From an optimization exercise on the open Yosys and OpenROAD flow, aimed at small area; shortcuts taken in it are not production practice. At most, simulation tests tie the RTL to the original design; equivalence was not proved. Not every run is shown, and edits may drop behaviour that the tests do not exercise. The RTL of run 9 was laid out without a check of its function. No activity file was given, so power comes from the tool's default toggle rates.

Run 1, close-up of the layout:
Window x 119 to 149, y 65 to 95 um. Cells in grey, sequential cells in the stronger grey; small squares are vias.
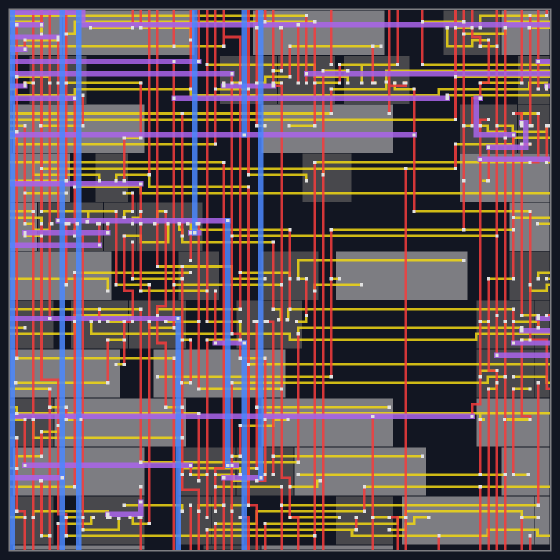
Run 1, gate families picked out:
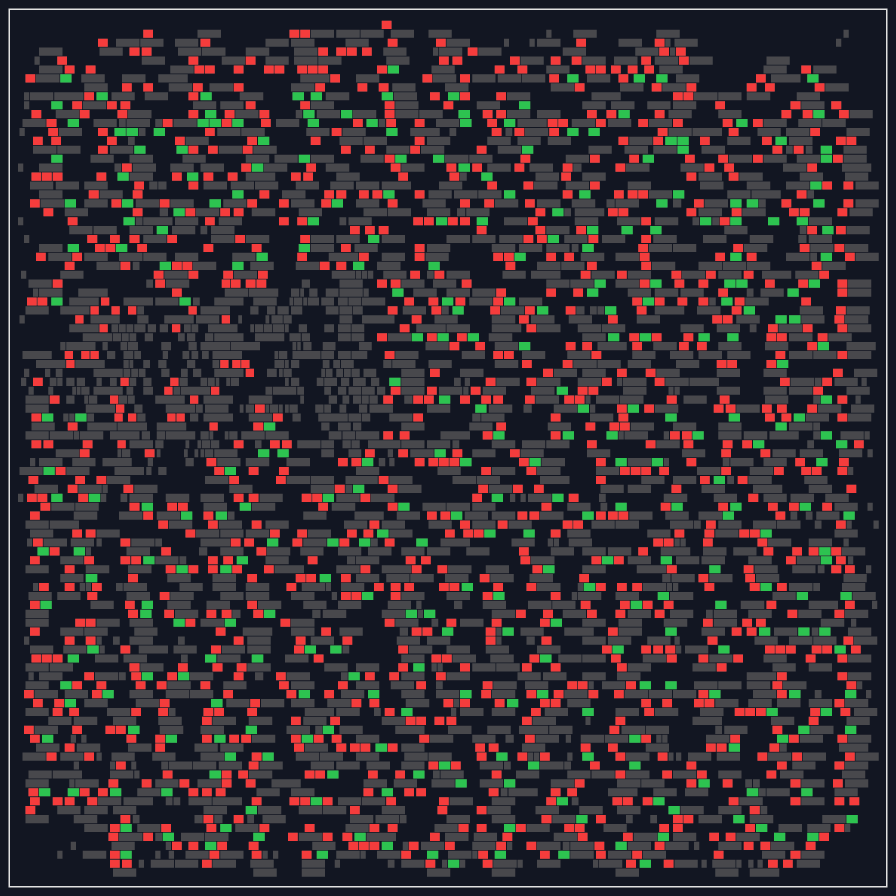
Run 1, congestion heat map:
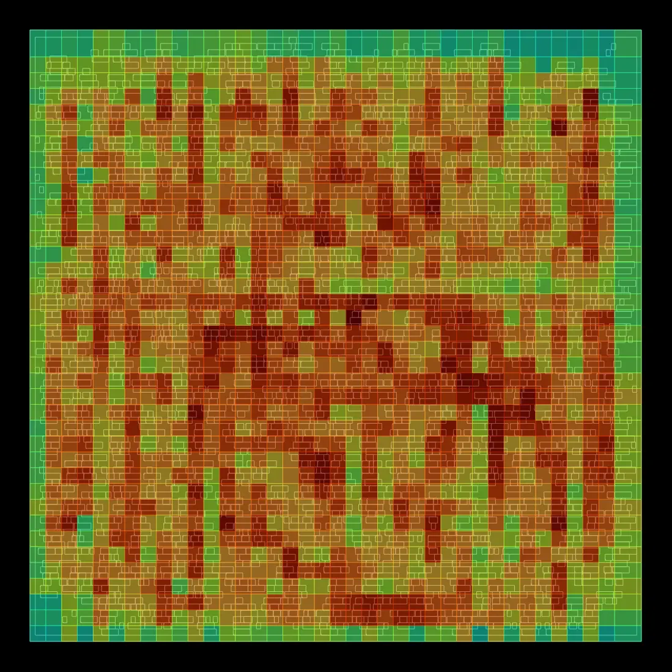
<file path="flow/flow/run.sh">
#!/bin/bash
# The standard ORFS layout (standard.sh, standard synthesis included),
# with two changes:
#  - port buffers are buf_2 cells instead of the buffer_ports default pick;
#  - clock tree: larger sink clusters, clkbuf_16/clkbuf_8 only, no dummy loads.
# make's full output goes to flow.log; each ORFS step keeps its own log
# under orfs/logs/.
set -euo pipefail
export BUFFER_PORTS_ARGS="-buffer_cell sky130_fd_sc_hd__buf_2"
export CTS_ARGS="-sink_clustering_enable -repair_clock_nets -sink_clustering_size 30 -sink_clustering_max_diameter 60 -buf_list {sky130_fd_sc_hd__clkbuf_16 sky130_fd_sc_hd__clkbuf_8} -dont_use_dummy_load"
bash standard.sh finish > flow.log 2>&1
</file>
<file path="flow/standard.sh">
#!/bin/bash
# synth_recipe.tcl (not shown) runs the flow's synth.tcl, then flattens the netlist and writes it again
# the make line also repeats each setting of config.mk as NAME=value (left out here)
make -C /OpenROAD-flow-scripts/flow DESIGN_CONFIG=/design/flow/config.mk WORK_HOME=/design/flow/orfs CLKGATE_MAP_FILE= SYNTH_SCRIPT=/design/flow/synth_recipe.tcl "${@:-finish}"
</file>
<file path="flow/config.mk">
export PLATFORM = sky130hd
export DESIGN_NAME = registers
export DESIGN_NICKNAME = registers
export VERILOG_FILES = /design/flow/design.v
export SDC_FILE = /design/flow/constraint.sdc
export NUM_CORES = 4
export LEC_CHECK = 0
export CAP_MARGIN = 20
export CORE_MARGIN = 2
export CORE_UTILIZATION = 50
export SETUP_SLACK_MARGIN = 0.2
export SLEW_MARGIN = 20
export SYNTH_HIERARCHICAL = 1
</file>
<file path="flow/constraint.sdc">
create_clock -name core_clock -period 6.0 [get_ports {clk}]
set_input_delay 1.2000 -clock core_clock [delete_from_list [all_inputs] [get_ports {clk}]]
set_output_delay 1.2000 -clock core_clock [all_outputs]
set_load 0.01 [all_outputs]
</file>
<file path="flow/design.v">
module registers_bit_next (
    input  q,
    input  d,
    input  we,
    input  wen,
    output nq
);
    assign nq = (q & wen) | (d & we);
endmodule
module registers_rd3 (
    input  [2:0] a,
    input  [2:0] s,
    output       yn
);
    assign yn = ~|(a & s);
endmodule
module registers_rdsum (
    input  [10:0] yn,
    output        y
);
    assign y = ~&yn;
endmodule
module registers (
    input [4:0] write_addr,
    input [4:0] read_addr,
    input write,
    input clk,
    input rstn,
    input [32-1:0] write_data,
    output [32-1:0] read_data
);
    reg [31:1] valid;
    reg [32-1:0] regs [1:31];
    wire [31:1] wsel;
    wire [31:1] rsel;
    genvar g, b;
    generate
        for (g = 1; g < 32; g = g + 1) begin : row
            wire [32-1:0] nq;
            assign wsel[g] = write && (write_addr == g);
            assign rsel[g] = valid[g] && (read_addr == g);
            wire wen = !wsel[g];
            for (b = 0; b < 32; b = b + 1) begin : bt
                registers_bit_next u_next (
                    .q(regs[g][b]), .d(write_data[b]), .we(wsel[g]), .wen(wen), .nq(nq[b])
                );
            end
            always @(posedge clk)
                regs[g] <= nq;
        end
        for (b = 0; b < 32; b = b + 1) begin : col
            wire [10:0] yn;
            for (g = 0; g < 10; g = g + 1) begin : grp
                registers_rd3 u_rd3 (
                    .a({regs[3*g+3][b], regs[3*g+2][b], regs[3*g+1][b]}),
                    .s(rsel[3*g+3:3*g+1]),
                    .yn(yn[g])
                );
            end
            assign yn[10] = ~(regs[31][b] & rsel[31]);
            registers_rdsum u_sum (.yn(yn), .y(read_data[b]));
        end
    endgenerate
    always @(posedge clk or negedge rstn) begin
        if (!rstn)
            valid <= 31'b0;
        else
            valid <= valid | wsel;
    end
endmodule
</file>
==> flow_summary.yaml, run 1 <==
detailed_routing:
  vias_per_cell: 7.75
  route.met2.wl_mm: 60.2
  wl_met3_mm: 16.1
  dr.first_iter.drc_count: 5480
logic_synthesis:
  synth_top_family_by_area: "compound AO/OA/AOI/OAI gates"
  postSynthCellCount: 2688
  yosysTopAreaCell: "dfxtp_1"
  synth_edf_count: 0
  synth_adder_area_share_pct: 0
  synth_top_area_share_pct: 57.4
  ys.warnings.count: 9
  ys_ff_latch: 1023
  avgSynthCellArea_um2: 12.9
pwr:
  seqPwrFrac_pct: 60.3
  p_leak_nw: 15.1
  p_switching_mw: 3.71
layout:
  final_nets: 2938
  drive_gt1_share_pct: 9.37
  nFillCells: 5654
placed_design:
  placed_cells_incl_taps: 3758
  gp_congestion: 0.881
global_route:
  grt_overflow: 0
  grt_max_degree: 33
  grt_pass1_vias: 29085
clock_tree:
  cts_max_path_buffers: 3
  ctsHoldBuffers: 0
  cts_setup_buffers: 0
  clock_sinks: 1023
timing:
  setup_tns_ns: 0
  rsz0062_at_grt: "false"
  finalHoldViolCount: 0
  fmax_mhz: 189
  fin_worst_skew_ns: 0
run_status:
  status: "timing/DRC/antenna clean"
floorplan:
  die_x_um: 267
  core_region_area_um2: 68600
setup_path:
  cp-end-kind: "output pin"
  cp_data_arrival_time_ns: 4.10
  regToRegSetupSlack_ns: 5.31
About 'close-up of the layout':
Key: met1 = yellow; met3 = purple; met2 = red; met4 = blue
44 logic cells have their middle in the window. Most frequent: a22o_1 (17), dfxtp_1 (15), a222oi_1 (5). Sequential cells in the window: 15. Netlist names of flops here include `regs` (15).

About 'gate families picked out':
Key: AND-OR and OR-AND gates = red [cells 1023, most used a22o_1, where spread over the die]; inverting AOI/OAI gates = green [cells 320, most used a222oi_1, where spread over the die]

About 'congestion heat map':
wire per inst: 35.7 um
met3 usage: 8.71%
met2 Usage GRT: 56.5%
all-layer global routing usage: 37.0%
busiest grt layer: met2

-- run 1: placed cells by master (no fill, tap or decap), types with 4 or more instances in the layout --
master | synthesis | routed
nand2_1 | 32 | 32
a222oi_1 | 320 | 320
a21o_1 | 31 | 31
and4b_1 | 5 | 5
nor2_4 | 0 | 24
a22o_1 | 992 | 992
and4_1 | 4 | 4
nor2_2 | 0 | 7
nor3b_1 | 4 | 4
buf_12 | 0 | 6
nand3_1 | 64 | 64
buf_4 | 3 | 88
nand4_1 | 65 | 65
dfrtp_1 | 31 | 31
buf_2 | 15 | 76
nor2b_1 | 5 | 4
clkbuf_16 | 0 | 60
dfxtp_1 | 992 | 992
or3_1 | 32 | 32
and3_1 | 28 | 25
-- run 1: per-module statistics from Yosys, one instance, submodules excluded --
module	area, um2	copies in the design	cells inside	flops+latches
registers	21900	1	1248	1023
registers_bit_next	8.76	992	1	0
registers_rd3	10.0	320	1	0
registers_rdsum	23.8	32	4	0
-- run 1: logic make-up after synthesis --
kind of cell | count (synthesis)
simple gates | 292
flops | 1023
buf+inv | 30
compound gates | 1343
-- run 1: metrics by stage --
stage | hold WS, ns | setup slack, ns | instance area, um2
floorplan | 0.420 | 1.93 | 34600
global placement | 0.431 | 0.748 | 36900
detailed placement | 0.437 | 0.744 | 37000
finish | 0.453 | 0.701 | 38600
global route | 0.460 | 0.644 | 38600
CTS | 0.453 | 0.743 | 38500
-- run 1: cell type report --
cell class | count | area (um2) | area share, %
Tap cell | 931 | 1160 | 3.02
Multi-Input combinational cell | 1635 | 14000 | 36.3
Antenna cell | 3 | 7.51 | 0.0195
Clock buffer | 60 | 1500 | 3.89
Sequential cell | 1023 | 20600 | 53.5
Timing Repair Buffer | 173 | 1240 | 3.23
-- run 1: per-layer routing --
metal  vias to the layer above  GRT usage (%)
li1                      12109              -
met1                     15021           49.5
met2                      2147           56.5
met3                       372           8.71
met4                         2           17.1
met5                         -          0.554
-- run 1: critical path, stage by stage --
cell and delay [ns]:
buf_2 0.17, and3_1 0.18, and3_1 0.46, buf_4 0.38, a222oi_1 0.53, nand4_1 0.48
or3_1 0.51, buf_2 0.17
-- run 1: worst paths after layout --
kind,from,to
setup / recovery,read_addr[1],read_data[15]
hold / removal,valid[21],valid[21]
setup reg to reg,regs[13][12],regs[13][12]
hold reg to reg,valid[21],valid[21]
max in group asynchronous,rstn,valid[15]
min in group asynchronous,rstn,valid[22]
-- run 1: power groups by stage --
stage                     logic [mW]  clock network, mW  registers, mW
after floorplan                 1.40                  0           8.79
after global placement          1.79                  0           8.96
after detailed placement        1.87                  0           9.01
after CTS                       1.87               3.99           8.87
after global routing            2.02               4.23           9.04
final                           1.91               3.97           8.92
-- run 1: registers in the layout, indices dropped and copies added (netlist names) --
signal	flops
regs	992
valid	31
Run 1, M3 wires:
The bar under the picture is 100 um long.
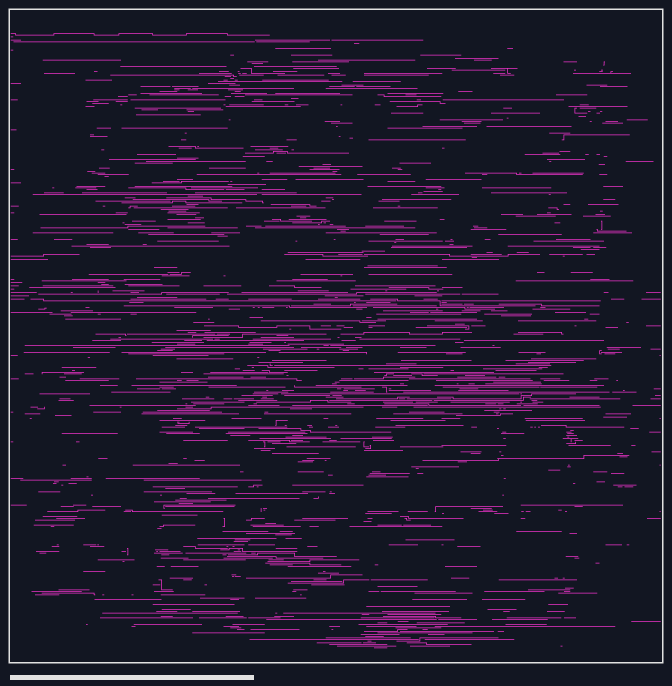

==> inputs of run 2 (changes only) <==
==> flow/run.sh (new file) <==
#!/bin/bash
# synth_recipe.tcl (not shown) runs the flow's synth.tcl, then flattens the netlist and writes it again
# the make line also repeats each setting of config.mk as NAME=value (left out here)
make -C /OpenROAD-flow-scripts/flow DESIGN_CONFIG=/design/flow/config.mk WORK_HOME=/design/flow/orfs CLKGATE_MAP_FILE= SYNTH_SCRIPT=/design/flow/synth_recipe.tcl finish
--- a/flow/config.mk
+++ b/flow/config.mk
@@ -9,4 +9,3 @@
 export CORE_MARGIN = 2
-export CORE_UTILIZATION = 50
-export SETUP_SLACK_MARGIN = 0.2
+export CORE_UTILIZATION = 60
 export SLEW_MARGIN = 20
removed: flow/flow/run.sh
removed: flow/standard.sh
Run 2, M3 wires:
The bar under the picture is 50 um long.
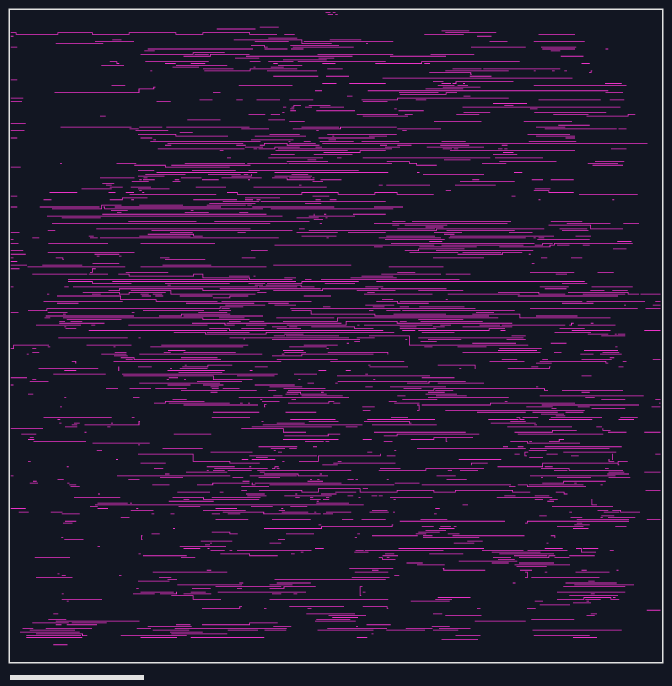
The wires run mostly horizontal. 476 nets have wire on it.

Run 2, close-up of the layout:
Window x 107 to 137, y 58 to 88 um. Cells in grey, sequential cells in the stronger grey; small squares are vias.
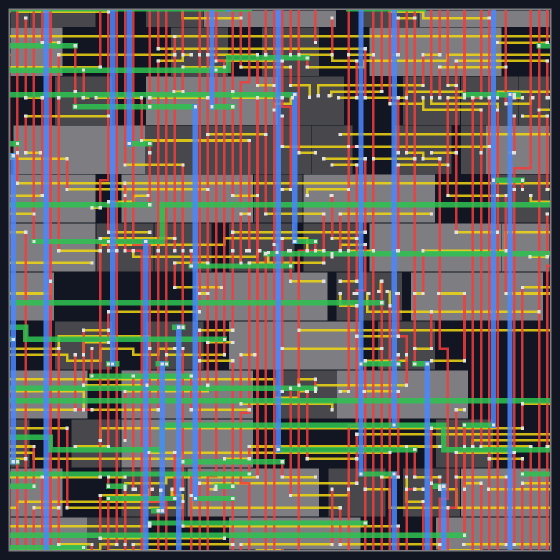
Key: met4 = blue; met2 = red; met1 = yellow; met3 = green
Most frequent: dfxtp_1 (20), a22o_1 (18), a222oi_1 (4). Sequential cells in the window: 20. Netlist names of flops here include `regs` (20). 47 logic cells have their middle in the window.

Run 2, congestion heat map:
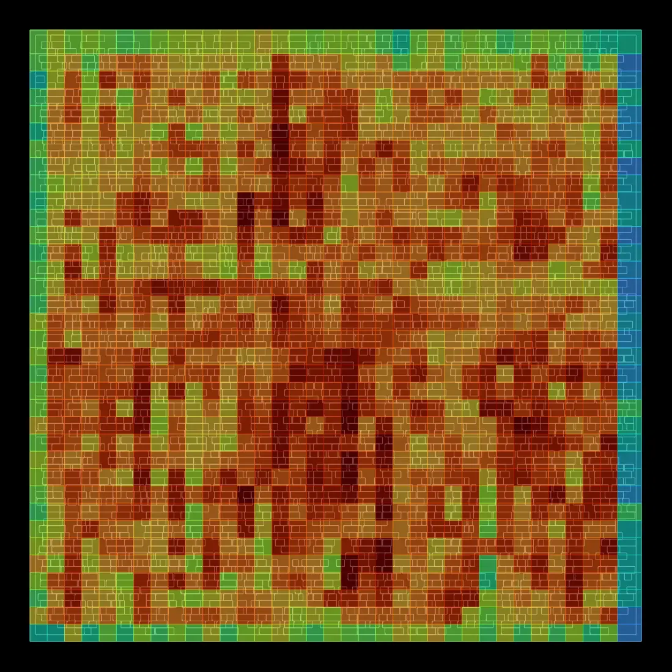
met2 Usage GRT: 63.4%
met3 usage: 11.4%
wire per inst: 33.7 um

==> run 2 against run 1 <==
Against the previous run: clock power rose by 57%; first-iteration DRC count fell by 2.0%; combinational power rose by 4%; synthesized cell count did not move; maximum frequency fell by 9.6%; power rose by 16%; area after synthesis did not move; global-route usage rose by 4.6 points; largest power group unchanged; highest routed layer is now met4.
==> flow_summary.yaml, run 2 <==
run_status:
  status: "timing/DRC/antenna clean"
setup_path:
  r2r-start: "regs[26][15]"
  crit_path_start: "read_addr[1]"
  regToRegSetupSlack_ns: 5.29
  worst_path_max_delay_cell: "clkdlybuf4s50_1"
  cp.depth: 8
  cp.buffers_inverters: 3
  endpoint: "read_data[3]"
  cp_data_arrival_time_ns: 4.66
  path_cells: "clkdlybuf4s50_1, nor3_1, and3_1, buf_4, a222oi_1, nand4_1, or3_1, clkdlybuf4s50_1"
  timing.rr.end: "regs[26][15]"
  cpLargestDelayFamily: "buffers and inverters"
  crit_top_cell: "clkdlybuf4s50_1"
  cp-end-kind: "output pin"
  slowest_delay_ns: 0.72
layout:
  mostFrequentLayoutCells: "a22o_1 (992), dfxtp_1 (992), a222oi_1 (320)"
  final_nets: 3009
  top_register: "regs"
  drive_gt1_share_pct: 11.0
  multi_input_area_um2: 14000
  seqCellArea_um2: 20600
floorplan:
  die_x_um: 244
  core_region_area_um2: 57400
detailed_routing:
  dr.first_iter.drc_count: 5373
  route.met2.wl_mm: 57.1
  vias_per_cell: 7.90
clock_tree:
  cts_setup_buffers: 0
  clock_sinks: 1023
  ctsHoldBuffers: 0
  cts_max_path_buffers: 3
global_route:
  grt_usage_pct: 41.5
  grt_pass1_vias: 29721
  grt_max_degree: 33
  grt_overflow: 0
timing:
  fmax_mhz: 171
  setup_tns_ns: 0
  finalHoldViolCount: 0
  rsz0062_at_grt: "false"
logic_synthesis:
  yosysTopAreaCell: "dfxtp_1"
  synth_top_family_by_area: "compound AO/OA/AOI/OAI gates"
  postSynthCellCount: 2688
  ys.warnings.count: 9
  avgSynthCellArea_um2: 12.9
  synth_edf_count: 0
placed_design:
  placed_cells_incl_taps: 3629
  gp_congestion: 0.942
worst_hold_path:
  hp-start: "valid[13]"
pwr:
  p_switching_mw: 4.18
  seqPwrFrac_pct: 52.0
-- run 2: cell counts after synthesis --
Identical to the previous run, type by type.
-- run 2: how the worst min path moves through the flow --
stage	slack (ns)	endpoint	depth (start not counted)
floorplan	0.42	valid[10]	1
global placement	0.43	valid[31]	1
detailed placement	0.44	valid[13]	1
CTS	0.45	valid[13]	1
global route	0.47	valid[24]	1
finish	0.45	valid[13]	1
-- run 2: logic make-up after synthesis --
family | count (synthesis)
AND/OR/NAND/NOR | 292
AO/OA/AOI/OAI | 1343
buffers and inverters | 30
flip-flops | 1023
-- run 2: power by group through the flow --
stage / combinational (mW) / sequential [mW] / clock [mW]
3_3_place_gp: 1.85 / 8.94 / 0
4_1_cts: 1.95 / 8.88 / 6.25
5_1_grt: 2.10 / 9.04 / 6.55
3_5_place_dp: 1.94 / 9.01 / 0
2_1_floorplan: 1.40 / 8.79 / 0
6_report: 1.99 / 8.93 / 6.24
-- run 2: layer usage --
metal,up-vias,track usage (%)
met2,2382,63.4
met5,-,0
met3,458,11.4
met1,14951,53.1
li1,12348,-
met4,0,23.9
-- run 2: final cells by class --
class	count	area share, %
clock buffers	144	7.04
diodes	3	0.0184
flip-flops and latches	1023	50.7
well taps	765	2.35
clock inverters	39	0.956
repair buffers	206	4.67
multi-input cells	1635	34.3
-- run 2: modules after synthesis (local to each module, per instance) --
module              times used  area, um2  flip-flops and latches  cells
registers_rd3              320       10.0                       0      1
registers                    1      21900                    1023   1248
registers_rdsum             32       23.8                       0      4
registers_bit_next         992       8.76                       0      1
-- run 2: through the flow --
stage	hold slack, ns	cell area (um2)	util (%)	setup WS, ns	total power, mW
floorplan	0.420	34600	-	1.93	10.2
global placement	0.434	37400	65.2	0.388	10.8
detailed placement	0.437	37400	65.3	0.266	10.9
CTS	0.450	40700	70.9	0.299	17.1
global route	0.471	40700	71.0	0.124	17.7
finish	0.449	40700	71.0	0.140	17.2
Run 2, gate families picked out:
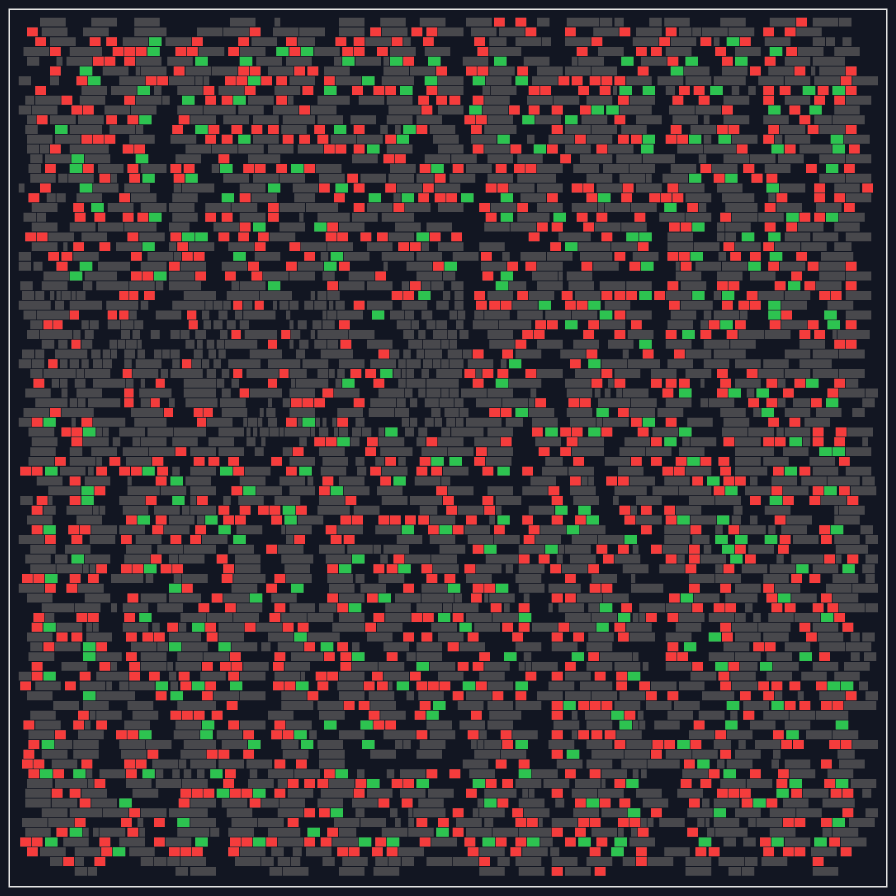

==> inputs of run 3 (changes only) <==
--- a/flow/config.mk
+++ b/flow/config.mk
@@ -9,3 +9,7 @@
 export CORE_MARGIN = 2
-export CORE_UTILIZATION = 60
+export CORE_UTILIZATION = 50
+export CTS_BUF_LIST = sky130_fd_sc_hd__clkbuf_16 sky130_fd_sc_hd__clkbuf_8
+export CTS_CLUSTER_DIAMETER = 60
+export CTS_CLUSTER_SIZE = 30
+export SETUP_SLACK_MARGIN = 0.2
 export SLEW_MARGIN = 20
Run 3, gate families picked out:
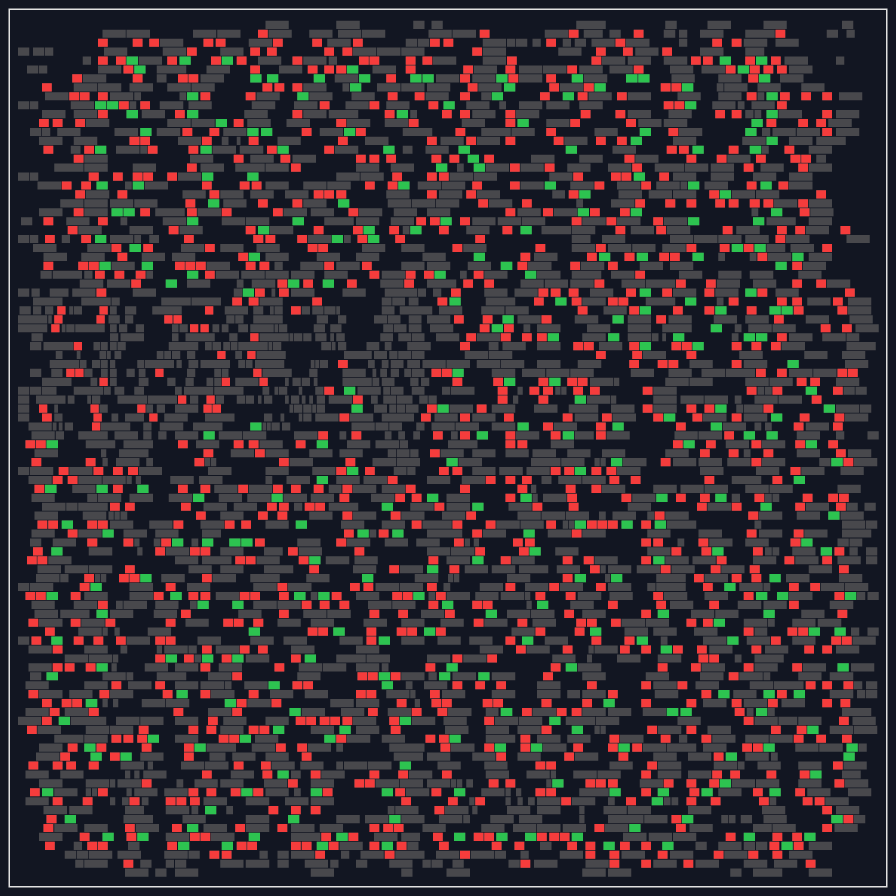
Key: inverting AOI/OAI gates = green [cells 320, most used a222oi_1, where spread over the die]; AND-OR and OR-AND gates = red [cells 1023, most used a22o_1, where spread over the die]

Run 3, M3 wires:
The bar under the picture is 100 um long.
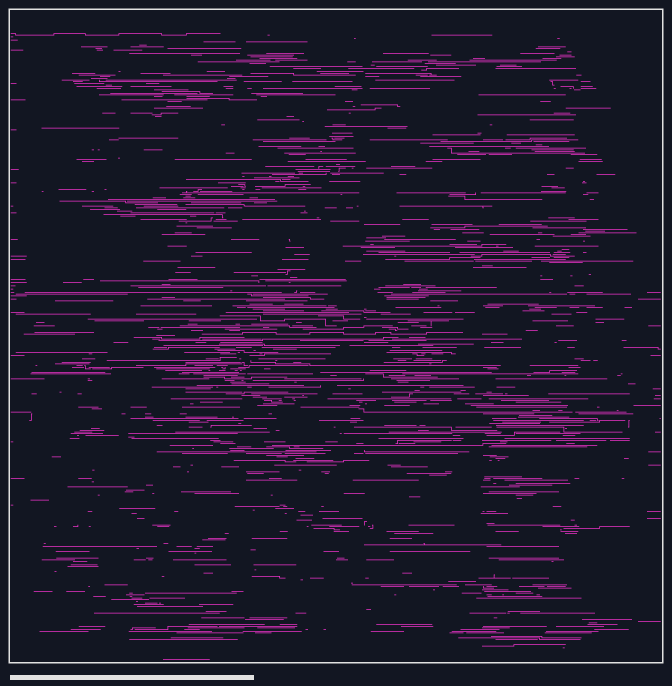
The layer holds 11% of the routed length. 426 nets have wire on it.

Run 3, close-up of the layout:
Window x 119 to 149, y 65 to 95 um. Cells in grey, sequential cells in the stronger grey; small squares are vias.
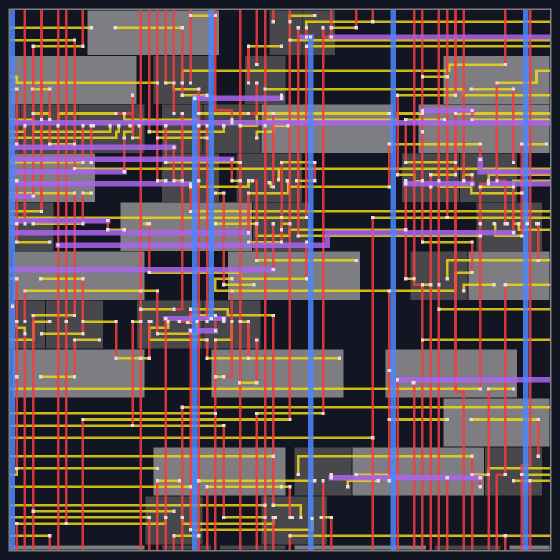
Key: met2 = red; met3 = purple; met4 = blue; met1 = yellow
Sequential cells in the window: 16. Most frequent: dfxtp_1 (16), a22o_1 (15), a222oi_1 (5). Netlist names of flops here include `regs` (16). 40 logic cells have their middle in the window.

==> run 3 against run 2 <==
Against the previous run: cell count increased by 2.3%; critical endpoint is now read_data[4]; clock power decreased by 24%; wire length increased by 3.3%; via count decreased by 2.3%; sequential power about the same.
==> flow_summary.yaml, run 3 <==
setup_path:
  cp_data_arrival_time_ns: 4.51
  timing.rr.end: "regs[29][28]"
  regToRegSetupSlack_ns: 5.30
  cp-end-kind: "output pin"
  r2r-start: "regs[29][28]"
placed_design:
  placed_cells_incl_taps: 3790
  place_ws_ns: 0.311
layout:
  nFillCells: 5658
  mostFrequentLayoutCells: "a22o_1 (992), dfxtp_1 (992), a222oi_1 (320)"
  largest_reg_flops: 992
  drive_gt1_share_pct: 9.08
  final_nets: 2968
  stdcell_area_um2: 39900
  fin_util_pct: 58.2
timing:
  fmax_mhz: 175
  hold_ws_ns: 0.455
  setup_tns_ns: 0
  rsz0062_at_grt: "false"
  finalHoldViolCount: 0
  setup_slack_ns: 0.285
  fin_worst_skew_ns: 0
worst_hold_path:
  hp-start: "valid[21]"
  worstHoldEndpoint: "valid[21]"
clock_tree:
  cts_max_path_buffers: 3
  clock_sinks: 1023
  cts_setup_buffers: 0
logic_synthesis:
  avgSynthCellArea_um2: 12.9
  synth_top_area_share_pct: 57.4
  ys.warnings.count: 9
  postSynthCellCount: 2688
  synth_edf_count: 0
  yosysTopAreaCell: "dfxtp_1"
  ys_ff_latch: 1023
run_status:
  status: "timing/DRC/antenna clean"
detailed_routing:
  dr.first_iter.drc_count: 4945
  num_vias: 29444
  vias_per_cell: 7.54
  wl_per_cell_um: 34.0
pwr:
  p_leak_nw: 15.6
  p_total_mw: 15.7
global_route:
  grt_overflow: 0
  grt_usage_pct: 35.8
  grt_max_degree: 33
  grt_pass1_vias: 28715
floorplan:
  die_x_um: 267
  die_h_um: 267
  core_region_area_um2: 68600
-- run 3: logic make-up after synthesis --
kind of cell	synth area share, %
DFF	59.7
AOI/OAI and AO/OA	35.1
buffers and inverters	0.441
and+or+nand+nor	4.85
-- run 3: cell type report --
class	count	area, um2	share of cell area, %
sequential	1023	20600	51.7
multi-input combinational	1635	14000	35.1
timing repair buffer	206	2000	5.01
clock buffer	60	1490	3.73
tap	931	1160	2.92
clock inverter	48	638	1.60
antenna	1	2.50	0.00627
-- run 3: what timing repair did --
action	CTS	global route
endpoints found under the setup margin	0	13
resized for setup	0	1
hold buffers	0	0
-- run 3: how the worst max path moves through the flow --
stage / to / cells after the start / slack, ns / start
final: read_data[4] / 8 / 0.29 / read_addr[3]
after detailed placement: read_data[23] / 8 / 0.31 / read_addr[1]
after global placement: read_data[5] / 8 / 0.35 / read_addr[1]
after CTS: read_data[24] / 8 / 0.30 / read_addr[1]
after global routing: read_data[10] / 8 / 0.24 / read_addr[3]
after floorplan: read_data[0] / 6 / 1.93 / read_addr[1]
-- run 3: modules after synthesis (local to each module, per instance) --
module	area, um2	cells
registers	21900	1248
registers_bit_next	8.76	1
registers_rd3	10.0	1
registers_rdsum	23.8	4
-- run 3: per-layer routing --
metal | share of wire [%] | up-vias | global-route usage, %
li1 | - | 12235 | -
met1 | 40 | 14867 | 47.5
met2 | 44 | 1998 | 55.6
met3 | 11 | 340 | 8.14
met4 | 4.5 | 4 | 16.8
met5 | 0.021 | - | 0
-- run 3: worst max-delay path, stage by stage --
cell             delay (ns)
clkdlybuf4s50_1        0.52
and2_1                 0.29
and3_1                 0.22
buf_4                  0.27
a222oi_1               0.65
nand4_1                0.38
or3_1                  0.47
clkdlybuf4s50_1        0.49
-- run 3: power by group --
group	internal [mW]	switching [mW]
clock	2.14	2.62
sequential	8.15	0.762
combinational	1.25	0.743
Run 3, register map, names as in the netlist:
The bar under the picture is 100 um long.
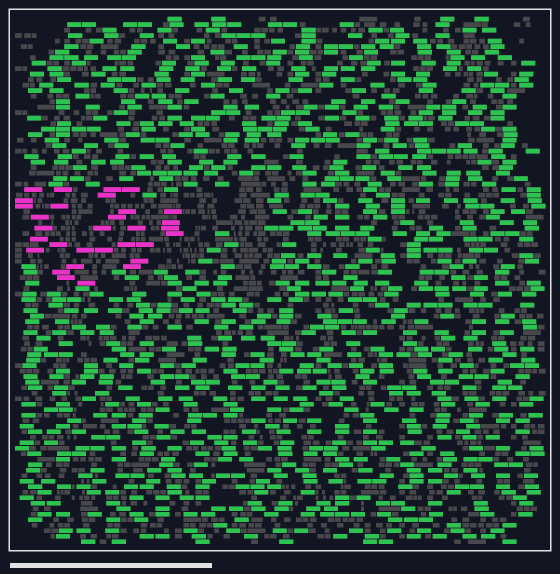

==> inputs of run 4 (changes only) <==
==> flow/flow/run.sh (new file) <==
#!/bin/bash
# The standard ORFS layout (standard.sh, standard synthesis included),
# with two changes:
#  - port buffers are buf_1 cells instead of the buffer_ports default pick;
#  - clock tree: larger sink clusters, clkbuf_8 only, no dummy loads.
# make's full output goes to flow.log; each ORFS step keeps its own log
# under orfs/logs/.
set -euo pipefail
export BUFFER_PORTS_ARGS="-buffer_cell sky130_fd_sc_hd__buf_1"
export CTS_ARGS="-sink_clustering_enable -repair_clock_nets -sink_clustering_size 16 -sink_clustering_max_diameter 60 -buf_list {sky130_fd_sc_hd__clkbuf_8} -dont_use_dummy_load"
bash standard.sh finish > flow.log 2>&1
==> flow/standard.sh (new file) <==
#!/bin/bash
# synth_recipe.tcl (not shown) runs the flow's synth.tcl, then flattens the netlist and writes it again
# the make line also repeats each setting of config.mk as NAME=value (left out here)
make -C /OpenROAD-flow-scripts/flow DESIGN_CONFIG=/design/flow/config.mk WORK_HOME=/design/flow/orfs CLKGATE_MAP_FILE= SYNTH_SCRIPT=/design/flow/synth_recipe.tcl "${@:-finish}"
==> flow/config.mk (replaced) <==
export PLATFORM = sky130hd
export DESIGN_NAME = registers
export DESIGN_NICKNAME = registers
export VERILOG_FILES = /design/flow/design.v
export SDC_FILE = /design/flow/constraint.sdc
export NUM_CORES = 4
export LEC_CHECK = 0
export CAP_MARGIN = 5
export CORE_MARGIN = 2
export CORE_UTILIZATION = 50
export GPL_TIMING_DRIVEN = 0
export SETUP_SLACK_MARGIN = 0.1
export SLEW_MARGIN = 5
export SYNTH_HIERARCHICAL = 1
removed: flow/run.sh
Run 4, register map, names as in the netlist:
The bar under the picture is 100 um long.
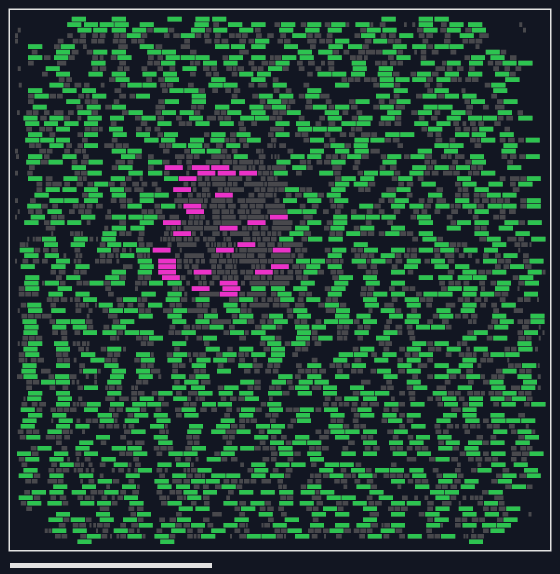
Key: `valid` = magenta [sequential cells 31]; `regs` = green [sequential cells 992, where spread over the die]

Run 4, congestion heat map:
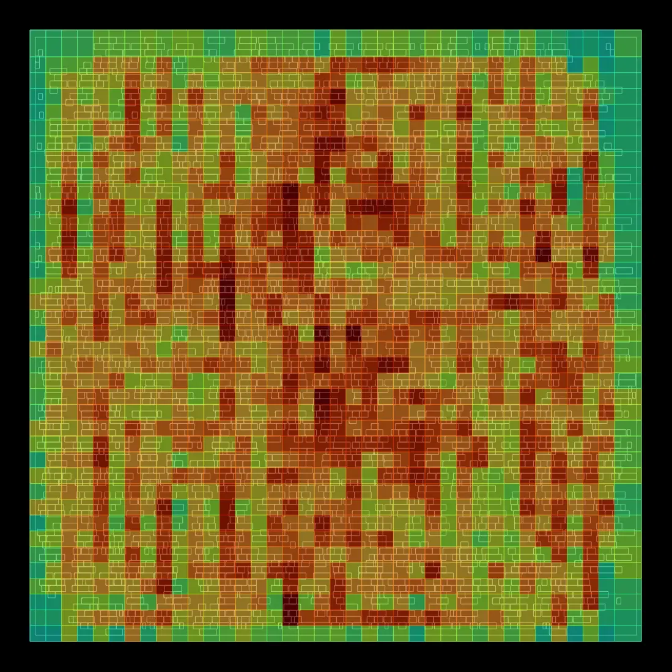
met3 usage: 8.38%
all-layer global routing usage: 35.4%

Run 4, close-up of the layout:
Window x 119 to 149, y 65 to 95 um. Cells in grey, sequential cells in the stronger grey; small squares are vias.
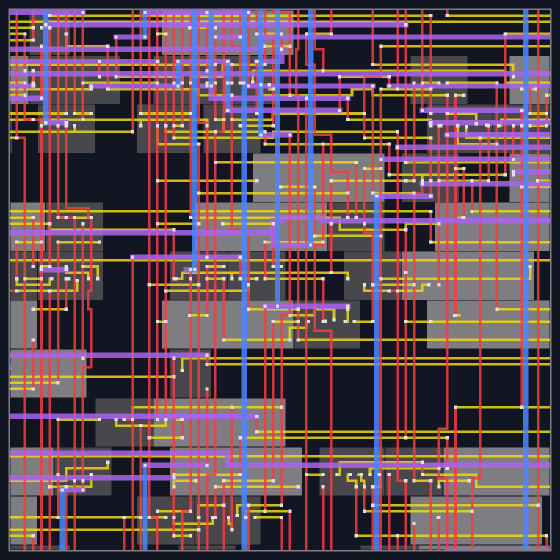
Key: met3 = purple; met2 = red; met1 = yellow; met4 = blue
Netlist names of flops here include `regs` (12). Most frequent: a22o_1 (16), dfxtp_1 (12), a222oi_1 (6). 37 logic cells have their middle in the window. Sequential cells in the window: 12.

==> run 4 against run 3 <==
Against the previous run: core utilization is 2.1 points lower; sequential share of layout area is 1.9 points higher; critical path depth stayed put; register-to-register slack hardly changed; cell count is 2.2% lower; combinational power is 4% lower; flip-flop and latch count stayed put; largest cell class unchanged; highest routed layer unchanged.
==> flow_summary.yaml, run 4 <==
logic_synthesis:
  avgSynthCellArea_um2: 12.9
  postSynthCellCount: 2688
  ys_ff_latch: 1023
  synth_top_area_share_pct: 57.4
  ys.warnings.count: 9
  synth_edf_count: 0
layout:
  multi_input_area_um2: 14100
  top_register: "regs"
  mostFrequentLayoutCells: "a22o_1 (992), dfxtp_1 (992), a222oi_1 (320)"
  nFillCells: 5650
  largest_reg_flops: 992
  reg_top3: "regs (992), valid (31)"
  drive_gt1_share_pct: 9.20
clock_tree:
  cts_setup_buffers: 0
  clock_sinks: 1023
  ctsHoldBuffers: 0
  cts_max_path_buffers: 3
  post_cts_resize_count: 0
timing:
  setup_tns_ns: 0
  fin_worst_skew_ns: 0
  finalHoldViolCount: 0
  setup_slack_ns: 0.322
  rsz0062_at_grt: "false"
detailed_routing:
  wl_met3_mm: 15.3
  drt-met1-wl_mm: 51.9
  top_layer: "met5"
  route.met2.wl_mm: 56.2
worst_hold_path:
  whs_path_depth: 1
  hp-start: "valid[14]"
placed_design:
  place_ws_ns: 0.578
  placed_cells_incl_taps: 3736
run_status:
  status: "timing/DRC/antenna clean"
setup_path:
  worst_path_max_delay_cell: "or3_1"
  crit_top_cell: "buf_1"
  cp-end-kind: "output pin"
  path_cells: "buf_1, clkbuf_1, nor3b_1, and3_2, a222oi_1, nand4_1, or3_1, buf_1"
global_route:
  grt_pass1_vias: 28451
  grt_max_degree: 33
pwr:
  seqPwrFrac_pct: 63.0
  pwr-share-clk_pct: 23.3
  p_int_mw: 10.4
  combPwrFrac_pct: 13.7
  switching_share_pct: 25.9
floorplan:
  core_region_area_um2: 68600
  die_x_um: 267
  die_h_um: 267
## run 4: worst max-delay path, delay by kind of cell
kind            cells  cell delay [ns]
compound gates      1             0.41
buf+inv             3             0.85
simple gates        4             1.97
## run 4: kinds of logic after synthesis
family / after synthesis / share of synthesized area [%]
compound gates: 1343 / 35.1
buf+inv: 30 / 0.441
flops: 1023 / 59.7
simple gates: 292 / 4.85
## run 4: area by class of cell
class / instances / share of cell area [%]
flip-flops and latches: 1023 / 53.6
multi-input cells: 1635 / 36.8
repair buffers: 117 / 3.47
well taps: 931 / 3.03
clock buffers: 75 / 2.68
plain buffers: 30 / 0.397
diodes: 6 / 0.0390
## run 4: how the worst max path moves through the flow
stage                      start            end  slack [ns]  depth (start not counted)
floorplan           read_addr[1]   read_data[0]        1.93                          6
global placement    read_addr[2]  read_data[15]       0.008                          8
detailed placement  read_addr[1]  read_data[22]        0.58                          8
CTS                 read_addr[1]  read_data[22]        0.56                          8
global route        read_addr[1]  read_data[24]        0.35                          8
finish              read_addr[1]  read_data[15]        0.32                          8
## run 4: power by group through the flow
stage	registers, mW	logic, mW	clock network, mW
floorplan	8.79	1.40	0
global placement	8.90	1.78	0
detailed placement	8.99	1.90	0
CTS	8.85	1.90	3.31
global route	9.02	2.04	3.54
finish	8.88	1.92	3.29
## run 4: Yosys stat by module (local to each module, per instance)
module,area [um2],times used,cells inside,flops+latches
registers_rdsum,23.8,32,4,0
registers_bit_next,8.76,992,1,0
registers_rd3,10.0,320,1,0
registers,21900,1,1248,1023
## run 4: layer usage
layer  vias to the layer above  GRT usage, %
li1                      12091             -
met1                     14635          47.6
met2                      1940          53.1
met3                       345          8.38
met4                         6          18.3
met5                         -             0
Run 4, M3 wires:
The bar under the picture is 100 um long.
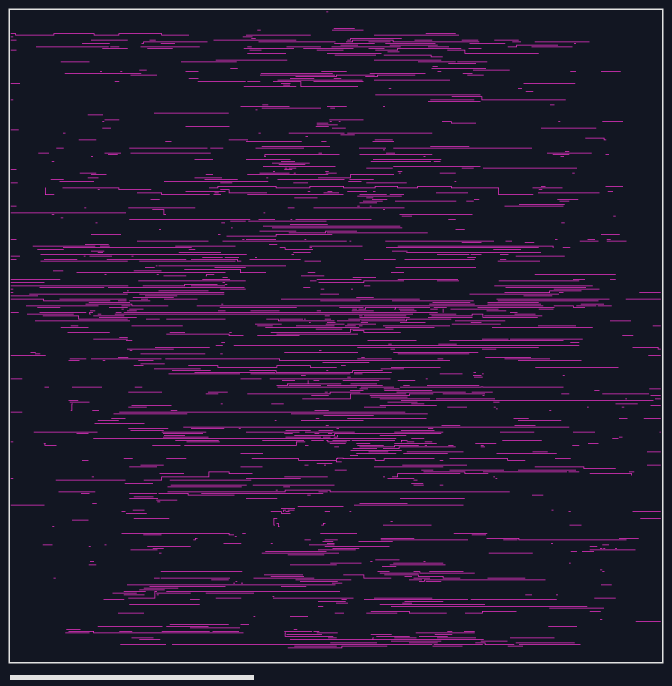

==> inputs of run 5 (changes only) <==
--- a/flow/config.mk
+++ b/flow/config.mk
@@ -10,3 +10,2 @@
 export CORE_UTILIZATION = 50
-export GPL_TIMING_DRIVEN = 0
 export SETUP_SLACK_MARGIN = 0.1
Run 5, M3 wires:
The bar under the picture is 100 um long.
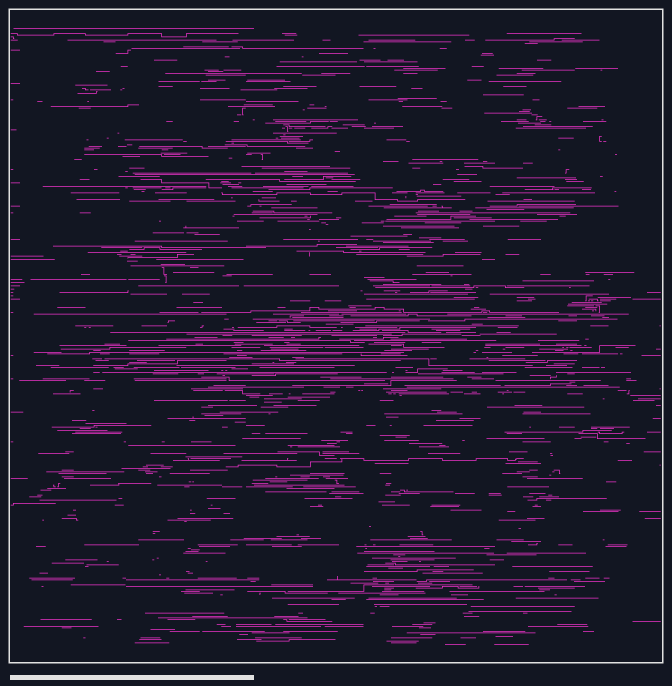
The longest straight run is 129 um. 425 nets have wire on it. The layer holds 12% of the routed length.

Run 5, congestion heat map:
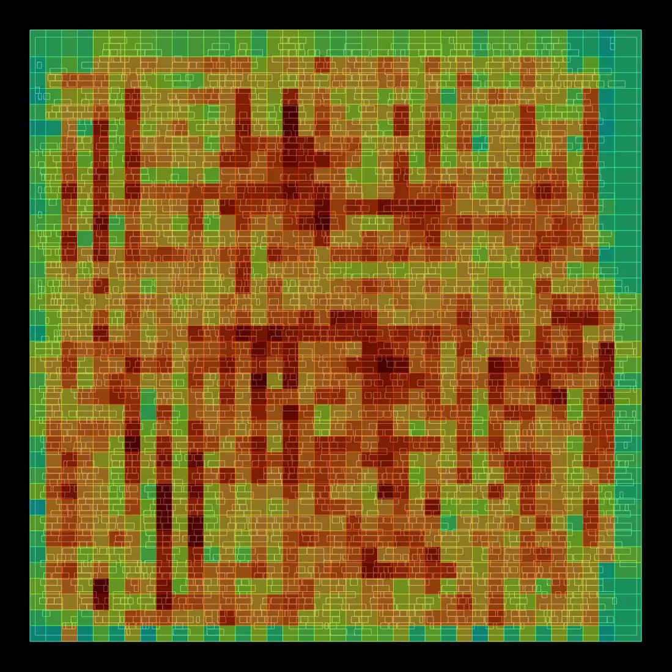
met2 Usage GRT: 55.0%
wire per inst: 34.7 um

Run 5, register map, names as in the netlist:
The bar under the picture is 100 um long.
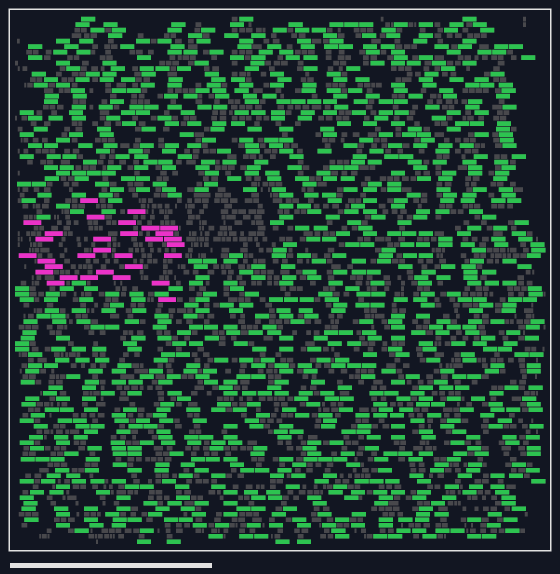
Key: `valid` = magenta [sequential cells 31, where west]; `regs` = green [sequential cells 992, where spread over the die]

==> run 5 against run 4 <==
Against the previous run: clock skew unchanged; power rose by 0.15%; still clean; critical path depth did not move; flip-flop and latch count unchanged; count of clock-buffer cells in the layout grew 2.
==> flow_summary.yaml, run 5 <==
floorplan:
  core_region_area_um2: 68600
  die_x_um: 267
  die_h_um: 267
detailed_routing:
  dr.first_iter.drc_count: 5505
  num_vias: 29747
setup_path:
  cp-end-kind: "output pin"
  timing.rr.end: "regs[22][1]"
  cp_data_arrival_time_ns: 4.35
  r2r-start: "regs[22][1]"
  regToRegSetupSlack_ns: 5.32
timing:
  finalHoldViolCount: 0
  setup_slack_ns: 0.451
logic_synthesis:
  synth_edf_count: 0
  avgSynthCellArea_um2: 12.9
run_status:
  status: "timing/DRC/antenna clean"
layout:
  nFillCells: 5771
  mostFrequentLayoutCells: "a22o_1 (992), dfxtp_1 (992), a222oi_1 (320)"
  top_register: "regs"
  multi_input_area_um2: 14000
  final_nets: 2983
  fin_util_pct: 55.6
  seqCellArea_um2: 20600
  drive_gt1_share_pct: 8.41
pwr:
  combPwrFrac_pct: 13.5
  switching_share_pct: 25.8
  pwr-share-clk_pct: 23.5
global_route:
  grt_max_degree: 33
  grt_overflow: 0
  grt_pass1_vias: 28934
clock_tree:
  cts_setup_buffers: 0
  cts_max_path_buffers: 3
  ctsHoldBuffers: 0
worst_hold_path:
  whs_path_depth: 1
## run 5: worst min-delay path by stage
stage,endpoint,slack (ns),start
2_1_floorplan,valid[10],0.42,valid[10]
3_3_place_gp,valid[21],0.43,valid[21]
3_5_place_dp,valid[9],0.44,valid[9]
4_1_cts,valid[18],0.46,valid[18]
5_1_grt,valid[10],0.47,valid[10]
6_report,valid[24],0.46,valid[24]
## run 5: per-layer routing
metal,part of all wire (%),global-route usage (%),wire [um]
met5,0.045,0,60
met4,4.4,17.2,5960
met3,12,9.02,15500
met2,44,55.0,58600
met1,40,49.4,54200
## run 5: power groups by stage
stage / Combinational (mW) / Clock, mW / Sequential (mW)
after global routing: 2.02 / 3.59 / 9.02
after floorplan: 1.40 / 0 / 8.79
after detailed placement: 1.87 / 0 / 8.99
final: 1.90 / 3.32 / 8.89
after CTS: 1.87 / 3.35 / 8.85
after global placement: 1.80 / 0 / 8.93
## run 5: final cells by class
| type | instances | area share, % |
|---|---|---|
| diodes | 5 | 0.0328 |
| multi-input cells | 1635 | 36.7 |
| flip-flops and latches | 1023 | 54.1 |
| well taps | 931 | 3.05 |
| clock buffers | 77 | 2.78 |
| repair buffers | 201 | 3.31 |
## run 5: cell families (layout without fill, tap and decap cells)
group / after synthesis / count (layout) / synth area share [%]
DFF: 1023 / 1023 / 59.7
buffers and inverters: 30 / 278 / 0.441
and+or+nand+nor: 292 / 292 / 4.85
AOI/OAI and AO/OA: 1343 / 1343 / 35.1
other: 0 / 5 / 0
## run 5: modules after synthesis, one instance, submodules excluded
module | flip-flops and latches | cell area (um2) | cells
registers | 1023 | 21900 | 1248
registers_bit_next | 0 | 8.76 | 1
registers_rd3 | 0 | 10.0 | 1
registers_rdsum | 0 | 23.8 | 4
## run 5: worst max-delay path, stage by stage
cell and delay [ns]:
buf_1 0.41, nor3b_1 0.21, and3_1 0.70, buf_4 0.42
a222oi_1 0.48, nand4_1 0.23, or3_1 0.51, buf_1 0.17
## run 5: stage by stage
stage	power, mW	area [um2]	hold WS (ns)	instances
after floorplan	10.2	34600	0.420	2688
after global placement	10.7	37100	0.430	3790
after detailed placement	10.9	37100	0.436	3790
after CTS	14.1	38100	0.457	3867
after global routing	14.6	38100	0.470	3872
final	14.1	38100	0.457	3872
Run 5, gate families picked out:
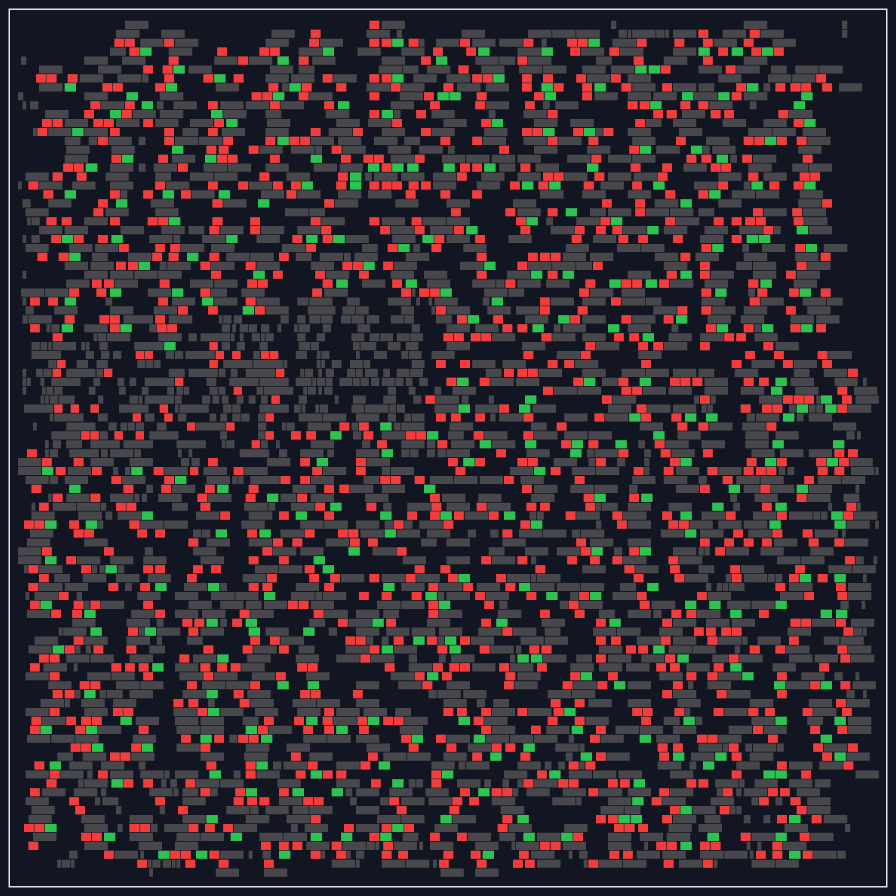

==> inputs of run 6 (changes only) <==
==> flow/flow/run.sh (replaced) <==
#!/bin/bash
# The standard ORFS layout (standard.sh, standard synthesis included),
# with two changes:
#  - port buffers are buf_2 cells instead of the buffer_ports default pick;
#  - clock tree: larger sink clusters, clkbuf_8 only, no dummy loads.
# make's full output goes to flow.log; each ORFS step keeps its own log
# under orfs/logs/.
set -euo pipefail
export BUFFER_PORTS_ARGS="-buffer_cell sky130_fd_sc_hd__buf_2"
export CTS_ARGS="-sink_clustering_enable -repair_clock_nets -sink_clustering_size 16 -sink_clustering_max_diameter 60 -buf_list {sky130_fd_sc_hd__clkbuf_8} -dont_use_dummy_load"
bash standard.sh finish > flow.log 2>&1
--- a/flow/config.mk
+++ b/flow/config.mk
@@ -9,3 +9,3 @@
 export CORE_MARGIN = 2
-export CORE_UTILIZATION = 50
+export CORE_UTILIZATION = 45
 export SETUP_SLACK_MARGIN = 0.1
Run 6, gate families picked out:
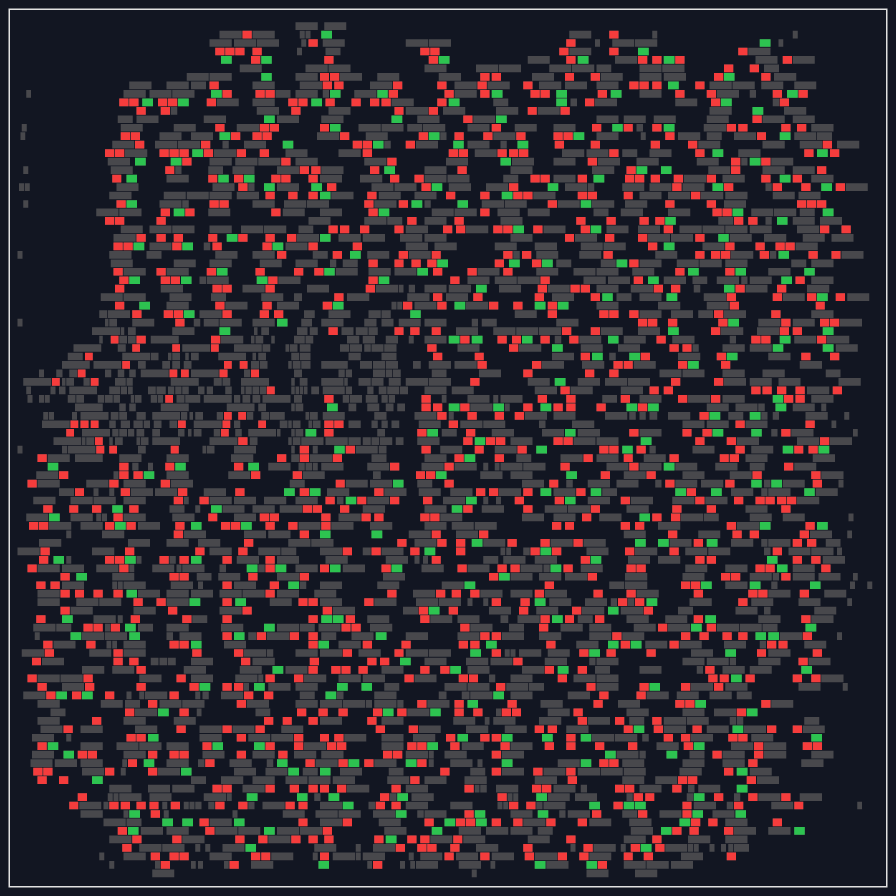
Key: inverting AOI/OAI gates = green [cells 320, most used a222oi_1, where spread over the die]; AND-OR and OR-AND gates = red [cells 1023, most used a22o_1, where spread over the die]

Run 6, register map, names as in the netlist:
The bar under the picture is 100 um long.
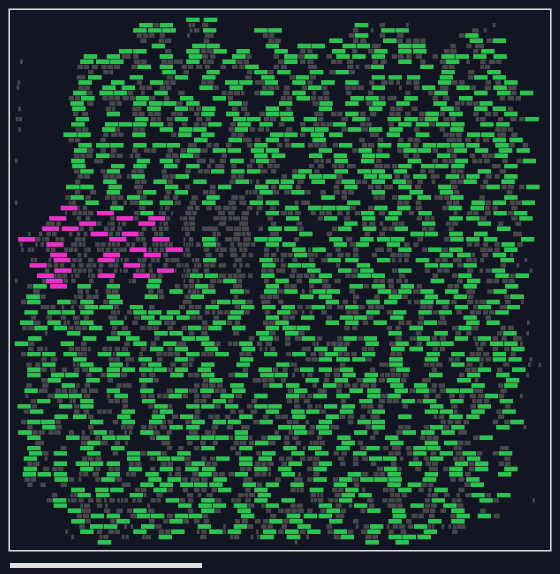
Key: `valid` = magenta [sequential cells 31, where west]; `regs` = green [sequential cells 992, where spread over the die]

==> run 6 against run 5 <==
Against the previous run: still clean; maximum frequency up 6.3%; critical path depth stayed put; setup slack better by 0.33 ns; clock power increased by 3%; wire length increased by 2.2%; die area grew 11%; critical path type unchanged.
==> flow_summary.yaml, run 6 <==
pwr:
  p_int_mw: 10.5
  p_switching_mw: 3.69
  combPwrFrac_pct: 13.5
  p_total_mw: 14.2
  p_leak_nw: 14.9
  seqPwrFrac_pct: 62.5
detailed_routing:
  vias_per_cell: 7.50
logic_synthesis:
  synth_top_area_share_pct: 57.4
  avgSynthCellArea_um2: 12.9
  postSynthCellCount: 2688
  synth-simple-area-share_pct: 4.85
  synth_top_family_by_area: "compound AO/OA/AOI/OAI gates"
  ys_ff_latch: 1023
global_route:
  grt_pass1_vias: 28945
  grt_overflow: 0
layout:
  reg_top3: "regs (992), valid (31)"
  mostFrequentLayoutCells: "a22o_1 (992), dfxtp_1 (992), a222oi_1 (320)"
  top_register: "regs"
  stdcell_area_um2: 38100
timing:
  setup_tns_ns: 0
  setup_slack_ns: 0.782
  fmax_mhz: 192
setup_path:
  slowest_delay_ns: 1.14
  cp-end-kind: "output pin"
  cpLargestDelayFamily: "simple AND/OR/NAND/NOR gates"
  r2r-start: "regs[22][12]"
  cp.depth: 8
  worst_path_max_delay_cell: "and3_1"
  crit_path_start: "read_addr[2]"
floorplan:
  die_h_um: 281
  core_region_area_um2: 76100
  die_x_um: 281
clock_tree:
  cts_setup_buffers: 0
  clock_sinks: 1023
placed_design:
  dpl-instance-area_um2: 36900
  place_ws_ns: 1.02
run_status:
  status: "timing/DRC/antenna clean"
Run 6, congestion heat map:
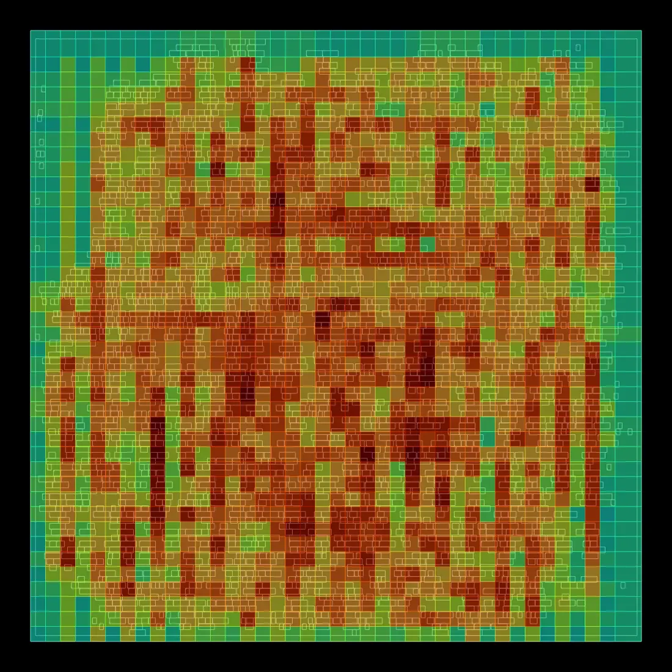
wire per inst: 34.9 um
all-layer global routing usage: 33.4%
met3 usage: 8.20%
final core utilization: 50.0%

[run 6: cell counts after synthesis]
No cell type changed its count.
[run 6: cells by family (layout without fill, tap and decap cells)]
group / count (synthesis) / count (layout)
AOI/OAI and AO/OA: 1343 / 1343
DFF: 1023 / 1023
and+or+nand+nor: 292 / 292
buffers and inverters: 30 / 239
other: 0 / 6
[run 6: worst paths after layout]
kind	to	slack [ns]
setup reg to reg	regs[22][12]	5.31
max in group asynchronous	valid[2]	4.96
min in group asynchronous	valid[24]	0.54
hold reg to reg	valid[1]	0.45
setup / recovery	read_data[4]	0.78
hold / removal	valid[1]	0.45
[run 6: per-module statistics from Yosys, one instance, submodules excluded]
module	flip-flops and latches	cells inside	times used	cell area, um2
registers_bit_next	0	1	992	8.76
registers_rd3	0	1	320	10.0
registers	1023	1248	1	21900
registers_rdsum	0	4	32	23.8
[run 6: routing by layer]
| layer | global-route usage (%) | part of all wire (%) | routed length [um] |
|---|---|---|---|
| met5 | 0.938 | 0.073 | 100 |
| met4 | 15.1 | 4.5 | 6230 |
| met3 | 8.20 | 11 | 15500 |
| met2 | 50.5 | 44 | 60200 |
| met1 | 45.1 | 40 | 55100 |
[run 6: cell type report]
cell class                 instances  area, um2
multi-input combinational       1635      14000
antenna                            6       15.0
sequential                      1023      20600
clock buffer                      81       1110
fill                            6627      38000
tap                             1030       1290
timing repair buffer             158        996
[run 6: stage by stage]
step	instances	hold WS (ns)
after floorplan	2688	0.420
after global placement	3846	0.431
after detailed placement	3846	0.437
after CTS	3927	0.454
after global routing	3930	0.466
final	3933	0.455
[run 6: power by group through the flow]
stage | clock network, mW | registers [mW] | logic [mW]
floorplan | 0 | 8.79 | 1.40
global placement | 0 | 8.92 | 1.81
detailed placement | 0 | 8.99 | 1.88
CTS | 3.43 | 8.85 | 1.89
global route | 3.66 | 9.02 | 2.03
finish | 3.41 | 8.89 | 1.93
Run 6, close-up of the layout:
Window x 126 to 156, y 69 to 99 um. Cells in grey, sequential cells in the stronger grey; small squares are vias.
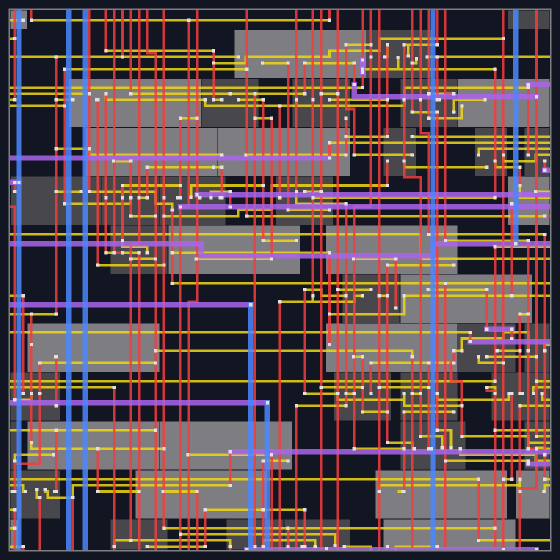

==> inputs of run 7 (changes only) <==
--- a/flow/config.mk
+++ b/flow/config.mk
@@ -9,3 +9,3 @@
 export CORE_MARGIN = 2
-export CORE_UTILIZATION = 45
+export CORE_UTILIZATION = 50
 export SETUP_SLACK_MARGIN = 0.1
Run 7, close-up of the layout:
Window x 119 to 149, y 65 to 95 um. Cells in grey, sequential cells in the stronger grey; small squares are vias.
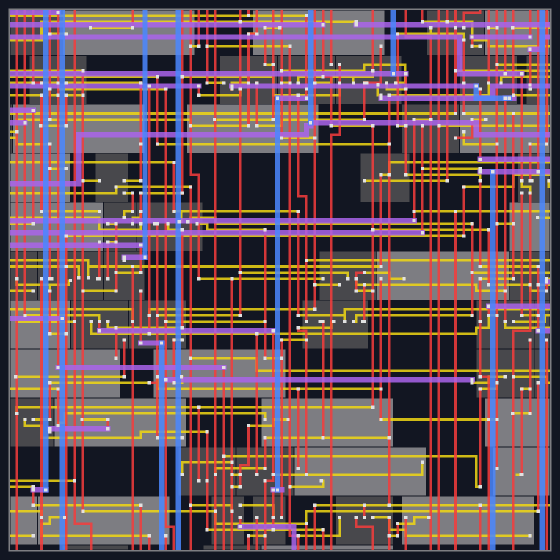
Key: met3 = purple; met1 = yellow; met2 = red; met4 = blue
Netlist names of flops here include `regs` (14). Most frequent: a22o_1 (16), dfxtp_1 (14). Sequential cells in the window: 14. 41 logic cells have their middle in the window.

Run 7, M3 wires:
The bar under the picture is 100 um long.
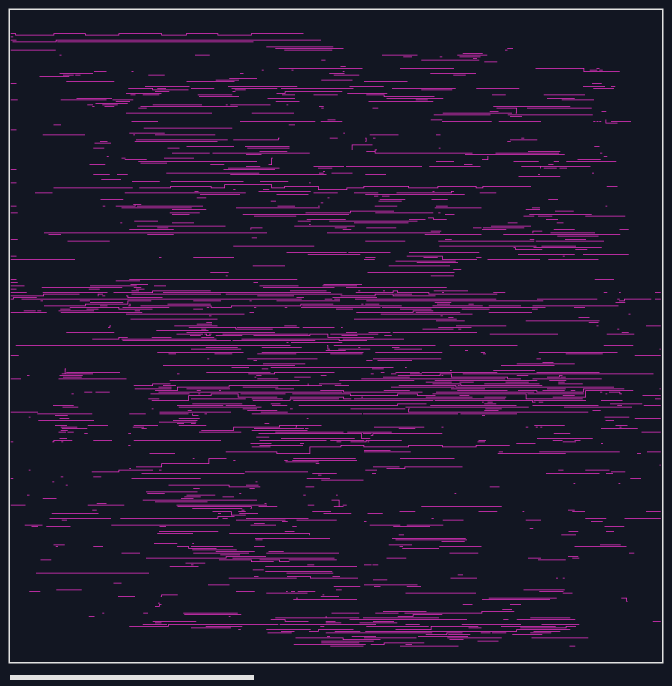
The layer carries 15200 um of wire. 401 nets have wire on it. The longest straight run is 115 um. The layer holds 11% of the routed length. The wires run mostly horizontal.

Run 7, congestion heat map:
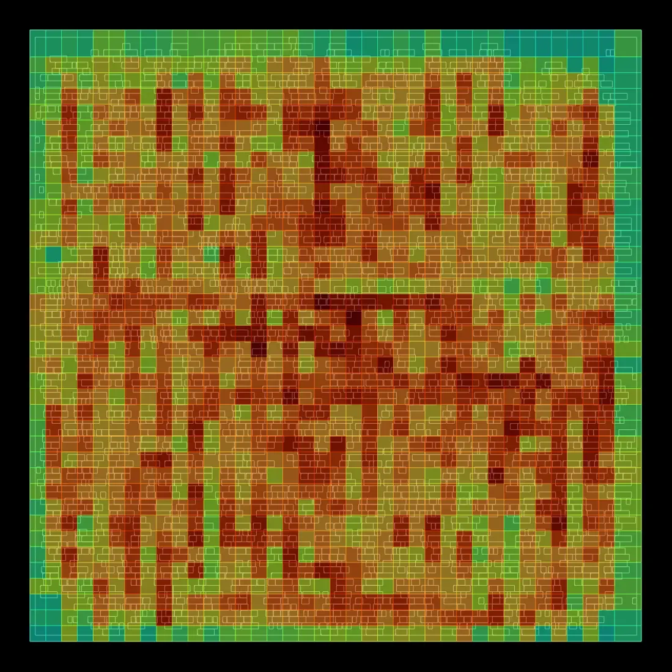
met3 usage: 8.99%
wire per inst: 35.8 um
all-layer global routing usage: 37.1%

==> run 7 against run 6 <==
Against the previous run: still clean on timing, DRC and antenna; setup slack worse by 0.16 ns; worst hold slack better by 0.0030 ns; sequential share of layout area up 0.16 points; clock skew unchanged; area after synthesis unchanged; critical path depth unchanged; via count up 0.19%; die area down 9.9%; critical path type unchanged.
==> flow_summary.yaml, run 7 <==
run_status:
  status: "timing/DRC/antenna clean"
placed_design:
  dpl-instance-area_um2: 36900
  place_ws_ns: 0.736
  gp_congestion: 0.881
  placed_cells_incl_taps: 3756
setup_path:
  regToRegSetupSlack_ns: 5.31
  r2r-start: "regs[5][23]"
  cp-end-kind: "output pin"
  cp_data_arrival_time_ns: 4.18
pwr:
  combPwrFrac_pct: 13.5
  pwr-share-clk_pct: 23.2
  switching_share_pct: 25.9
  p_switching_mw: 3.64
  p_int_mw: 10.4
  p_leak_nw: 14.9
  seqPwrFrac_pct: 63.3
layout:
  reg_top3: "regs (992), valid (31)"
  final_nets: 2947
  mostFrequentLayoutCells: "a22o_1 (992), dfxtp_1 (992), a222oi_1 (320)"
  largest_reg_flops: 992
  drive_gt1_share_pct: 9.59
  nFillCells: 5738
floorplan:
  die_h_um: 267
  core_region_area_um2: 68600
detailed_routing:
  vias_per_cell: 7.71
  top_layer: "met5"
  wl_met3_mm: 15.2
  dr.first_iter.drc_count: 5370
  route.met2.wl_mm: 60.8
  num_vias: 29571
  drt-met1-wl_mm: 54.7
clock_tree:
  cts_setup_buffers: 0
  ctsHoldBuffers: 0
  clock_sinks: 1023
  cts_max_path_buffers: 3
  clk_pin_slew_ns: 0.09
  post_cts_resize_count: 0
logic_synthesis:
  ys_ff_latch: 1023
  synth_edf_count: 0
  async_flop_share_pct: 3.03
  avgSynthCellArea_um2: 12.9
  ys.warnings.count: 9
  yosysTopAreaCell: "dfxtp_1"
timing:
  hold_ws_ns: 0.458
  fmax_mhz: 186
  fin_worst_skew_ns: 0
global_route:
  grt_overflow: 0
  grt_max_degree: 33
worst_hold_path:
  hp-start: "valid[21]"
-- run 7: final cells by class --
| cell class | count | area, um2 | area share (%) |
|---|---|---|---|
| sequential | 1023 | 20600 | 54.4 |
| multi-input combinational | 1635 | 14000 | 36.9 |
| tap | 931 | 1160 | 3.07 |
| timing repair buffer | 167 | 1100 | 2.90 |
| clock buffer | 75 | 1030 | 2.72 |
| antenna | 3 | 7.51 | 0.0198 |
-- run 7: path summary, 6_finish.rpt --
kind	endpoint	depth (start not counted)
min in group asynchronous	valid[22]	1
min	valid[21]	1
max	read_data[21]	8
max in group asynchronous	valid[7]	1
min reg2reg	valid[21]	1
max reg2reg	regs[5][23]	1
-- run 7: logic make-up after synthesis --
kind of cell | after synthesis | share of synthesized area [%]
AO/OA/AOI/OAI | 1343 | 35.1
flip-flops | 1023 | 59.7
AND/OR/NAND/NOR | 292 | 4.85
buffers and inverters | 30 | 0.441
-- run 7: critical path, cell delays in order --
cell and delay, ns:
buf_2 0.14, nor2b_1 0.21, and3_1 0.57, buf_4 0.36
a222oi_1 0.48, nand4_1 0.48, or3_1 0.55, buf_2 0.17
-- run 7: routing by layer --
metal	vias to the layer above	global-route usage [%]
met5	-	1.32
met4	2	17.5
met3	352	8.99
met2	2007	57.1
met1	15086	49.1
li1	12124	-
-- run 7: power groups by stage --
| stage | registers, mW | clock network, mW | logic, mW |
|---|---|---|---|
| floorplan | 8.79 | 0 | 1.40 |
| global placement | 8.96 | 0 | 1.79 |
| detailed placement | 9.01 | 0 | 1.87 |
| CTS | 8.87 | 3.31 | 1.87 |
| global route | 9.04 | 3.54 | 2.01 |
| finish | 8.92 | 3.27 | 1.90 |
-- run 7: metrics by stage --
step	util (%)	power, mW
2_1_floorplan	-	10.2
3_3_place_gp	53.8	10.8
3_5_place_dp	53.8	10.9
4_1_cts	55.3	14.0
5_1_grt	55.3	14.6
6_report	55.3	14.1
-- run 7: Yosys stat by module, one instance, submodules excluded --
| module | flops+latches | cells inside | area, um2 |
|---|---|---|---|
| registers | 1023 | 1248 | 21900 |
| registers_rd3 | 0 | 1 | 10.0 |
| registers_bit_next | 0 | 1 | 8.76 |
| registers_rdsum | 0 | 4 | 23.8 |
Run 7, gate families picked out:
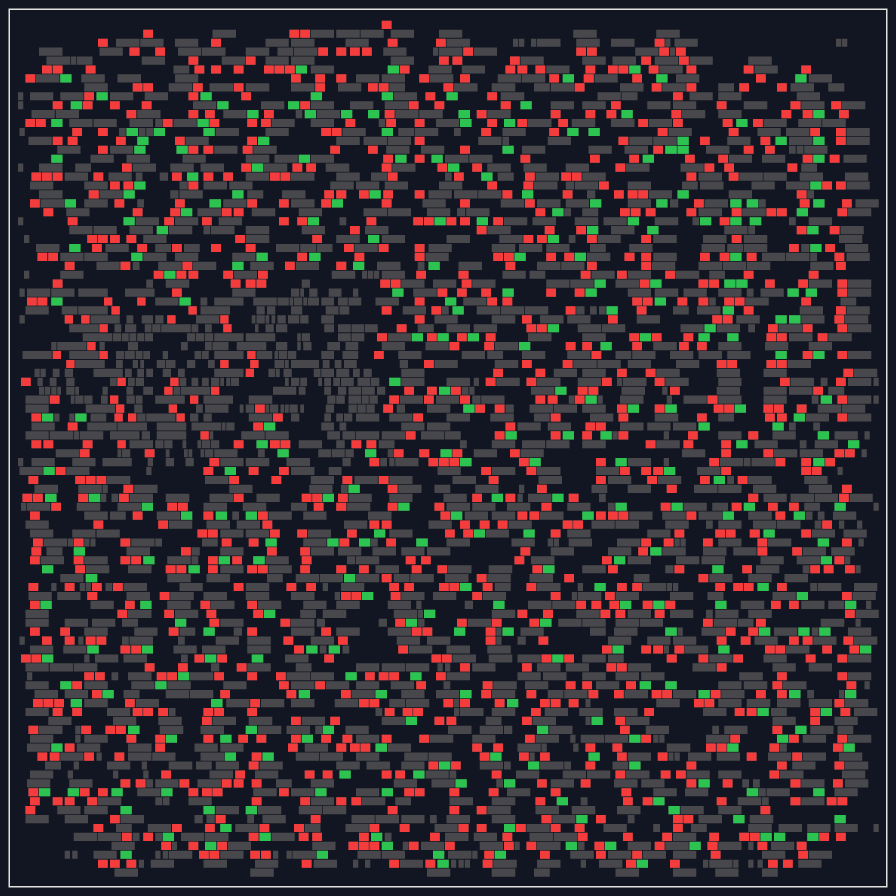

==> inputs of run 8 (changes only) <==
--- a/flow/flow/run.sh
+++ b/flow/flow/run.sh
@@ -9,3 +9,3 @@
 export BUFFER_PORTS_ARGS="-buffer_cell sky130_fd_sc_hd__buf_2"
-export CTS_ARGS="-sink_clustering_enable -repair_clock_nets -sink_clustering_size 16 -sink_clustering_max_diameter 60 -buf_list {sky130_fd_sc_hd__clkbuf_8} -dont_use_dummy_load"
+export CTS_ARGS="-sink_clustering_enable -repair_clock_nets -sink_clustering_size 18 -sink_clustering_max_diameter 60 -buf_list {sky130_fd_sc_hd__clkbuf_8} -dont_use_dummy_load"
 bash standard.sh finish > flow.log 2>&1
Run 8, gate families picked out:
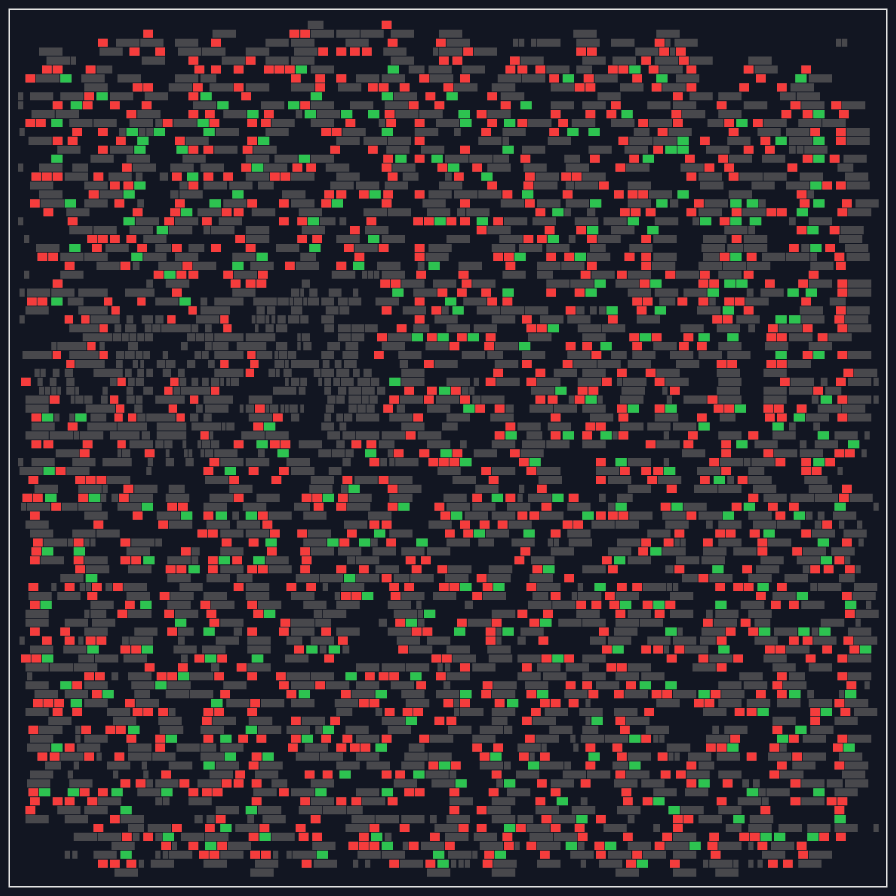
Key: AND-OR and OR-AND gates = red [cells 1023, most used a22o_1, where spread over the die]; inverting AOI/OAI gates = green [cells 320, most used a222oi_1, where spread over the die]

Run 8, register map, names as in the netlist:
The bar under the picture is 100 um long.
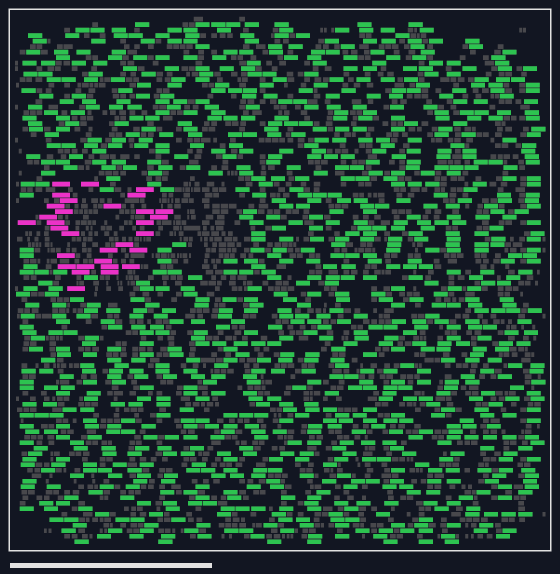
Key: `valid` = magenta [sequential cells 31, where west]; `regs` = green [sequential cells 992, where spread over the die]

Run 8, congestion heat map:
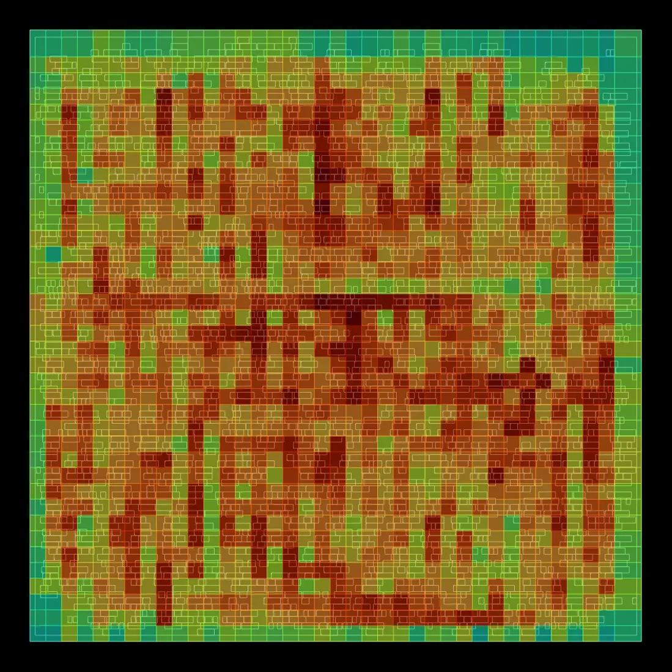
met1 Use GR: 49.0%
wire per inst: 35.7 um
met2 Usage GRT: 56.4%
final core utilization: 55.2%
met3 usage: 9.43%

==> run 8 against run 7 <==
Against the previous run: area after synthesis stayed put; flip-flop and latch count stayed put; cell area is 0.14% lower; wire length is 0.27% lower; core utilization is 0.077 points lower; die area stayed put; clock power is 2% lower; critical path depth stayed put; via count is 0.45% higher; non-clock buffer count stayed put; largest cell class unchanged; combinational power hardly changed; setup slack better by 0.038 ns.
==> flow_summary.yaml, run 8 <==
placed_design:
  gp_congestion: 0.881
detailed_routing:
  top_layer: "met5"
  drt-met1-wl_mm: 54.7
  wl_met3_mm: 15.0
  dr.first_iter.drc_count: 5584
  route.met2.wl_mm: 60.4
  vias_per_cell: 7.75
  num_vias: 29704
clock_tree:
  ctsHoldBuffers: 0
  clock_sinks: 1023
  post_cts_resize_count: 0
  cts_setup_buffers: 0
layout:
  largest_reg_flops: 992
  mostFrequentLayoutCells: "a22o_1 (992), dfxtp_1 (992), a222oi_1 (320)"
  multi_input_area_um2: 14000
  final_nets: 2943
  drive_gt1_share_pct: 9.46
  top_register: "regs"
  seqCellArea_um2: 20600
  nFillCells: 5725
floorplan:
  core_region_area_um2: 68600
  die_h_um: 267
  die_x_um: 267
logic_synthesis:
  avgSynthCellArea_um2: 12.9
  async_flop_share_pct: 3.03
pwr:
  p_leak_nw: 14.9
  p_total_mw: 14.0
  peakVddDrop_mv: 0.225
setup_path:
  regToRegSetupSlack_ns: 5.32
  cp_data_arrival_time_ns: 4.14
  cp-end-kind: "output pin"
timing:
  setup_tns_ns: 0
  finalHoldViolCount: 0
  fin_worst_skew_ns: 0
  fmax_mhz: 187
  rsz0062_at_grt: "false"
global_route:
  grt_overflow: 0
  grt_max_degree: 33
  grt_usage_pct: 37.0
run_status:
  status: "timing/DRC/antenna clean"
## run 8: final timing paths
| kind | cells past startpoint | start | endpoint |
|---|---|---|---|
| setup / recovery | 8 | read_addr[4] | read_data[29] |
| hold reg to reg | 1 | valid[7] | valid[7] |
| max in group asynchronous | 1 | rstn | valid[7] |
| min in group asynchronous | 1 | rstn | valid[24] |
| hold / removal | 1 | valid[7] | valid[7] |
| setup reg to reg | 1 | regs[13][12] | regs[13][12] |
## run 8: Yosys stat by module, one instance, submodules excluded
module | area (um2) | cells inside | flip-flops and latches | copies in the design
registers_bit_next | 8.76 | 1 | 0 | 992
registers_rd3 | 10.0 | 1 | 0 | 320
registers_rdsum | 23.8 | 4 | 0 | 32
registers | 21900 | 1248 | 1023 | 1
## run 8: layout make-up
cell class                 count  share of cell area (%)
antenna                        4                  0.0264
sequential                  1023                    54.5
timing repair buffer         167                    2.91
multi-input combinational   1635                    37.0
tap                          931                    3.07
clock buffer                  71                    2.58
## run 8: worst max-delay path, stage by stage
cell and delay [ns]:
buf_2 0.15, and3_1 0.21, and3_1 0.46, buf_4 0.38, a222oi_1 0.54, nand4_1 0.52
or3_1 0.52, buf_2 0.15
## run 8: metrics by stage
| step | cells | hold WS, ns | setup slack (ns) | util, % | area [um2] |
|---|---|---|---|---|---|
| finish | 3831 | 0.454 | 0.658 | 55.2 | 37900 |
| global route | 3829 | 0.469 | 0.726 | 55.2 | 37900 |
| CTS | 3827 | 0.457 | 0.742 | 55.2 | 37900 |
| detailed placement | 3756 | 0.438 | 0.736 | 53.8 | 36900 |
| global placement | 3756 | 0.431 | 0.748 | 53.8 | 36900 |
| floorplan | 2688 | 0.420 | 1.93 | - | 34600 |
## run 8: cell families (layout without fill, tap and decap cells)
family	count (synthesis)	after routing	share of synthesized area, %
simple gates	292	292	4.85
flops	1023	1023	59.7
other cells	0	4	0
compound gates	1343	1343	35.1
buf+inv	30	238	0.441
## run 8: layer usage
metal,vias up,track usage (%)
met5,-,0.970
met4,2,17.9
met3,374,9.43
met2,2073,56.4
met1,15161,49.0
li1,12094,-
## run 8: power breakdown
part | switching [mW] | leakage (nW) | internal [mW] | total (mW)
registers | 0.768 | 8.61 | 8.15 | 8.91
clock network | 2.14 | 0.511 | 1.07 | 3.21
logic | 0.728 | 5.73 | 1.17 | 1.90
Run 8, close-up of the layout:
Window x 119 to 149, y 65 to 95 um. Cells in grey, sequential cells in the stronger grey; small squares are vias.
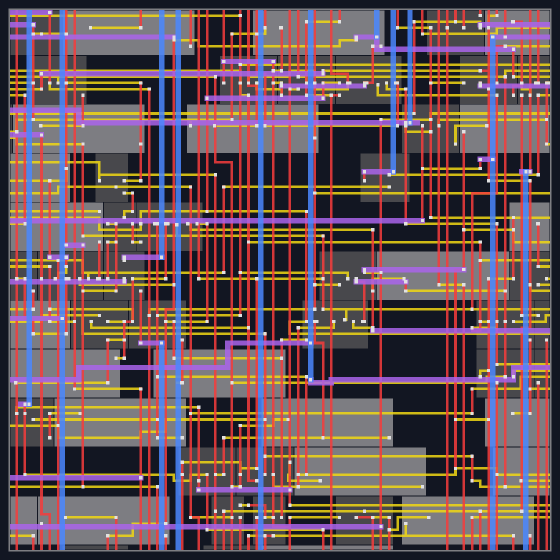

==> inputs of run 9 (changes only) <==
==> flow/design.v (replaced) <==
module registers (
    input [4:0] write_addr,
    input [4:0] read_addr,
    input write,
    input clk,
    input rstn,
    input [32-1:0] write_data,
    output [32-1:0] read_data
);
    reg [32-1:0] regs [0:31];
    reg [5:0] i;
    assign read_data = regs[read_addr];
    always @(posedge clk or negedge rstn) begin
        if (!rstn) begin
            for (i = 0; i < 32; i = i+1) begin
                regs[i[4:0]] <= 'b0;
            end
        end
        else begin
            if (write) begin
                if (write_addr != 0) begin
                    regs[write_addr] <= write_data;
                end
            end
        end
    end
endmodule
==> flow/run.sh (new file) <==
#!/bin/bash
# synth_recipe.tcl (not shown) runs the flow's synth.tcl, then flattens the netlist and writes it again
# the make line also repeats each setting of config.mk as NAME=value (left out here)
make -C /OpenROAD-flow-scripts/flow DESIGN_CONFIG=/design/flow/config.mk WORK_HOME=/design/flow/orfs CLKGATE_MAP_FILE= SYNTH_SCRIPT=/design/flow/synth_recipe.tcl finish
--- a/flow/config.mk
+++ b/flow/config.mk
@@ -7,7 +7,5 @@
 export LEC_CHECK = 0
-export CAP_MARGIN = 5
+export CAP_MARGIN = 20
 export CORE_MARGIN = 2
-export CORE_UTILIZATION = 50
-export SETUP_SLACK_MARGIN = 0.1
-export SLEW_MARGIN = 5
-export SYNTH_HIERARCHICAL = 1
+export CORE_UTILIZATION = 40
+export SLEW_MARGIN = 20
removed: flow/flow/run.sh
removed: flow/standard.sh
Run 9, close-up of the layout:
Window x 157 to 187, y 88 to 118 um. Cells in grey, sequential cells in the stronger grey; small squares are vias.
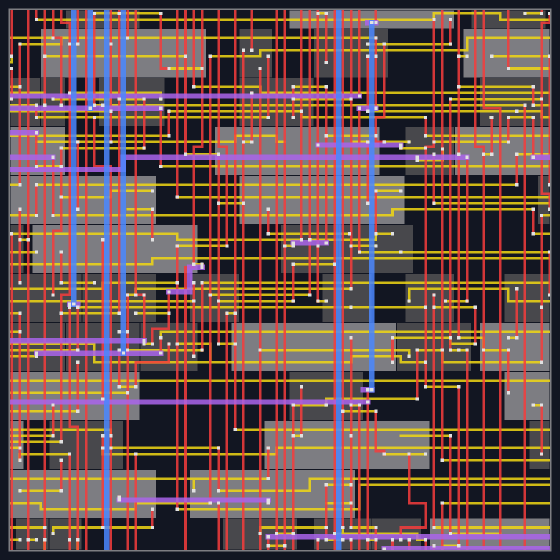
Key: met3 = purple; met1 = yellow; met2 = red; met4 = blue
Most frequent: dfrtp_1 (13), mux2_2 (12). Sequential cells in the window: 13. Netlist names of flops here include `regs` (13). 39 logic cells have their middle in the window.

Run 9, M3 wires:
The bar under the picture is 100 um long.
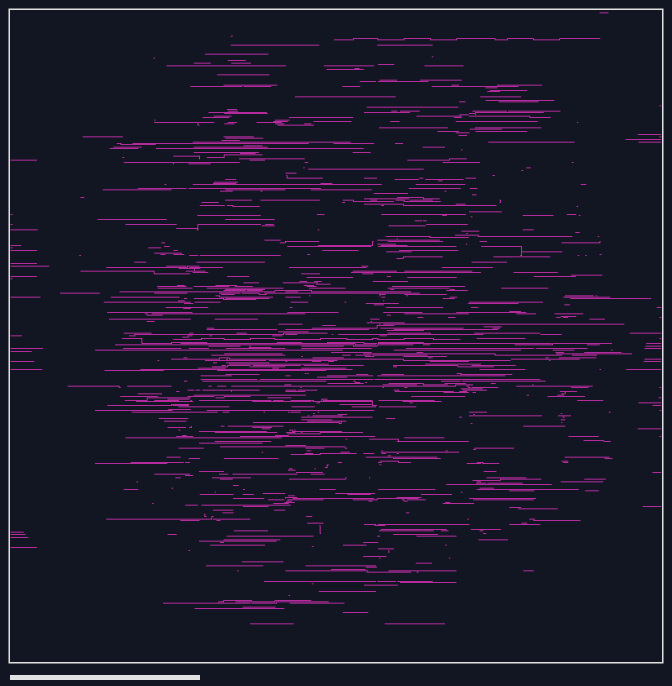
The longest straight run is 130 um. The layer holds 9.0% of the routed length. 389 nets have wire on it. The layer carries 14900 um of wire.

Run 9, gate families picked out:
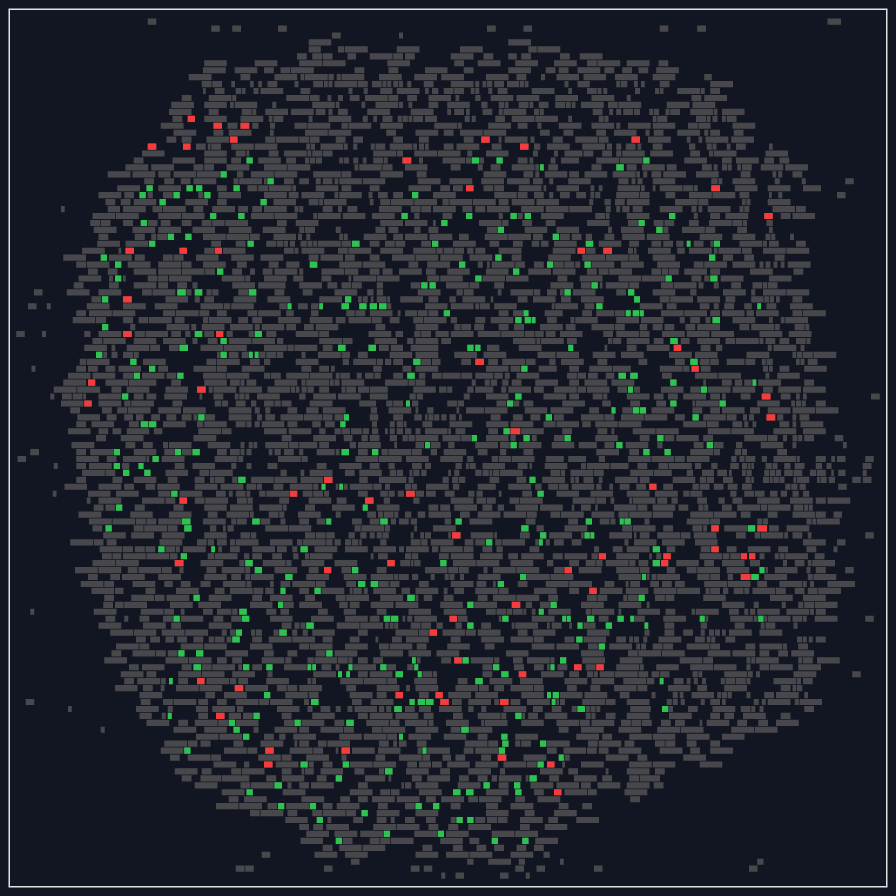
Key: inverting AOI/OAI gates = green [cells 301, most used a22oi_1]; AND-OR and OR-AND gates = red [cells 71, most used a22o_1, where spread over the die]

==> run 9 against run 8 <==
Against the previous run: still clean; count of clock-buffer cells in the layout rose by 93; largest cell class unchanged; critical path depth rose by 1; global-route usage fell by 8.9 points; synthesized cell count rose by 33%; flip-flop and latch count rose by 1; wire length rose by 22%; combinational power rose by about 30%; clock power rose by 120%; core utilization fell by 9.2 points.
==> flow_summary.yaml, run 9 <==
logic_synthesis:
  yosysTopAreaCell: "dfrtp_1"
  ys.warnings.count: 2
  synthMuxAreaShare_pct: 25.9
  synth_top_area_share_pct: 55.7
setup_path:
  r2r_cells: 1
  cp_data_arrival_time_ns: 4.58
  timing.rr.end: "regs[25][6]"
  crit_top_cell: "buf_4"
  r2r-start: "regs[25][6]"
  regToRegSetupSlack_ns: 5.14
  slowest_delay_ns: 0.90
timing:
  fmax_mhz: 173
  finalHoldViolCount: 0
floorplan:
  die_x_um: 343
  die_h_um: 343
  core_region_area_um2: 114000
clock_tree:
  ctsHoldBuffers: 0
  post_cts_resize_count: 0
  clock_sinks: 1024
detailed_routing:
  dr.first_iter.drc_count: 3939
layout:
  top_register: "regs"
  final_nets: 3595
  drive_gt1_share_pct: 40.3
  nFillCells: 10334
  largest_reg_flops: 1024
pwr:
  peakVddDrop_mv: 0.215
placed_design:
  gp_congestion: 0.859
run_status:
  status: "timing/DRC/antenna clean"
global_route:
  grt_pass1_vias: 31927
[run 9: cell types whose count changed in the layout (fill, tap and decap cells not counted), sizes merged, moves of 31 or more]
| cell | before | now |
|---|---|---|
| nor2 | 33 | 64 |
| dfrtp | 31 | 1024 |
| a222oi | 320 | 3 |
| nand3 | 64 | 304 |
| nand4 | 65 | 114 |
| buf | 167 | 211 |
| mux2 | 0 | 1006 |
| clkbuf | 71 | 164 |
| a22o | 992 | 30 |
| a22oi | 0 | 164 |
| clkdlybuf4s50 | 0 | 48 |
| mux2i | 0 | 46 |
| and3 | 28 | 70 |
| dfxtp | 992 | 0 |
[run 9: worst max-delay path, delay by kind of cell]
kind | cells | cell delay, ns
AND/OR/NAND/NOR | 3 | 1.56
buffers and inverters | 4 | 1.32
AO/OA/AOI/OAI | 2 | 0.46
[run 9: cells by family after synthesis]
family	Yosys count
AOI/OAI and AO/OA	372
buffers and inverters	389
DFF	1024
muxes	1057
and+or+nand+nor	725
[run 9: per-stage QoR]
| step | hold slack (ns) | area [um2] | total power, mW | worst slack [ns] | utilization [%] |
|---|---|---|---|---|---|
| 2_1_floorplan | 0.423 | 46000 | 10.4 | 1.87 | - |
| 3_3_place_gp | 0.361 | 49000 | 11.3 | 0.292 | 42.9 |
| 3_5_place_dp | 0.366 | 49000 | 11.4 | 0.338 | 42.9 |
| 4_1_cts | 0.380 | 52700 | 18.3 | 0.312 | 46.1 |
| 5_1_grt | 0.387 | 52600 | 18.9 | 0.225 | 46.0 |
| 6_report | 0.379 | 52600 | 18.3 | 0.222 | 46.1 |
[run 9: power by group]
part / switching [mW] / internal (mW) / total (mW)
Combinational: 1.13 / 1.34 / 2.47
Sequential: 0.673 / 8.21 / 8.88
Clock: 2.86 / 4.05 / 6.91
Total: 4.67 / 13.6 / 18.3
[run 9: worst max path at each step]
| stage | from | end | slack (ns) | cells after the start |
|---|---|---|---|---|
| 5_1_grt | read_addr[3] | read_data[1] | 0.22 | 9 |
| 3_3_place_gp | read_addr[0] | read_data[24] | 0.29 | 8 |
| 3_5_place_dp | read_addr[3] | read_data[1] | 0.34 | 9 |
| 6_report | read_addr[3] | read_data[1] | 0.22 | 9 |
| 4_1_cts | read_addr[3] | read_data[1] | 0.31 | 9 |
| 2_1_floorplan | read_addr[4] | read_data[30] | 1.87 | 7 |
[run 9: final cells by class]
type                    count  area (um2)  area share, %
flip-flops and latches   1024       25600           48.7
multi-input cells        2154       19100           36.3
clock buffers             164        3280           6.23
repair buffers            259        2330           4.43
well taps                1512        1890           3.60
clock inverters            32         369          0.702
inverters                   3        11.3         0.0214
diodes                      1        2.50        0.00476
[run 9: routing by layer]
metal	vias up	track usage, %	share of wire [%]
li1	13176	-	-
met1	17410	40.4	43
met2	1528	42.7	45
met3	282	5.99	9.0
met4	4	8.73	3.1
met5	-	0.521	0.061

## Gallery

Register map, names as in the netlist.
image #1
The bar under the picture is 100 um long.
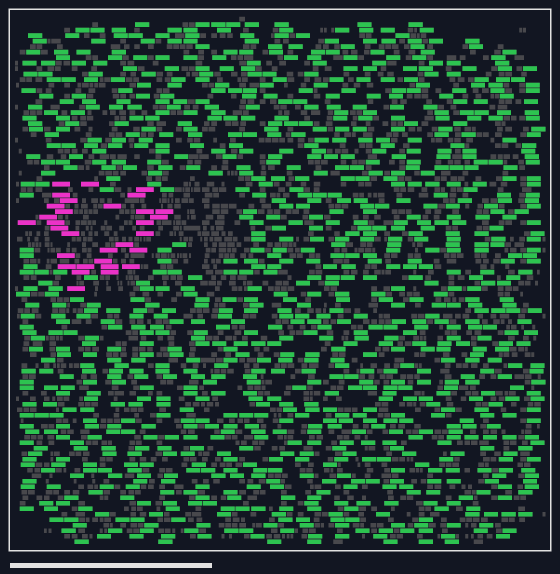
image #2
The bar under the picture is 50 um long.
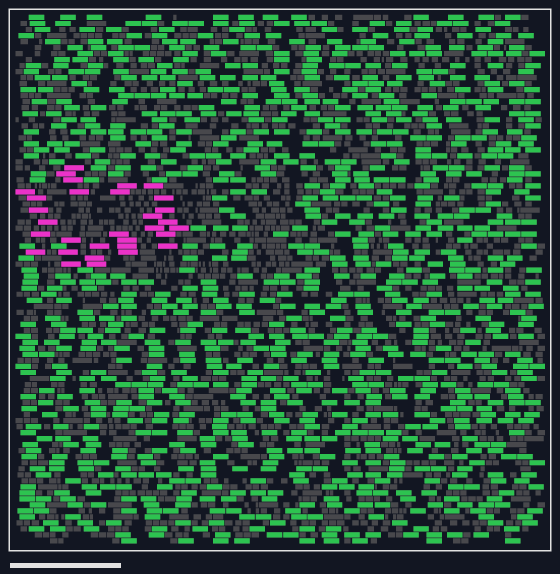
- largest die: image #1
Run 7 is image #1.
Run 2 is image #2.

[port drivers added, routing unchanged]
No port has a modelled driver above. Below, the same layouts with a new extraction and two added sets of constraints. Step 1, drivers: a clkbuf_16 drives clk and a buf_2 each remaining input, both assumed. Step 2 adds t to the input delays and takes it off the output delays; t is the mean of the earliest and latest rising clock arrival at the registers after step 1. Input paths then give back, and output paths get back, about the clock's delay inside the block. Three values: no drivers, after step 1, after step 2; two values: the first two.
run | t (ns) | setup slack, ns | worst hold slack (ns) | worst slew at a driven data input, ns
run 1 | 0.719 | 0.701 / 0.662 / 0.662 | 0.453 / 0.453 / 0.453 | 0.12
run 2 | 0.724 | 0.140 / 0.117 / 0.117 | 0.449 / 0.449 / 0.449 | 0.10
run 3 | 0.730 | 0.285 / 0.264 / 0.264 | 0.455 / 0.455 / 0.455 | 0.05
run 4 | 0.753 | 0.322 / 0.289 / 0.289 | 0.454 / 0.454 / 0.454 | 0.10
run 5 | 0.759 | 0.451 / 0.424 / 0.424 | 0.457 / 0.457 / 0.457 | 0.12
run 6 | 0.768 | 0.782 / 0.754 / 0.754 | 0.455 / 0.455 / 0.455 | 0.10
run 7 | 0.746 | 0.619 / 0.597 / 0.597 | 0.458 / 0.458 / 0.458 | 0.13
run 8 | 0.739 | 0.658 / 0.621 / 0.621 | 0.454 / 0.454 / 0.454 | 0.13
run 9 | 0.769 | 0.222 / 0.183 / 0.183 | 0.379 / 0.379 / 0.379 | 0.13
After both steps setup and hold are still met in every run listed.
